Context: an optimization exercise on an open-source flow, tuned for a short achievable clock period and few clock cycles. The choices shown serve that exercise and are no tape-out recipe. RTL that was checked went through simulation tests only; none was proved equivalent to the original. Not every run is shown, and edits may drop behaviour that the tests do not exercise. The RTL of run 5 was laid out without a check of its function.

==> design.v <==
module regfile(
		input [31:0] wa_oh, input [31:0] wa_data,
		input [31:0] wb_oh, input [31:0] wb_data,
		input [31:0] r0_oh, output logic [31:0] r0_data,
		input [31:0] r1_oh, output logic [31:0] r1_data,
		output [31:0] ra_data,
		input clk, reset);
	parameter [31:0] sp_init = 0;
	parameter [31:0] ra_init = 0;
	logic [31:1][31:0] data;
	genvar i;
	generate
		for (i = 1; i < 32; i = i + 1) begin : g_reg
			if (i == 29 || i == 31) begin : g_rst
				always @(posedge clk or posedge reset)
					if (reset) data[i] <= (i == 29) ? sp_init : ra_init;
					else if (wa_oh[i]) data[i] <= wa_data;
					else if (wb_oh[i]) data[i] <= wb_data;
			end else begin : g_nrst
				always @(posedge clk)
					if (wa_oh[i]) data[i] <= wa_data;
					else if (wb_oh[i]) data[i] <= wb_data;
			end
		end
	endgenerate
	always_comb begin
		r0_data = 32'h0;
		r1_data = 32'h0;
		for (int k = 1; k < 32; k = k + 1) begin
			r0_data = r0_data | ({32{r0_oh[k]}} & data[k]);
			r1_data = r1_data | ({32{r1_oh[k]}} & data[k]);
		end
	end
	assign ra_data = data[31];
endmodule
module mips(
	input clk, reset,
	output [31:0] instr_addr,
	input [31:0] instr_in,
	output logic [31:0] data_addr,
	input [31:0] data_in,
	output logic [31:0] data_out,
	output data_rd_wr);
	parameter [31:0] pc_init = 32'h80020000;
	parameter [31:0] sp_init = 32'h80120000;
	parameter [31:0] ra_init = 0;
	function automatic [31:0] onehot(input [4:0] n);
		onehot = 32'h1 << n;
		onehot[0] = 1'b0;
	endfunction
	function automatic [31:0] ks_add(input [31:0] x, input [31:0] y);
		logic [31:0] g, p, gg, pp, gn, pn;
		g = x & y;
		p = x ^ y;
		gg = g;
		pp = p;
		for (int d = 1; d < 32; d = d * 2) begin
			gn = gg;
			pn = pp;
			for (int i = d; i < 32; i = i + 1) begin
				gn[i] = gg[i] | (pp[i] & gg[i - d]);
				pn[i] = pp[i] & pp[i - d];
			end
			gg = gn;
			pp = pn;
		end
		ks_add = p ^ {gg[30:0], 1'b0};
	endfunction
	logic [31:0] pc_fn, pc_o, pc_i;
	logic pf_t, i_v, ib_full;
	logic [31:0] ib_ir;
	logic btb_v;
	logic [31:0] btb_pc, btb_tgt;
	assign instr_addr = pc_o;
	wire [31:0] pc_f = ~pc_fn;
	wire hit_f = btb_v && (pc_f == btb_pc);
	wire [31:0] pred = hit_f ? btb_tgt : pc_f + 32'd4;
	logic r_v, pt_r;
	logic [31:0] ir_r, pc_r, nxt_r;
	wire [5:0] d_op = ir_r[31:26];
	wire [5:0] d_fn = ir_r[5:0];
	wire d_addiu = d_op == 6'h09;
	wire d_lw = d_op == 6'h23;
	wire d_sw = d_op == 6'h2B;
	wire d_addu = d_op == 6'h00 && d_fn == 6'h21;
	wire d_jr = d_op == 6'h00 && d_fn == 6'h08;
	wire [4:0] d_rs = ir_r[25:21];
	wire [4:0] d_rt = ir_r[20:16];
	wire d_use_rs = d_addiu | d_addu | d_lw | d_sw;
	wire d_use_rt = d_addu | d_sw;
	wire [31:0] d_rs_oh = d_use_rs ? onehot(d_rs) : 32'h0;
	wire [31:0] d_rt_oh = d_addu ? onehot(d_rt) : 32'h0;
	wire [31:0] d_st_oh = d_sw ? onehot(d_rt) : 32'h0;
	wire [31:0] d_ra_oh = onehot(d_rs);
	wire [31:0] d_rb_oh = onehot(d_rt);
	wire [31:0] d_imm = {{16{ir_r[15]}}, ir_r[15:0]};
	wire [31:0] d_wa_oh = d_addiu ? onehot(d_rt) : d_addu ? onehot(ir_r[15:11]) : 32'h0;
	wire [31:0] d_ld_oh = d_lw ? onehot(d_rt) : 32'h0;
	logic x_v, stall_q;
	logic [31:0] rs_oh_x, rt_oh_x, st_oh_x, wa_oh_x, ld_oh_x;
	logic [31:0] a_q, b_q, s_q, ra_q;
	logic fa_x, fb_x, fs_x, fra_x;
	logic lw_x, sw_x, jr_x, pt_x;
	logic [31:0] pc_x, nxt_x;
	logic [31:0] res_qn;
	wire [31:0] res_q = ~res_qn;
	logic [31:0] wa_q, wb_q, din_q;
	logic st_q;
	logic [31:0] ld_m_oh, ld_w_oh;
	assign data_rd_wr = ~st_q;
	logic [4:0] ld_n_x, ld_n_m;
	wire [31:0] a_rd, b_rd, ra_rd;
	wire stall, commit;
	wire [31:0] a_v = fa_x ? res_q : a_q;
	wire [31:0] b_v = fb_x ? res_q : b_q;
	wire [31:0] s_v = fs_x ? res_q : s_q;
	wire [31:0] ra_v = fra_x ? res_q : ra_q;
	wire [31:0] sum = ks_add(a_v, b_v);
	regfile #(.sp_init(sp_init), .ra_init(ra_init)) regs(
		.wa_oh(wa_q), .wa_data(res_q),
		.wb_oh(wb_q), .wb_data(din_q),
		.r0_oh(d_ra_oh), .r0_data(a_rd),
		.r1_oh(d_rb_oh), .r1_data(b_rd),
		.ra_data(ra_rd),
		.clk(clk), .reset(reset));
	wire [31:0] x_wr = wa_oh_x & {32{commit}};
	wire [31:0] a_nx = |(wa_q & d_ra_oh) ? res_q : |(ld_w_oh & d_ra_oh) ? data_in :
	                   |(wb_q & d_ra_oh) ? din_q : a_rd;
	wire [31:0] s_nx = |(wa_q & d_rb_oh) ? res_q : |(ld_w_oh & d_rb_oh) ? data_in :
	                   |(wb_q & d_rb_oh) ? din_q : b_rd;
	wire [31:0] b_nx = d_addu ? s_nx : d_imm;
	wire [31:0] ra_nx = wa_q[31] ? res_q : ld_w_oh[31] ? data_in : wb_q[31] ? din_q : ra_rd;
	wire [4:0] ldm_nx = x_v ? ld_n_x : 5'd0;
	wire [4:0] ldw_nx = |(ld_m_oh & ~(wa_oh_x & {32{x_v}})) ? ld_n_m : 5'd0;
	wire stall_adv = (ldm_nx != 0) & ((d_use_rs & d_rs == ldm_nx) | (d_use_rt & d_rt == ldm_nx) |
	                                  (d_jr & ldm_nx == 5'd31)) |
	                 (ldw_nx != 0) & ((d_use_rs & d_rs == ldw_nx) | (d_addu & d_rt == ldw_nx));
	wire stall_hold = |(ld_m_oh & (rs_oh_x | rt_oh_x));
	wire stall_nx = stall ? stall_hold : stall_adv;
	assign stall = x_v & stall_q;
	logic chk_p;
	logic [31:0] chk_d, chk_n;
	wire late_mis = chk_p & (chk_d != chk_n);
	assign commit = x_v & ~stall_q & ~late_mis;
	wire [31:0] st_val = |(ld_w_oh & st_oh_x) ? data_in : s_v;
	wire [31:0] r31_val = ld_w_oh[31] ? data_in : ra_v;
	wire jr_neq = ld_w_oh[31] ? data_in[9:2] != nxt_x[9:2] : ra_v != nxt_x;
	wire jr_mis = commit & jr_x & jr_neq;
	wire pt_bad = commit & pt_x & ~jr_x;
	wire redirect = late_mis | jr_mis | pt_bad;
	wire [31:0] target = late_mis ? chk_d : jr_x ? r31_val : pc_x + 32'd4;
	wire [31:0] pc_nx = redirect ? target : stall ? pc_f : pred;
	always @(posedge clk or posedge reset) begin
		if (reset) begin
			pc_fn <= ~pc_init;
			pc_o <= pc_init;
			pf_t <= 0;
			i_v <= 0;
			ib_full <= 0;
			r_v <= 0;
			x_v <= 0;
			stall_q <= 0;
			chk_p <= 0;
			btb_v <= 0;
			st_q <= 0;
			ld_m_oh <= 0;
			ld_w_oh <= 0;
			wa_q <= 0;
			wb_q <= 0;
		end else begin
			pc_fn <= ~pc_nx;
			pc_o <= pc_nx;
			stall_q <= stall_nx;
			chk_p <= commit & jr_x & ld_w_oh[31] & ~jr_neq;
			if (redirect) begin
				pf_t <= 0;
				i_v <= 0;
				ib_full <= 0;
				r_v <= 0;
				x_v <= 0;
			end else if (stall) begin
				if (!ib_full) ib_full <= i_v;
			end else begin
				pf_t <= hit_f;
				i_v <= 1;
				ib_full <= 0;
				r_v <= i_v;
				x_v <= r_v;
			end
			if (commit & jr_x) btb_v <= 1;
			st_q <= commit & sw_x;
			ld_m_oh <= commit ? ld_oh_x : 32'h0;
			ld_w_oh <= ld_m_oh & ~(wa_oh_x & {32{commit}});
			wa_q <= x_wr;
			wb_q <= ld_w_oh;
		end
	end
	always @(posedge clk) begin
		if (stall) begin
			if (!ib_full) ib_ir <= instr_in;
			a_q <= |(ld_w_oh & rs_oh_x) ? data_in : a_v;
			b_q <= |(ld_w_oh & rt_oh_x) ? data_in : b_v;
			s_q <= |(ld_w_oh & st_oh_x) ? data_in : s_v;
			fa_x <= 0;
			fb_x <= 0;
			fs_x <= 0;
			fra_x <= 0;
			ra_q <= ld_w_oh[31] ? data_in : ra_v;
		end else begin
			pc_i <= pc_f;
			ir_r <= ib_full ? ib_ir : instr_in;
			pc_r <= pc_i;
			nxt_r <= pc_f;
			pt_r <= pf_t;
			rs_oh_x <= d_rs_oh;
			rt_oh_x <= d_rt_oh;
			st_oh_x <= d_st_oh;
			wa_oh_x <= d_wa_oh;
			ld_oh_x <= d_ld_oh;
			ld_n_x <= d_lw ? d_rt : 5'd0;
			a_q <= a_nx;
			b_q <= b_nx;
			s_q <= s_nx;
			fa_x <= |(x_wr & d_ra_oh);
			fb_x <= d_addu & |(x_wr & d_rb_oh);
			fs_x <= |(x_wr & d_rb_oh);
			fra_x <= x_wr[31];
			ra_q <= ra_nx;
			lw_x <= d_lw;
			sw_x <= d_sw;
			jr_x <= d_jr;
			pt_x <= pt_r;
			pc_x <= pc_r;
			nxt_x <= nxt_r;
		end
		if (commit & jr_x) begin
			btb_pc <= pc_x;
			btb_tgt <= r31_val;
		end
		res_qn <= ~sum;
		chk_d <= data_in;
		din_q <= data_in;
		chk_n <= nxt_x;
		ld_n_m <= ld_n_x;
		data_addr <= sum;
		data_out <= st_val;
	end
endmodule
==> flow/run.sh <==
#!/bin/bash
set -euo pipefail
bash standard.sh SETUP_SLACK_MARGIN=6.6 TNS_END_PERCENT=20 MATCH_CELL_FOOTPRINT=0 \
  "BUFFER_PORTS_ARGS=-buffer_cell sky130_fd_sc_hd__buf_4" finish > standard_flow.log 2>&1
==> standard.sh <==
#!/bin/bash
# synth_recipe.tcl (not shown) runs the flow's synth.tcl, then flattens the netlist and writes it again
# the make line also repeats each setting of config.mk as NAME=value (left out here)
make -C /OpenROAD-flow-scripts/flow DESIGN_CONFIG=/design/flow/config.mk WORK_HOME=/design/flow/orfs CLKGATE_MAP_FILE= SYNTH_SCRIPT=/design/flow/synth_recipe.tcl "${@:-finish}"
==> config.mk <==
export PLATFORM = sky130hd
export DESIGN_NAME = mips
export DESIGN_NICKNAME = mips
export VERILOG_FILES = /design/flow/design.v
export SDC_FILE = /design/flow/constraint.sdc
export NUM_CORES = 4
export LEC_CHECK = 0
export ABC_CLOCK_PERIOD_IN_PS = 1200
export CAP_MARGIN = 20
export CELL_PAD_IN_SITES_DETAIL_PLACEMENT = 1
export CELL_PAD_IN_SITES_GLOBAL_PLACEMENT = 1
export CORE_MARGIN = 2
export CORE_UTILIZATION = 30
export PLACE_DENSITY = 0.5
export SLEW_MARGIN = 20
==> constraint.sdc <==
create_clock -name core_clock -period 10.0 [get_ports {clk}]
set_input_delay 2.0000 -clock core_clock [delete_from_list [all_inputs] [get_ports {clk}]]
set_output_delay 2.0000 -clock core_clock [all_outputs]
set_load 0.01 [all_outputs]
Run 1, power grid:
Bar = 200 µm. Pins as bars on the die edge.
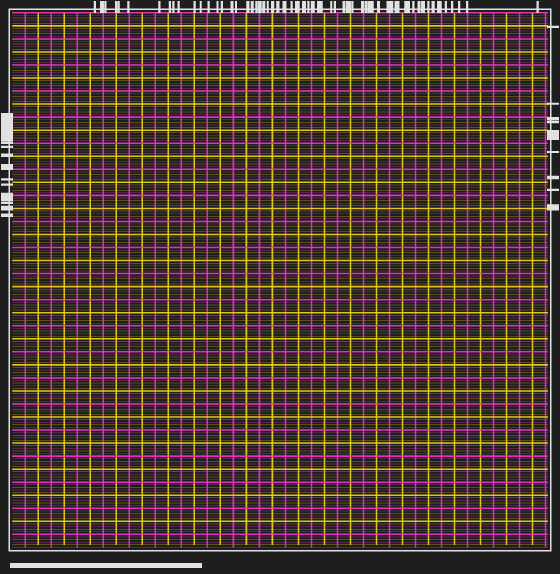
[VDD] yellow
[VSS] magenta
met4 straps: 41
met1 rails: 206
met5 straps: 41
rows: 205
signal pins: 163

Run 1, cells coloured by class:
Bar = 200 µm.
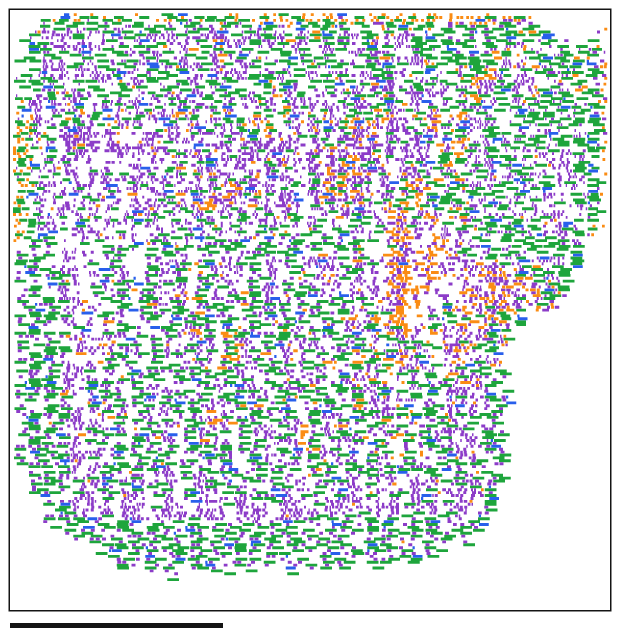
[flip-flops] green | cells: 1,874 | share of their area: 47%
[other buffers and delay cells] orange | cells: 860 | share of their area: 8.5%
[clock drivers and dummy loads] blue | cells: 407 | share of their area: 6.5%
[all other logic] purple | cells: 5,492 | share of their area: 38%

Run 1, clock network drawn from the DEF:
Bar = 200 µm.
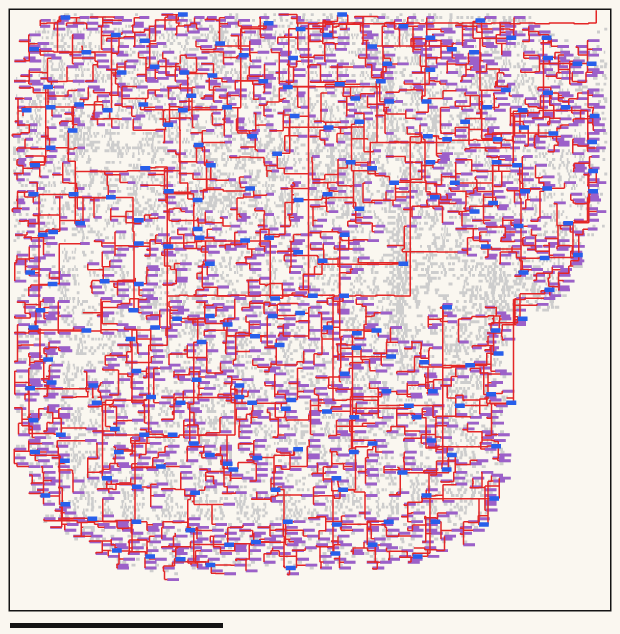
[cells driving clock nets] blue | count: 222
[clock wires] red | length: 30.0 mm
[flip-flops] purple | count: 1,874
flops lie: spread over the die

run 1: path summary, 6_finish.rpt:
path,start,end,cells past startpoint
max,ir_r[17]$_DFFE_PN_,b_q[0]$_DFF_P_,14
min,nxt_r[31]$_DFFE_PN_,nxt_x[31]$_DFFE_PN_,0
max reg2reg,ir_r[17]$_DFFE_PN_,b_q[0]$_DFF_P_,14
min reg2reg,nxt_r[31]$_DFFE_PN_,nxt_x[31]$_DFFE_PN_,0
max in group asynchronous,reset,regs.data[917]$_DFFE_PP0P_,4
min in group asynchronous,reset,st_q$_DFF_PP0_,2
run 1: timing repair:
| action | in CTS | in global routing |
|---|---|---|
| setup endpoints to repair | 510 | 372 |
| gates resized for setup | 682 | 280 |
| buffers inserted | 245 | 73 |
| pin swaps | 115 | 81 |
| gates cloned | 36 | 16 |
| endpoints found under the hold margin | 0 | 0 |
run 1: kinds of logic after synthesis:
kind of cell    synth area share (%)
compound gates                  14.9
xor+xnor                        1.61
fa+ha+maj                      0.461
buf+inv                         4.34
flops                           55.5
mux                             13.9
simple gates                    9.24
run 1: metrics by stage:
stage	setup WS [ns]	instance area, µm²
final	6.16	115000
after global routing	6.24	115000
after CTS	6.33	113000
after detailed placement	4.74	100000
after global placement	4.86	100000
after floorplan	4.59	93800
run 1: area by class of cell:
| type | instances | share of cell area (%) |
|---|---|---|
| Antenna cell | 51 | 0.111 |
| Tap cell | 4140 | 4.49 |
| Clock inverter | 106 | 0.926 |
| Multi-Input combinational cell | 5258 | 35.0 |
| Timing Repair Buffer | 860 | 8.13 |
| Clock buffer | 301 | 5.29 |
| Sequential cell | 1874 | 45.2 |
| Inverter | 234 | 0.778 |
run 1: worst max-delay path, delay by kind of cell (launching register included):
family                 cells  cell delay (ns)
AO/OA/AOI/OAI              4             1.15
AND/OR/NAND/NOR            4             1.13
buffers and inverters      5             0.92
flip-flops                 1             0.38
multiplexers               1             0.09
run 1: layer usage:
| layer | wire (µm) | vias to the layer above | share of wire (%) | track usage, % |
|---|---|---|---|---|
| li1 | - | 31800 | - | - |
| met1 | 238000 | 44600 | 38 | 48.3 |
| met2 | 250000 | 7461 | 40 | 52.4 |
| met3 | 75800 | 2202 | 12 | 11.4 |
| met4 | 57000 | 38 | 9.2 | 28.0 |
| met5 | 265 | - | 0.043 | 0 |
==> parameters.txt, run 1 <==
Parameter                              Value

Clock network
  Clock Root Buffer ... clkbuf_16
  Sinks on the clock net ... 1,874
  Hold buffer count at CTS ... 0
  Maximum number of buffers from clock root to sink ... 4
  Number of levels in the clock H-tree ... 4
  TritonCTS buffer count ... 222
  Clock latency reported for the late side of the worst-skew pair ... approximately 1 ns
  CTS tree ... built
  Clock transition at the registers of the reported paths ... approximately 0.07 ns

Floorplan
  Floorplan die height ... 563 µm
  Standard-cell rows ... 205
  Die ar. ... 317,000 µm²
  Starting density of the core ... 30.1%
  Core outline area ... 312,000 µm²
  Die outline width ... 563 µm
  Count of boundary I/O pins ... 163

Final layout
  FILL cells ... 33.2k
  Area used by multi-input combinational logic ... 40,500 µm²
  # nets final ... around 8.6k
  Final Non-Filler Cells ... 12.8k
  FF+latch area ... 52,200 µm²
  Largest register FFs ... 992
  Leading cell types in the layout, fill and taps excluded ... edfxtp_1 (1,316), mux2i_1 (1,068), a22oi_1 (918)
  Post-layout utilization of the core ... 37.1%
  Fraction of layout cells with a size suffix above 1 ... a little over a fifth
  Most common cell after layout, fill and taps aside ... edfxtp_1
  Largest register by flop count ... regs.data
  Area added between synthesis and finish ... 23.1%

Run status
  Result of the run ... timing/DRC/antenna clean

Worst setup path
  CP peak stage delay ... 0.74 ns
  Cell at the slowest stage of the critical path ... a2111oi_0
  Setup crit start kind ... flop
  Worst-path maximum fanout ... 12
  Cell seen most often among critical-path stages ... buf_4
  Capturing element type of the critical path ... flop
  Data required time at the worst endpoint ... about 11 ns
  Critical path data arrival time ... 4.71 ns
  Critical path type ... flop to flop
  Cells traversed along the worst timing path ... buf_6 -> buf_8 -> nand2_4 -> nor2_4 -> buf_4 -> buf_12 -> a2111oi_0 -> nand3_1 -> nor4_2 -> buf_4 -> mux2i_1 -> o221ai_2 -> a21oi_1 -> o21bai_1

Yosys
  Number of instances in the synthesized netlist ... 8,180
  Post-synthesis cell type with the largest combined area ... edfxtp_1
  Most frequent cell after synthesis ... edfxtp_1
  Leading register cell type out of synthesis ... edfxtp_1
  Post-Synthesis Net Count ... roughly 8.3k
  Area share of the largest cell type after synthesis ... 42.1%
  Number of library cell types mapped by synthesis ... 88
  Cell area after synthesis ... 93,800 µm²
  Yosys warns ... 2
  Count of state elements after synthesis ... 1,874
  Sequential-to-total area share from yosys stat ... between 50% and 60%
  Number of enable flip-flop cells after synthesis ... 1,316
  Async set-or-reset flop fraction in the synthesized netlist ... between 10% and 20%
  Biggest area contributors in the synthesized netlist ... edfxtp_1 (42%), mux2i_1 (12%), a22oi_1 (7.4%), dfxtp_1 (6.3%), dfrtp_1 (6.0%)
  Top cell types by occurrence after synthesis ... edfxtp_1 (1,316), mux2i_1 (1,079), a22oi_1 (931)
  Average size of a mapped cell ... 11.5 µm²

STA
  Final worst hold slack ... roughly 0.4 ns
  Slew @ Worst Pin ... 1.31 ns
  Endpoints failing setup ... 0
  Count of endpoints failing hold in the final timing report ... 0
  Number of slew-limit violations in the final report ... 0
  Clk_skew ... 0.0810 ns
  Headroom to the max-slew limit ... 12.8%
  RSZ-0062 raised after global routing ... yes
  Max Clock Freq ... 260 MHz
  Final critical path time including I/O delays and setup ... 3.84 ns
  Period utilization ... a little under 40%
  Final TNS setup ... 0 ns

Placed design
  Detailed placer's ending HPWL ... 370,000 µm
  Cell Count Post-Placement ... ~12k
  GPL Wtd Cong ... around 0.95
  I/O Buffers ... ~160

Drt
  Via/cell ratio ... 6.71
  Routed via count ... 86.1k
  Number of nets with antenna violations after routing ... 0
  Wire length reported by the detailed router ... 621,000 µm
  Number of search-and-repair iterations in the first detailed-routing pass ... 10
  WL/cell ... 48.4 µm
  Starting DRC count in detailed routing ... 15.7k
  Final routed DRC violation total ... 0

GRT
  Largest net degree at the start of global routing ... 140
  GR Overflow Total ... 0
  Global-route usage over all layers ... approximately 37%
  First-pass GRT wire length ... 795,000 µm
  Antenna violations before repair ... 74
  Via count of the first global-routing pass ... 81.2k

Job
  Max-cap viol count ... 0

Min path
  Hold/Removal Path Class ... flop to flop
Testbench counts for the RTL of run 1, summed over its fixed seeds: cycles 11,908.
==> run 1 -> run 2 <==
--- a/design.v
+++ b/design.v
@@ -79,2 +79,4 @@
 	logic [31:0] ir_r, pc_r, nxt_r;
+	logic [31:0] ra_oh_r, rb_oh_r;
+	wire [31:0] iw = ib_full ? ib_ir : instr_in;
 	wire [5:0] d_op = ir_r[31:26];
@@ -93,4 +95,4 @@
 	wire [31:0] d_st_oh = d_sw ? onehot(d_rt) : 32'h0;
-	wire [31:0] d_ra_oh = onehot(d_rs);
-	wire [31:0] d_rb_oh = onehot(d_rt);
+	wire [31:0] d_ra_oh = ra_oh_r;
+	wire [31:0] d_rb_oh = rb_oh_r;
 	wire [31:0] d_imm = {{16{ir_r[15]}}, ir_r[15:0]};
@@ -210,3 +212,5 @@
 			pc_i <= pc_f;
-			ir_r <= ib_full ? ib_ir : instr_in;
+			ir_r <= iw;
+			ra_oh_r <= onehot(iw[25:21]);
+			rb_oh_r <= onehot(iw[20:16]);
 			pc_r <= pc_i;
==> run 2 against run 1 <==
Still clean on timing, DRC and antenna. Flip-flop and latch count is 62 higher. Critical path depth is 3 lower. Clock skew is 0.016 ns lower. First-iteration DRC count is 6.8% higher. Worst hold slack better by 0.0067 ns. Final cell count is 3.4% lower. Non-clock buffer count is 252 lower. Core utilization is 1.5 points lower. Register-to-register slack better by 0.15 ns. Fmax is 4.0% higher. Largest cell class unchanged. Highest routed layer unchanged.
==> parameters.txt, run 2 <==
Parameter                              Value

Final layout
  Post-Layout Inst Area ... 112,000 µm² (-3.2%)
  Area added between synthesis and finish ... 18.1%
  Largest register by flop count ... regs.data
  Post-layout utilization of the core ... 35.6% (-1.5 points)
  Fraction of layout cells with a size suffix above 1 ... 17.3% (-4.6 points)
  # nets final ... 8,094 (-5.3%)
  Leading cell types in the layout, fill and taps excluded ... edfxtp_1 (1,378), mux2i_1 (1,098), a22oi_1 (488)
  FILL cells ... 33.4k (+0.75%)
  Most common cell after layout, fill and taps aside ... edfxtp_1
  Largest register FFs ... 992 (unchanged)

Worst setup path
  Cell family contributing the most delay on the critical path ... compound AO/OA/AOI/OAI gates
  Capturing element type of the critical path ... flop
  Cell at the slowest stage of the critical path ... nor3_2
  Reg-to-reg slack, setup ... 6.30 ns
  Cells traversed along the worst timing path ... buf_4 -> buf_4 -> a22o_1 -> a221oi_1 -> nand4_1 -> nor3_2 -> nor2_1 -> a21oi_1 -> a21oi_1 -> o211ai_1 -> o21ai_0
  CP peak stage delay ... 0.58 ns (-0.16 ns)
  Setup crit start kind ... flop
  Critical path data arrival time ... 4.49 ns (-0.22 ns)
  Length in cells of the worst reg-to-reg path ... 11 (-3)
  Worst-path maximum fanout ... 30 (+18)
  Cell depth of the worst setup path ... 11 (-3)
  Critical path type ... flop to flop
  Buffer and inverter count on the worst path ... 2 (-3)
  Worst setup path endpoint ... a_q[17]$_DFF_P_
  Critical Path Source ... ra_oh_r[13]$_SDFFCE_PP0N_
  Reg-to-reg critical path startpoint ... ra_oh_r[13]$_SDFFCE_PP0N_
  Worst reg2reg path endpoint ... a_q[17]$_DFF_P_
  Data required time at the worst endpoint ... 10.79 ns (-0.08 ns)

Floorplan
  Core outline area ... 314,000 µm² (+0.90%)
  Floorplan die height ... 566 µm (+0.46%)
  Starting density of the core ... 30.1% (about the same)
  Standard-cell rows ... 206 (+0.49%)
  Count of boundary I/O pins ... 163 (unchanged)
  Die outline width ... 566 µm (+0.46%)
  Die ar. ... 320,000 µm² (+0.93%)

Placed design
  I/O Buffers ... 162 (unchanged)
  Pre-CTS setup slack ... 5.05 ns (+0.309 ns)
  Post-DP Area ... 101,000 µm² (+0.77%)
  Detailed placer's ending HPWL ... 353,000 µm (-4.5%)
  Cell Count Post-Placement ... 11.8k (-1.7%)
  GPL Wtd Cong ... 0.951 (-0.31%)

Min path
  Hold/Removal Path Class ... flop to flop

Yosys
  Leading register cell type out of synthesis ... edfxtp_1
  Most frequent cell after synthesis ... edfxtp_1
  Number of enable flip-flop cells after synthesis ... 1,378 (+4.7%)
  Yosys warns ... 2 (unchanged)
  Number of instances in the synthesized netlist ... 7,988 (-2.3%)
  Sequential-to-total area share from yosys stat ... 56.9% (+1.5 points)
  Post-Synthesis Net Count ... 8,088 (-2.3%)
  Area share of the largest cell type after synthesis ... 43.7% (+1.6 points)
  Average size of a mapped cell ... 11.9 µm² (+3.4%)
  Async set-or-reset flop fraction in the synthesized netlist ... 13.5% (-0.45 points)
  Number of library cell types mapped by synthesis ... 86 (-2.3%)
  Count of state elements after synthesis ... 1,936 (+3.3%)
  Cell area after synthesis ... 94,700 µm² (+0.94%)
  Biggest area contributors in the synthesized netlist ... edfxtp_1 (44%), mux2i_1 (12%), dfxtp_1 (6.3%), dfrtp_1 (6.0%), a22oi_1 (3.9%)
  Post-synthesis cell type with the largest combined area ... edfxtp_1
  Top cell types by occurrence after synthesis ... edfxtp_1 (1,378), mux2i_1 (1,102), clkbuf_1 (635)

Drt
  Number of nets with antenna violations after routing ... 0 (unchanged)
  Number of search-and-repair iterations in the first detailed-routing pass ... 8 (-2)
  Via/cell ratio ... 6.77 (+0.87%)
  Routed via count ... 83.9k (-2.6%)
  WL/cell ... 47.7 µm (-1.5%)
  Final routed DRC violation total ... 0 (unchanged)
  Wire length reported by the detailed router ... 591,000 µm (-4.9%)
  Starting DRC count in detailed routing ... 16.8k (+6.8%)

STA
  Period utilization ... 37.0% (-1.5 points)
  Number of slew-limit violations in the final report ... 0 (unchanged)
  Endpoints failing setup ... 0 (unchanged)
  Count of endpoints failing hold in the final timing report ... 0 (unchanged)
  RSZ-0062 raised after global routing ... yes
  Slew @ Worst Pin ... 1.30 ns (-0.00388 ns)
  Clk_skew ... 0.0651 ns (-0.0158 ns)
  Max Clock Freq ... 271 MHz (+4.0%)
  Final worst hold slack ... 0.414 ns (+0.00671 ns)
  Headroom to the max-slew limit ... 13.0% (+0.26 points)

Clock network
  Maximum number of buffers from clock root to sink ... 4 (unchanged)
  CTS tree ... built
  Clock latency reported for the late side of the worst-skew pair ... 0.96 ns (-0.03 ns)
  Sinks on the clock net ... 1,936 (+3.3%)
  Number of levels in the clock H-tree ... 4 (unchanged)
  Clock Root Buffer ... clkbuf_16
  Hold buffer count at CTS ... 0 (unchanged)
  Clock transition at the registers of the reported paths ... 0.06 ns (about the same)
  TritonCTS buffer count ... 232 (+4.5%)

GRT
  GR Overflow Total ... 0 (unchanged)
  First-pass GRT wire length ... 762,000 µm (-4.1%)
  Global-route usage over all layers ... 35.1% (-2.3 points)
  Antenna violations before repair ... 41 (-45%)
  Via count of the first global-routing pass ... 79.6k (-2.0%)
  Largest net degree at the start of global routing ... 169 (+21%)

Run status
  Result of the run ... timing/DRC/antenna clean

Job
  Max-cap viol count ... 0 (unchanged)
Testbench counts for the RTL of run 2, summed over its fixed seeds: cycles 11,908.
==> run 2: cell types whose count changed after synthesis, moves of 55 or more <==
cell / change
a221oi_1: +261
a22o_1: +248
a22oi_1: -443
and2_1: +60
and3_1: -131
buf_1: +57
edfxtp_1: +62
mux2_2: -61
nand2_1: -126
nand4_1: +55
==> run 2: cell families after synthesis <==
group,after synthesis,synth area share (%)
AND/OR/NAND/NOR,1602,8.27
multiplexers,1242,13.3
buffers and inverters,1035,4.15
flip-flops,1936,56.9
AO/OA/AOI/OAI,1973,15.4
adder cells (fa/ha/maj),34,0.457
XOR/XNOR,166,1.53
==> run 2: routing by layer <==
| metal | up-vias | track usage (%) | part of all wire, % |
|---|---|---|---|
| li1 | 30800 | - | - |
| met1 | 43500 | 45.8 | 38 |
| met2 | 7394 | 50.6 | 41 |
| met3 | 2102 | 10.3 | 12 |
| met4 | 14 | 22.8 | 8.1 |
| met5 | - | 0.327 | 0.020 |
==> run 2: area by class of cell <==
| class | instances | area, µm² | area share (%) |
|---|---|---|---|
| clock buffers | 316 | 6540 | 5.85 |
| flip-flops and latches | 1936 | 54100 | 48.4 |
| multi-input cells | 5025 | 38000 | 34.0 |
| clock inverters | 113 | 1020 | 0.910 |
| repair buffers | 608 | 6110 | 5.46 |
| well taps | 4160 | 5200 | 4.66 |
| diodes | 35 | 87.6 | 0.0783 |
| inverters | 191 | 751 | 0.671 |
==> run 2: timing repair <==
action                     in CTS  in global routing
gates resized for setup       234                175
setup endpoints to repair     557                448
buffers inserted               57                 45
gates cloned                   18                  8
pin swaps                      23                 29
==> run 2: how the worst min path moves through the flow <==
stage | start | end | slack [ns] | cells past startpoint
3_3_place_gp | nxt_r[24]$_DFFE_PN_ | nxt_x[24]$_DFFE_PN_ | 0.40 | 0
4_1_cts | nxt_r[0]$_DFFE_PN_ | nxt_x[0]$_DFFE_PN_ | 0.41 | 0
6_report | nxt_r[0]$_DFFE_PN_ | nxt_x[0]$_DFFE_PN_ | 0.41 | 0
2_1_floorplan | ld_n_x[1]$_SDFFCE_PN0N_ | ld_n_m[1]$_DFF_P_ | 0.35 | 0
5_1_grt | nxt_r[22]$_DFFE_PN_ | nxt_x[22]$_DFFE_PN_ | 0.42 | 0
3_5_place_dp | nxt_r[0]$_DFFE_PN_ | nxt_x[0]$_DFFE_PN_ | 0.41 | 0
Run 2, critical path on the layout:
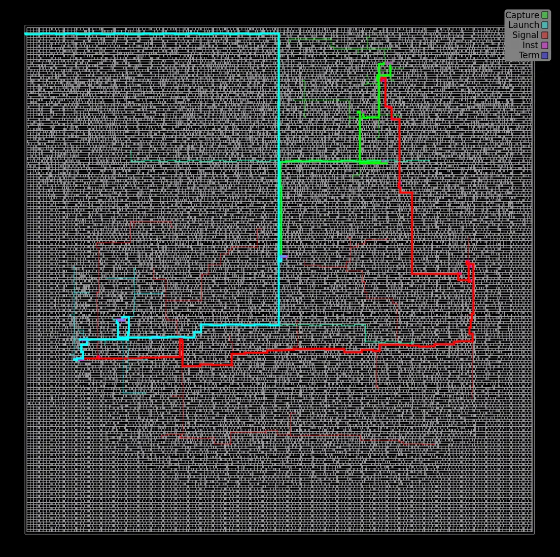
Final TNS setup: 0 ns
final critical path time including I/O delays and setup: 3.70 ns
Setup WS post-layout: 6.30 ns
Final Non-Filler Cells: 12.4k

Run 2, power grid:
Bar = 200 µm. Pins as bars on the die edge.
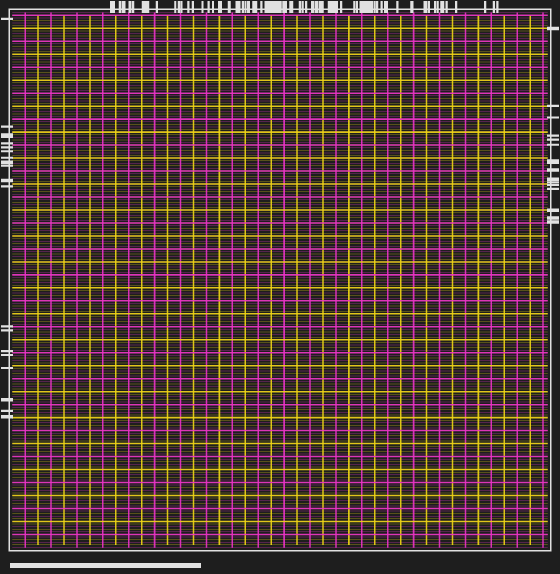
[VSS] magenta
[VDD] yellow
rows: 206
met4 straps: 41

Run 2, signal wires by layer:
Two of the layers only.
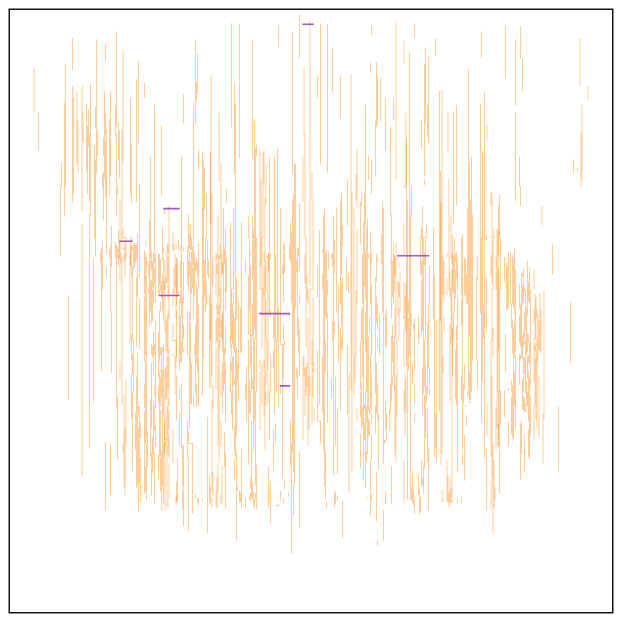
[met4] orange | wire length: 48.0 mm
[met5] purple | wire length: 117 µm

==> run 2 -> run 3 <==
--- a/config.mk
+++ b/config.mk
@@ -12,4 +12,4 @@
 export CORE_MARGIN = 2
-export CORE_UTILIZATION = 30
-export PLACE_DENSITY = 0.5
+export CORE_UTILIZATION = 40
+export PLACE_DENSITY = 0.6
 export SLEW_MARGIN = 20
==> run 3 against run 2 <==
Still clean on timing, DRC and antenna. Fmax shrank 0.30%. Critical path depth unchanged. Final cell count shrank 8.5%. Die area fell by 25%. Setup slack got worse by 0.011 ns. Sequential share of layout area up 0.83 points. Highest routed layer unchanged.
==> parameters.txt, run 3 <==
Parameter                              Value

GRT
  Largest net degree at the start of global routing ... 161 (-4.7%)
  Global-route usage over all layers ... 43.7% (+8.6 points)
  GR met2 Demand/Resource ... 60.4% (+9.8 points)
  GR met1 Demand/Resource ... 54.6% (+8.8 points)
  Grt peak-use layer ... met2

Clock network
  TritonCTS buffer count ... 218 (-6.0%)
  Sinks on the clock net ... 1,936 (unchanged)
  Clock Root Buffer ... clkbuf_16
  Hold buffer count at CTS ... 0 (unchanged)
  Clock transition at the registers of the reported paths ... 0.07 ns (about the same)
  Number of levels in the clock H-tree ... 4 (unchanged)
  CTS tree ... built

Floorplan
  Count of boundary I/O pins ... 163 (unchanged)
  Floorplan die height ... 491 µm (-13%)
  Standard-cell rows ... 178 (-14%)
  Starting density of the core ... 40.2% (+10 points)
  Die outline width ... 491 µm (-13%)

Yosys
  Async set-or-reset flop fraction in the synthesized netlist ... 13.5% (unchanged)
  Most frequent cell after synthesis ... edfxtp_1
  Adder and majority cell fraction of the synthesized area ... 0.457% (unchanged)
  Area share of the largest cell type after synthesis ... 43.7% (unchanged)
  Post-synthesis share of cell area spent on and, or, nand and nor gates ... 8.27% (unchanged)
  Cell area after synthesis ... 94,700 µm² (unchanged)
  Post-synthesis cell type with the largest combined area ... edfxtp_1
  Parity-gate share of the synthesized area counting xor and xnor cells ... 1.53% (unchanged)
  Number of instances in the synthesized netlist ... 7,988 (unchanged)
  Sequential-to-total area share from yosys stat ... 56.9% (unchanged)
  Biggest area contributors in the synthesized netlist ... edfxtp_1 (44%), mux2i_1 (12%), dfxtp_1 (6.3%), dfrtp_1 (6.0%), a22oi_1 (3.9%)
  Multiplexer share of the synthesized area ... 13.3% (unchanged)

Final layout
  Area added between synthesis and finish ... 16.1%
  Most common cell after layout, fill and taps aside ... edfxtp_1
  # nets final ... 8,051 (-0.53%)
  FILL cells ... 24.2k (-27%)
  Leading cell types in the layout, fill and taps excluded ... edfxtp_1 (1,378), mux2i_1 (1,090), a22oi_1 (488)
  Fraction of layout cells with a size suffix above 1 ... 16.8% (-0.53 points)

Drt
  Wire length on met2 ... 220,000 µm (-10%)
  WL/cell ... 48.6 µm (+1.9%)
  Uppermost layer routed ... met5
  Via/cell ratio ... 7.49 (+11%)
  Wire length reported by the detailed router ... 550,000 µm (-6.8%)
  Post-route met1 wirelength ... 196,000 µm (-14%)
  Final routed DRC violation total ... 0 (unchanged)
  Number of search-and-repair iterations in the first detailed-routing pass ... 13 (+5)
  Routed wl met3 ... 80,900 µm (+14%)

STA
  Number of slew-limit violations in the final report ... 0 (unchanged)
  Final TNS setup ... 0 ns (unchanged)
  Count of endpoints failing hold in the final timing report ... 0 (unchanged)
  Setup WS post-layout ... 6.29 ns (-0.0112 ns)
  Clk_skew ... 0.0423 ns (-0.0228 ns)
  Headroom to the max-slew limit ... 12.5% (-0.55 points)

Worst setup path
  Critical path data arrival time ... 4.43 ns (-0.06 ns)
  Capturing element type of the critical path ... flop
  Data required time at the worst endpoint ... 10.73 ns (-0.06 ns)
  Setup crit start kind ... flop

Job
  Max-cap viol count ... 0 (unchanged)

Placed design
  I/O Buffers ... 162 (unchanged)
  Cell Count Post-Placement ... 10.8k (-8.7%)

Run status
  Result of the run ... timing/DRC/antenna clean
## run 3: changes by cell type in the layout (fill, tap and decap cells not counted), sizes merged
cell | before | now
diode | 35 | 37
buf | 589 | 561
inv | 184 | 187
clkinv | 88 | 77
bufinv | 14 | 28
o21a | 16 | 14
clkbuf | 335 | 315
## run 3: metrics by stage
stage          hold slack [ns]  utilization, %
4_1_cts                  0.419            46.0
5_1_grt                  0.419            46.7
3_5_place_dp             0.406            42.2
3_3_place_gp             0.401            42.1
6_report                 0.411            46.7
2_1_floorplan            0.346               -
## run 3: logic make-up after synthesis
| family | Yosys count |
|---|---|
| AO/OA/AOI/OAI | 1973 |
| multiplexers | 1242 |
| adder cells (fa/ha/maj) | 34 |
| XOR/XNOR | 166 |
| AND/OR/NAND/NOR | 1602 |
| buffers and inverters | 1035 |
| flip-flops | 1936 |
## run 3: worst max-delay path, stage by stage, from the launching register on
cell and delay, ns:
edfxtp_1 0.37, buf_4 0.31, buf_4 0.46, a22o_1 0.31
a221oi_1 0.23, nand4_1 0.14, nor3_1 0.78, nor2_1 0.12
a21oi_2 0.30, a21oi_1 0.14, o211ai_1 0.21, o21ai_0 0.12
## run 3: cell type report
cell class                      instances  area [µm²]  share of cell area [%]
Antenna cell                           37        92.6                  0.0842
Clock buffer                          295        6110                    5.56
Clock inverter                        119        1460                    1.33
Sequential cell                      1936       54100                    49.2
Multi-Input combinational cell       5023       38000                    34.6
Tap cell                             3150        3940                    3.59
Inverter                              191         748                   0.681
Timing Repair Buffer                  581        5500                    5.00
## run 3: path summary, 6_finish.rpt
check | endpoint | depth (start not counted) | from
setup / recovery | a_q[7]$_DFF_P_ | 11 | ra_oh_r[30]$_SDFFCE_PN0N_
hold / removal | nxt_x[13]$_DFFE_PN_ | 0 | nxt_r[13]$_DFFE_PN_
setup reg to reg | a_q[7]$_DFF_P_ | 11 | ra_oh_r[30]$_SDFFCE_PN0N_
hold reg to reg | nxt_x[13]$_DFFE_PN_ | 0 | nxt_r[13]$_DFFE_PN_
max in group asynchronous | wa_q[10]$_DFF_PP0_ | 4 | reset
min in group asynchronous | pc_o[7]$_DFF_PP0_ | 2 | reset
## run 3: repair_timing
item                                    CTS  global route
pin swaps                                23            29
buffers inserted                         35            53
resized for setup                       209           215
cloned                                   14             9
endpoints found under the setup margin  447           397
Run 3, power grid:
Bar = 100 µm. Pins as bars on the die edge.
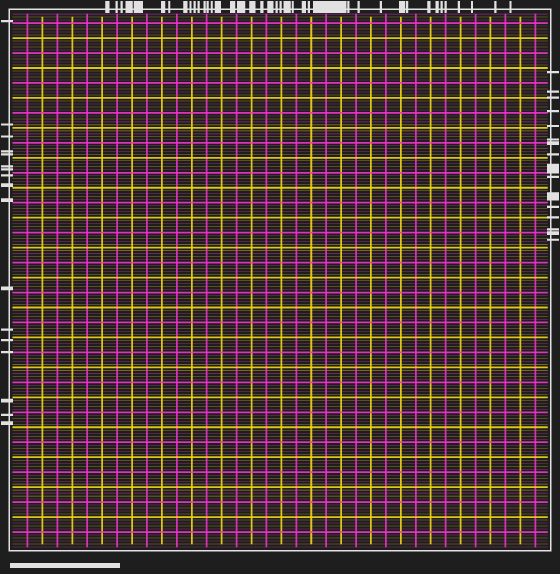
[VSS] magenta
[VDD] yellow
signal pins: 163
met5 straps: 35

Run 3, critical path on the layout:
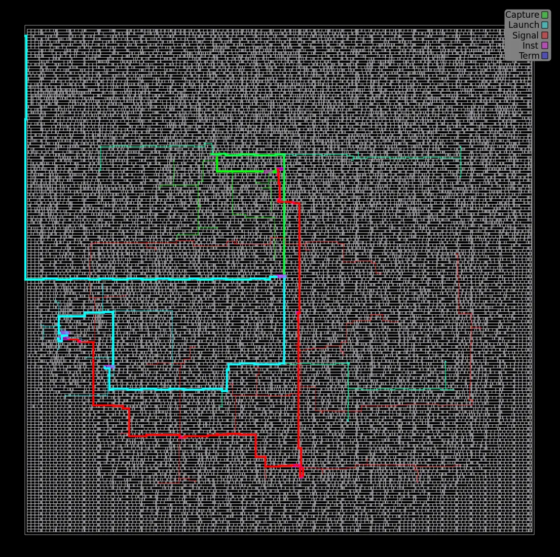
final critical path time including I/O delays and setup: 3.71 ns
post-layout utilization of the core: 46.7%

Run 3, signal wires by layer:
Two of the layers only.
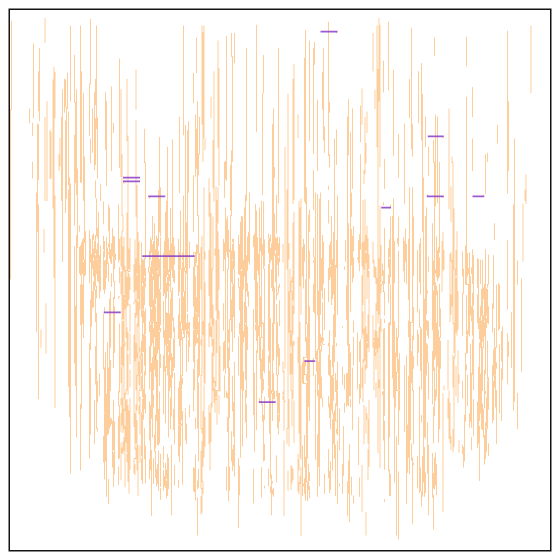
[met5] purple | wire length: 180 µm
[met4] orange | wire length: 53.5 mm

==> run 3 -> run 4 <==
==> flow/run.sh (replaced) <==
#!/bin/bash
set -euo pipefail
bash standard.sh SETUP_SLACK_MARGIN=6.8 TNS_END_PERCENT=30 MATCH_CELL_FOOTPRINT=0 \
  "BUFFER_PORTS_ARGS=-buffer_cell sky130_fd_sc_hd__buf_4" finish > standard_flow.log 2>&1
--- a/config.mk
+++ b/config.mk
@@ -12,4 +12,4 @@
 export CORE_MARGIN = 2
-export CORE_UTILIZATION = 40
-export PLACE_DENSITY = 0.6
+export CORE_UTILIZATION = 30
+export PLACE_DENSITY = 0.5
 export SLEW_MARGIN = 20
==> run 4 against run 3 <==
Core utilization down 11 points. Clock skew rose by 0.017 ns. Die area up 33%. Highest routed layer unchanged. Routed wire length is 9.3% higher. Final cell count is 9.8% higher.
==> parameters.txt, run 4 <==
Parameter                              Value

Run status
  Result of the run ... timing/DRC/antenna clean

Drt
  Via/cell ratio ... 6.80 (-9.3%)
  Number of search-and-repair iterations in the first detailed-routing pass ... 10 (-3)
  Final routed DRC violation total ... 0 (unchanged)
  Number of nets with antenna violations after routing ... 0
  Starting DRC count in detailed routing ... 15.9k
  WL/cell ... 48.3 µm (-0.47%)
  Wire length reported by the detailed router ... 601,000 µm (+9.3%)
  Routed via count ... 84.6k

STA
  Endpoints failing setup ... 0
  Max Clock Freq ... 276 MHz
  Headroom to the max-slew limit ... 10.9% (-1.6 points)
  RSZ-0062 raised after global routing ... yes
  Slew @ Worst Pin ... 1.34 ns
  Final critical path time including I/O delays and setup ... 3.63 ns (-0.0790 ns)
  Final worst hold slack ... 0.406 ns (-0.00551 ns)
  Final TNS setup ... 0 ns (unchanged)
  Period utilization ... about 36%
  Clk_skew ... 0.0594 ns (+0.0170 ns)
  Count of endpoints failing hold in the final timing report ... 0 (unchanged)
  Number of slew-limit violations in the final report ... 0 (unchanged)

Yosys
  Cell area after synthesis ... 94,700 µm² (unchanged)
  Async set-or-reset flop fraction in the synthesized netlist ... 13.5% (unchanged)
  Top cell types by occurrence after synthesis ... edfxtp_1 (1,378), mux2i_1 (1,102), clkbuf_1 (635)
  Post-Synthesis Net Count ... 8,088
  Count of state elements after synthesis ... 1,936
  Average size of a mapped cell ... 11.9 µm²
  Sequential-to-total area share from yosys stat ... 56.9% (unchanged)
  Number of enable flip-flop cells after synthesis ... 1,378
  Number of instances in the synthesized netlist ... 7,988 (unchanged)
  Biggest area contributors in the synthesized netlist ... edfxtp_1 (44%), mux2i_1 (12%), dfxtp_1 (6.3%), dfrtp_1 (6.0%), a22oi_1 (3.9%)
  Number of library cell types mapped by synthesis ... 86
  Area share of the largest cell type after synthesis ... 43.7% (unchanged)
  Leading register cell type out of synthesis ... edfxtp_1
  Yosys warns ... 2
  Post-synthesis cell type with the largest combined area ... edfxtp_1
  Most frequent cell after synthesis ... edfxtp_1

Final layout
  FILL cells ... 33.1k (+37%)
  Largest register FFs ... ~990
  Final Non-Filler Cells ... 12.4k
  Area used by multi-input combinational logic ... 38,900 µm² (+2.5%)
  Largest register by flop count ... regs.data
  Most common cell after layout, fill and taps aside ... edfxtp_1
  # nets final ... 8,126 (+0.93%)
  FF+latch area ... 54,200 µm² (+0.15%)
  Fraction of layout cells with a size suffix above 1 ... 19.4% (+2.6 points)
  Leading cell types in the layout, fill and taps excluded ... edfxtp_1 (1,378), mux2i_1 (1,091), a22oi_1 (488)
  Area added between synthesis and finish ... 20.1%

GRT
  Largest net degree at the start of global routing ... 140 (-13%)
  First-pass GRT wire length ... a little under 800,000 µm
  GR Overflow Total ... 0
  Via count of the first global-routing pass ... 81.0k
  Antenna violations before repair ... 68
  Global-route usage over all layers ... 36.0% (-7.8 points)

Placed design
  GPL Wtd Cong ... about 0.95
  I/O Buffers ... 162 (unchanged)
  Cell Count Post-Placement ... 11.8k (+9.5%)
  Detailed placer's ending HPWL ... 355,000 µm

Worst setup path
  Buffer and inverter count on the worst path ... 1 (-1)
  Worst setup path endpoint ... instr_addr[31]
  CP peak stage delay ... 0.57 ns (-0.21 ns)
  Length in cells of the worst reg-to-reg path ... 13 (+2)
  Cell family contributing the most delay on the critical path ... flip-flops
  Cell depth of the worst setup path ... 1 (-10)
  Reg-to-reg slack, setup ... 6.46 ns
  Reg-to-reg critical path startpoint ... fa_x$_SDFF_PP0_
  Cell at the slowest stage of the critical path ... dfstp_2
  Capturing element type of the critical path ... output port
  Cells traversed along the worst timing path ... buf_6
  Setup crit start kind ... flop
  Data required time at the worst endpoint ... 8.00 ns (-2.73 ns)
  Worst-path maximum fanout ... 1
  Critical Path Source ... pc_o[31]$_DFF_PP1_
  Critical path type ... flop to output port
  Critical path data arrival time ... 1.63 ns (-2.80 ns)
  Worst reg2reg path endpoint ... data_addr[28]$_DFF_P_

Clock network
  Clock Root Buffer ... clkbuf_16
  Maximum number of buffers from clock root to sink ... 4
  Clock latency reported for the late side of the worst-skew pair ... 0.95 ns
  CTS tree ... built
  Sinks on the clock net ... 1,936 (unchanged)
  Clock transition at the registers of the reported paths ... 0.06 ns (about the same)
  Number of levels in the clock H-tree ... 4 (unchanged)
  TritonCTS buffer count ... 226 (+3.7%)

Floorplan
  Count of boundary I/O pins ... 163 (unchanged)
  Die ar. ... 320,000 µm²
  Standard-cell rows ... 206 (+16%)
  Starting density of the core ... 30.1% (-10 points)

Job
  Max-cap viol count ... 0 (unchanged)

Min path
  Number of cells traversed by the worst hold path ... 0 (unchanged)
  Hold path startpoint ... nxt_r[13]$_DFFE_PN_
  Hold/Removal Path Class ... flop to flop
  Worst Hold Endpoint ... nxt_x[13]$_DFFE_PN_
-- run 4: changes by cell type in the layout (fill, tap and decap cells not counted), sizes merged --
cell,previous run,this run
and2,79,76
bufinv,28,18
clkbuf,315,337
diode,37,57
buf,561,620
clkinv,77,87
inv,187,190
o21a,14,18
clkinvlp,18,10
-- run 4: cell type report --
cell class	instances	share of cell area (%)
diodes	57	0.125
clock buffers	310	5.54
clock inverters	114	0.966
inverters	191	0.658
multi-input cells	5024	34.2
flip-flops and latches	1936	47.6
well taps	4160	4.58
repair buffers	647	6.29
-- run 4: kinds of logic (layout without fill, tap and decap cells) --
family	Yosys count	count (layout)	share of synthesized area, %
adders and majority gates	34	34	0.457
AOI/OAI and AO/OA	1973	1979	15.4
muxes	1242	1242	13.3
other	0	57	0
xor gates and xnor gates	166	166	1.53
buffers and inverters	1035	1262	4.15
DFF	1936	1936	56.9
and+or+nand+nor	1602	1603	8.27
-- run 4: stage by stage --
step / worst slack (ns) / instance area [µm²] / util, %
after floorplan: 4.59 / 94700 / -
after global placement: 5.09 / 101000 / 32.0
after detailed placement: 5.05 / 101000 / 32.1
after CTS: 6.32 / 112000 / 35.6
after global routing: 6.34 / 114000 / 36.1
final: 6.37 / 114000 / 36.2
-- run 4: what timing repair did --
action / in CTS / in global routing
setup endpoints to repair: 759 / 567
gates resized for setup: 506 / 328
pin swaps: 92 / 52
hold buffers: 0 / 0
gates cloned: 26 / 7
setup buffers: 91 / 48
-- run 4: layer usage --
layer,global-route usage [%],part of all wire (%)
met3,12.3,13
met4,23.7,8.4
met1,46.1,38
met2,51.1,41
met5,0.506,0.092
Run 4, signal wires by layer:
Two of the layers only.
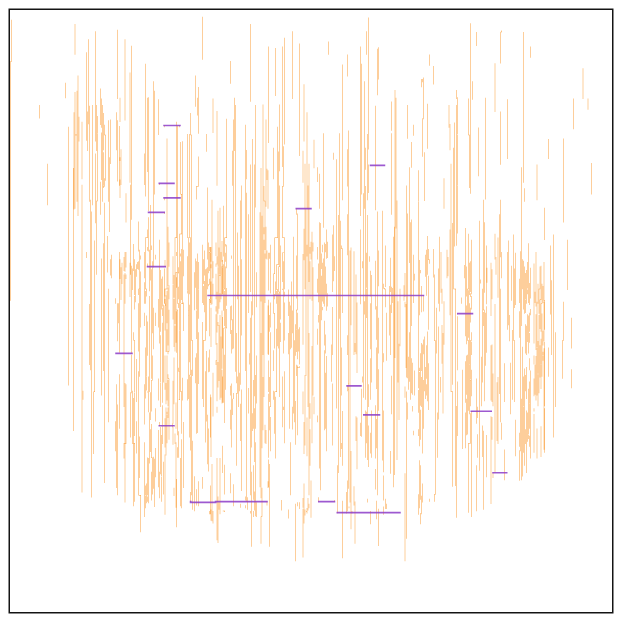
[met5] purple | wire length: 552 µm
[met4] orange | wire length: 50.8 mm

Run 4, cells coloured by class:
Bar = 200 µm.
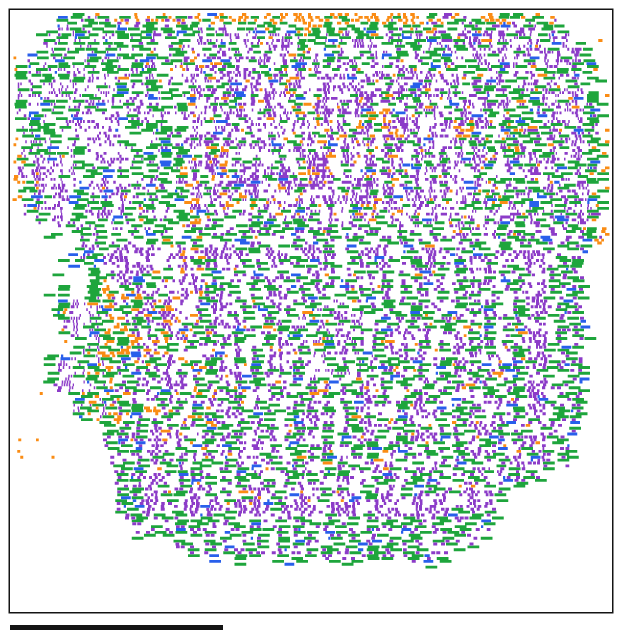
[all other logic] purple | cells: 5,215 | share of their area: 37%
[clock drivers and dummy loads] blue | cells: 424 | share of their area: 6.8%
[other buffers and delay cells] orange | cells: 647 | share of their area: 6.6%
[flip-flops] green | cells: 1,936 | share of their area: 50%

Run 4, power grid:
Bar = 200 µm. Pins as bars on the die edge.
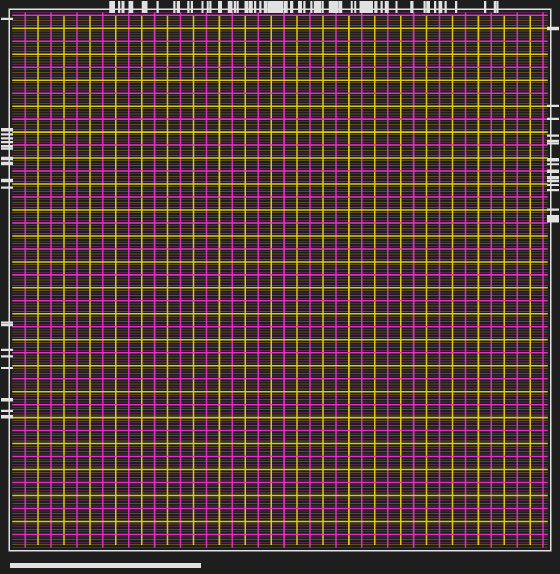
[VDD] yellow
[VSS] magenta
met5 straps: 41
met1 rails: 207
signal pins: 163
core outline area: 314,000 µm²
die outline width: 566 µm

--- run 5 (changed files replaced; the others as in run 4) ---
removed: flow/run.sh
removed: standard.sh
==> design.v <==
module regfile(
		input [4:0] wr_num, input [31:0] wr_data, input wr_en,
		input [4:0] rd0_num, output [31:0] rd0_data,
		input [4:0] rd1_num, output [31:0] rd1_data,
		input clk, reset);
	parameter [31:0] sp_init = 0;
	parameter [31:0] ra_init = 0;
    reg[31:0] data [1:31];  
	always @(posedge clk or posedge reset)
	if(reset) begin
		data[29] <= sp_init;
		data[31] <= ra_init;
	end
	else begin
        if(wr_en && wr_num!=0) data[wr_num] <= wr_data;
	end
   	assign rd0_data = (rd0_num!=0) ? data[rd0_num] : 32'h00000000;
   	assign rd1_data = (rd1_num!=0) ? data[rd1_num] : 32'h00000000;
endmodule
module mips(
	input clk, reset,
	output [31:0] instr_addr,
	input [31:0] instr_in,
	output logic [31:0] data_addr,
	input [31:0] data_in,
	output logic [31:0] data_out,
	output data_rd_wr);
	parameter [31:0] pc_init = 32'h80020000;
	parameter [31:0] sp_init = 32'h80120000;
	parameter [31:0] ra_init = 0;
	logic [31:0] pc;
	assign instr_addr = pc;
	logic [31:0] ir;
    logic [4:0] reg_rd_num0, reg_rd_num1;
    wire [31:0] reg_rd_data0, reg_rd_data1;
	assign reg_rd_num0 = ir[25:21];
	assign reg_rd_num1 = ir[20:16];
	logic [31:0] a, b, sign_ext_imm;
	logic [31:0] alu_out;
	logic lw;
	logic st_en;
	assign data_out = b;
	assign data_rd_wr = ~st_en;
    logic [4:0] reg_wr_num;
    logic [31:0] reg_wr_data;
    logic reg_wr_en;
	assign reg_wr_data = lw ? alu_out : data_in;
	enum { init, fetch, id, ex, me, wb } state;
    regfile #(.sp_init(sp_init), .ra_init(ra_init)) regs(
		.wr_num(reg_wr_num), .wr_data(reg_wr_data), .wr_en(reg_wr_en),
        .rd0_num(reg_rd_num0), .rd0_data(reg_rd_data0),
		.rd1_num(reg_rd_num1), .rd1_data(reg_rd_data1),
        .clk(clk), .reset(reset));
	always @(posedge clk or posedge reset) begin
		if(reset) begin
			reg_wr_en <= 0;
			pc <= pc_init;
			state <= init;
			lw <= 1;
			st_en <= 0;
			data_addr <= 0;
		end
		else
			case(state)
				init: begin
					state <= fetch;
				end
				fetch: begin							 
					ir <= instr_in;						 
					pc <= pc + 4;
					state <= id;
				end
				id: begin								 
					if ((ir[31:26] == 6'b000000) && (ir[5:0] == 6'b001000)) begin
						ir[25:21] <= 5'b11111;
						a <= reg_rd_data0;
					end else begin
						a <= reg_rd_data0;
						b <= reg_rd_data1;
					end
					sign_ext_imm <= {{16{ir[15]}},ir[15:0]};
					state <= ex;
				end
				ex: begin								 
					if (ir[31:26] == 6'b001001) begin	 
						alu_out <= a + sign_ext_imm;
						st_en <= 0;
					end else if (ir[31:26] == 6'b101011) begin
						st_en <= 1;
						data_addr <= a + sign_ext_imm;
						b <= reg_rd_data1;
					end else if (ir[31:26] == 6'b100011) begin
						st_en <= 0;
						data_addr <= a + sign_ext_imm;
					end else if (ir[31:26] == 6'b000000) begin
						if (ir[5:0] == 6'b100001) begin
							st_en <= 0;
							alu_out <= a + b;
						end else if (ir[5:0] == 6'b001000) begin
							st_en <= 0;		 
							a <= reg_rd_data0;	 
						end else if (ir[25:0] == 0) begin
							st_en <= 0;
						end
					end
					state <= me;
				end
				me: begin								 
					if (ir[31:26] == 6'b001001) begin
						reg_wr_en <= 1;
						reg_wr_num <= ir[20:16];
					end else if (ir[31:26] == 6'b101011) begin
						reg_wr_en <= 0;
						reg_wr_num <= 0;
					end else if (ir[31:26] == 6'b100011) begin
						reg_wr_en <= 1;
						reg_wr_num <= ir[20:16];
						lw <= 0;	 
					end else if (ir[31:26] == 6'b000000) begin
						if (ir[5:0] == 6'b100001) begin
							reg_wr_en <= 1;
							reg_wr_num <= ir[15:11];
						end else if (ir[5:0] == 6'b001000) begin
							reg_wr_en <= 0;
							reg_wr_num <= 0;
							pc <= a;	 
						end else if (ir[25:0] == 0) begin
							reg_wr_en <= 0;
							reg_wr_num <= 0;
						end
					end
					st_en <= 0;
					state <= wb;
				end
				wb: begin
					lw <= 1;		 
					reg_wr_en <= 0;
					state <= fetch;
				end
				default: begin
					reg_wr_en <= 0;
					state <= fetch;
				end
			endcase
	end
endmodule
==> run.sh <==
#!/bin/bash
# synth_recipe.tcl (not shown) runs the flow's synth.tcl, then flattens the netlist and writes it again
# the make line also repeats each setting of config.mk as NAME=value (left out here)
make -C /OpenROAD-flow-scripts/flow DESIGN_CONFIG=/design/flow/config.mk WORK_HOME=/design/flow/orfs CLKGATE_MAP_FILE= SYNTH_SCRIPT=/design/flow/synth_recipe.tcl finish
==> config.mk <==
export PLATFORM = sky130hd
export DESIGN_NAME = mips
export DESIGN_NICKNAME = mips
export VERILOG_FILES = /design/flow/design.v
export SDC_FILE = /design/flow/constraint.sdc
export NUM_CORES = 4
export LEC_CHECK = 0
export CAP_MARGIN = 20
export CORE_MARGIN = 2
export CORE_UTILIZATION = 40
export SLEW_MARGIN = 20
==> run 5 against run 4 <==
Flip-flop and latch count is 725 lower. Sequential share of layout area up 10 points. Die area fell by 58%. Critical endpoint is now regs.data[6][3]$_DFFE_PP_. Synthesized cell count down 52%. Clock skew fell by 0.011 ns. Routed wire length shrank 60%. First-iteration DRC count shrank 34%. Final cell count down 53%. Final area is 46% lower. Highest routed layer unchanged. Critical path depth is 4 higher. Still clean.
==> parameters.txt, run 5 <==
Parameter                              Value

Run status
  Result of the run ... timing/DRC/antenna clean

Final layout
  Fraction of layout cells with a size suffix above 1 ... 11.3% (-8.1 points)
  Post-Layout Inst Area ... 61,700 µm² (-46%)
  Area used by multi-input combinational logic ... 16,800 µm² (-57%)
  Largest register by flop count ... regs.data
  Most common cell after layout, fill and taps aside ... edfxtp_1
  Leading cell types in the layout, fill and taps excluded ... edfxtp_1 (1,077), a22oi_1 (629), nand3_1 (183)
  # nets final ... 4,135 (-49%)
  FF+latch area ... 35,700 µm² (-34%)
  FILL cells ... 11.5k (-65%)
  Largest register FFs ... 992 (unchanged)
  Area added between synthesis and finish ... 16.5%

STA
  Count of endpoints failing hold in the final timing report ... 0 (unchanged)
  Number of slew-limit violations in the final report ... 0 (unchanged)
  Max Clock Freq ... 197 MHz (-29%)
  Final TNS setup ... 0 ns (unchanged)
  Clk_skew ... 0.0480 ns (-0.0114 ns)
  Headroom to the max-slew limit ... 21.2% (+10 points)
  Endpoints failing setup ... 0 (unchanged)
  Period utilization ... 50.8% (+15 points)
  RSZ-0062 raised after global routing ... no
  Slew @ Worst Pin ... 1.15 ns (-0.187 ns)
  Final critical path time including I/O delays and setup ... 5.08 ns (+1.45 ns)

Drt
  Final routed DRC violation total ... 0 (unchanged)
  Number of search-and-repair iterations in the first detailed-routing pass ... 13 (+3)
  Routed via count ... 43.5k (-49%)
  Starting DRC count in detailed routing ... 10.5k (-34%)
  Via/cell ratio ... 7.40 (+8.9%)
  Number of nets with antenna violations after routing ... 0 (unchanged)
  Wire length reported by the detailed router ... 244,000 µm (-60%)

Yosys
  Number of enable flip-flop cells after synthesis ... 1,077 (-22%)
  Post-synthesis cell type with the largest combined area ... edfxtp_1
  Adder and majority cell fraction of the synthesized area ... 1.56% (+1.1 points)
  Leading register cell type out of synthesis ... edfxtp_1
  Area share of the largest cell type after synthesis ... 61.1% (+17 points)
  Most frequent cell after synthesis ... edfxtp_1
  Parity-gate share of the synthesized area counting xor and xnor cells ... 0.960% (-0.58 points)
  Multiplexer share of the synthesized area ... 1.15% (-12 points)
  Main combinational cell family by area after synthesis ... compound AO/OA/AOI/OAI gates
  Sequential-to-total area share from yosys stat ... 67.4% (+11 points)
  Yosys warns ... 3 (+1)
  Cell area after synthesis ... 52,900 µm² (-44%)
  Async set-or-reset flop fraction in the synthesized netlist ... 11.1% (-2.4 points)
  Number of library cell types mapped by synthesis ... 66 (-23%)
  Average size of a mapped cell ... 13.7 µm² (+15%)
  Number of instances in the synthesized netlist ... 3,866 (-52%)
  Count of state elements after synthesis ... 1,211 (-37%)
  Post-Synthesis Net Count ... 3,997 (-51%)
  Post-synthesis compound-gate area fraction ... 19.1% (+3.7 points)
  Post-synthesis share of cell area spent on and, or, nand and nor gates ... 7.59% (-0.68 points)
  Top cell types by occurrence after synthesis ... edfxtp_1 (1,077), a22oi_1 (629), clkbuf_1 (245)
  Biggest area contributors in the synthesized netlist ... edfxtp_1 (61%), a22oi_1 (8.9%), dfrtp_1 (6.1%), a22o_1 (2.3%), a221oi_1 (2.3%)

Clock network
  Resize count post-CTS ... 0 (-100%)
  Sinks on the clock net ... 1,211 (-37%)
  Hold buffer count at CTS ... 0 (unchanged)
  Post-CTS setup buffers ... 0 (-100%)
  CTS tree ... built
  Clock latency reported for the late side of the worst-skew pair ... 0.79 ns (-0.16 ns)
  Maximum number of buffers from clock root to sink ... 3 (-1)
  Clock Root Buffer ... clkbuf_16
  Number of levels in the clock H-tree ... 3 (-1)
  Clock transition at the registers of the reported paths ... 0.07 ns (about the same)
  TritonCTS buffer count ... 120 (-47%)

Floorplan
  Count of boundary I/O pins ... 163 (unchanged)
  Standard-cell rows ... 133 (-35%)
  Starting density of the core ... 40.3% (+10 points)
  Die ar. ... 135,000 µm² (-58%)

Worst setup path
  Critical path data arrival time ... 5.47 ns (+3.84 ns)
  Capturing element type of the critical path ... flop
  Worst-path maximum fanout ... 18 (+17)
  Critical path type ... input port to flop
  Setup crit start kind ... input port
  Data required time at the worst endpoint ... 10.39 ns (+2.39 ns)

GRT
  Global-route usage over all layers ... 34.9% (-1.0 points)
  Largest net degree at the start of global routing ... 65 (-54%)
  First-pass GRT wire length ... 329,000 µm (-58%)
  Antenna violations before repair ... 10 (-85%)
  Via count of the first global-routing pass ... 40.8k (-50%)
  GR Overflow Total ... 0 (unchanged)

Placed design
  GPL Wtd Cong ... 0.933 (-1.3%)
  Detailed placer's ending HPWL ... 131,000 µm (-63%)
  Cell Count Post-Placement ... 5,636 (-52%)
  Post-DP Area ... 57,400 µm² (-43%)
  I/O Buffers ... 162 (unchanged)

Min path
  Hold/Removal Path Class ... flop to flop

Job
  Max-cap viol count ... 0 (unchanged)
-- run 5: cell types whose count changed after synthesis, moves of 160 or more --
cell / change
buf_1: -178
a221oi_1: -160
dfxtp_1: -297
clkbuf_1: -390
nor2_1: -262
nand2_1: -183
edfxtp_1: -301
mux2i_1: -1065
-- run 5: area by class of cell --
class                           instances  area share [%]
Multi-Input combinational cell       2344            27.3
Tap cell                             1755            3.56
Timing Repair Buffer                  273            4.01
Sequential cell                      1211            57.9
Inverter                               54           0.337
Clock buffer                          163            5.42
Clock inverter                         67            1.47
Antenna cell                           14          0.0568
-- run 5: per-layer routing --
layer  up-vias  global-route usage, %  part of all wire, %
met5         -                   1.67                 0.20
met4        18                   17.9                  6.5
met3      1259                   16.8                   17
met2      4843                   50.9                   42
met1     21100                   42.9                   34
li1      16300                      -                    -
-- run 5: path summary, 6_finish.rpt --
check | slack [ns] | start | endpoint | depth (start not counted)
worst min-delay path | 0.48 | data_addr[26]$_DFFE_PP0P_ | data_addr[26]$_DFFE_PP0P_ | 2
min in group asynchronous | 1.96 | reset | pc[0]$_DFFE_PP0P_ | 2
worst min register to register | 0.48 | data_addr[26]$_DFFE_PP0P_ | data_addr[26]$_DFFE_PP0P_ | 2
worst max-delay path | 4.92 | reset | regs.data[6][3]$_DFFE_PP_ | 5
worst max register to register | 5.89 | a[0]$_SDFFCE_PN0P_ | alu_out[30]$_DFFE_PP_ | 11
max in group asynchronous | 6.68 | reset | regs.data[31][23]$_DFFE_PP0P_ | 3
-- run 5: cell families after synthesis --
| family | Yosys count |
|---|---|
| mux | 58 |
| simple gates | 803 |
| compound gates | 1360 |
| fa+ha+maj | 65 |
| xor+xnor | 58 |
| buf+inv | 311 |
| flops | 1211 |
-- run 5: metrics by stage --
step | util (%) | worst slack, ns | hold WS (ns)
3_5_place_dp | 43.6 | 4.37 | 0.461
5_1_grt | 46.9 | 4.95 | 0.490
2_1_floorplan | - | 1.83 | 0.427
4_1_cts | 46.9 | 5.14 | 0.481
6_report | 46.9 | 4.92 | 0.479
3_3_place_gp | 43.6 | 4.39 | 0.463
-- run 5: critical path, stage by stage --
cell and delay (ns):
clkdlybuf4s50_1 0.68, nor3_1 0.90, nand2b_1 0.38, nor2_4 0.92, buf_4 0.57
Run 5, power grid:
Bar = 100 µm. Pins as bars on the die edge.
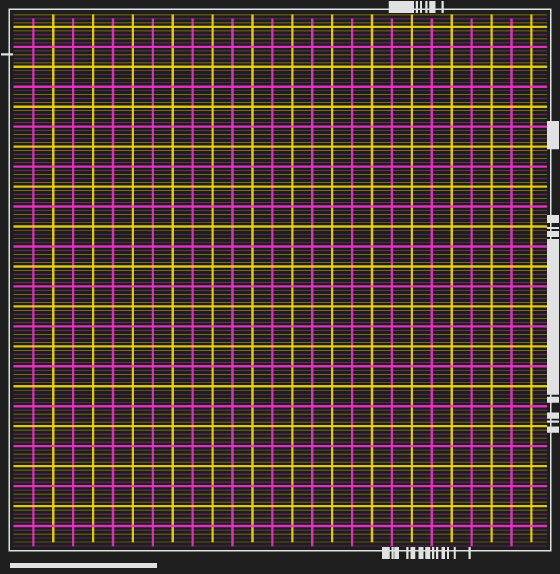
[VDD] yellow
[VSS] magenta
signal pins: 163
rows: 133
met4 straps: 26
core outline area: 131,000 µm²
die outline width: 368 µm

Run 5, signal routing as the flow saved it:
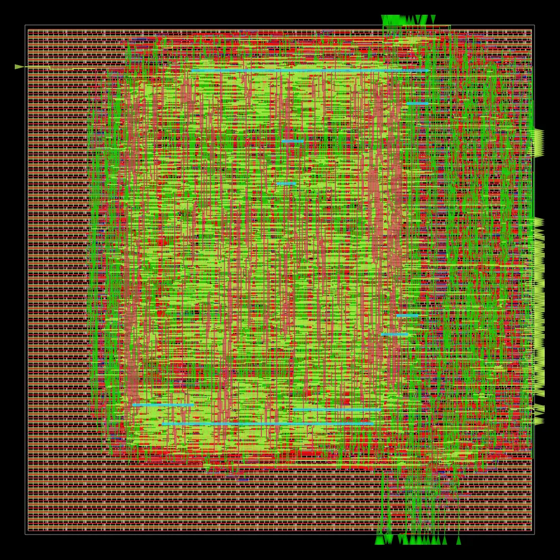
post-route met1 wirelength: 83,000 µm
WL/cell: 41.4 µm

Run 5, critical path on the layout:
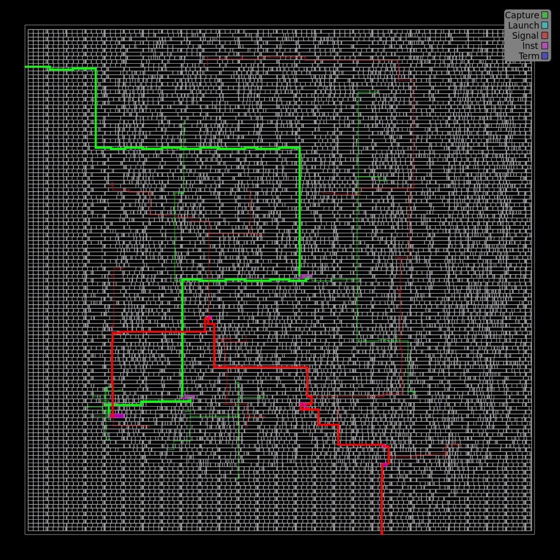
post-layout utilization of the core: 46.9%
Final Non-Filler Cells: 5,881

==> re-timing with driven ports <==
In the flow no input, the clock included, has a driving cell. The finished layouts below were timed again as built, in two steps. Step 1: set_driving_cell puts a clkbuf_16 on clk and a buf_2 on each other input, an assumption about the parent block. Step 2 moves the port delays by t, midway between the first and last clock arrival at a register: inputs arrive t later, outputs are due t later. That takes back most of the time a late clock gives input paths. a / b / c = ideal / step 1 / step 2; a / b = the first two.
| run | t, ns | setup WS [ns] | worst register clock-pin slew, ns | worst data-port slew with drivers (ns) | pins driven straight from the clock port |
|---|---|---|---|---|---|
| run 1 | 1.058 | 6.157 / 6.157 / 5.626 | 0.07 / 0.07 | 0.13 | 1 |
| run 2 | 1.034 | 6.305 / 6.266 / 5.501 | 0.07 / 0.07 | 0.21 | 1 |
| run 3 | 0.970 | 6.293 / 6.293 / 5.557 | 0.07 / 0.07 | 0.22 | 1 |
| run 4 | 1.032 | 6.372 / 6.264 / 5.515 | 0.07 / 0.07 | 0.26 | 1 |
| run 5 | 0.843 | 4.919 / 4.957 / 4.114 | 0.08 / 0.08 | 0.10 | 1 |
After both steps setup and hold are still met in every run listed. For run 4, which loses most, drivers alone change the setup slack by -0.108 ns; drivers and shift together by -0.857 ns.
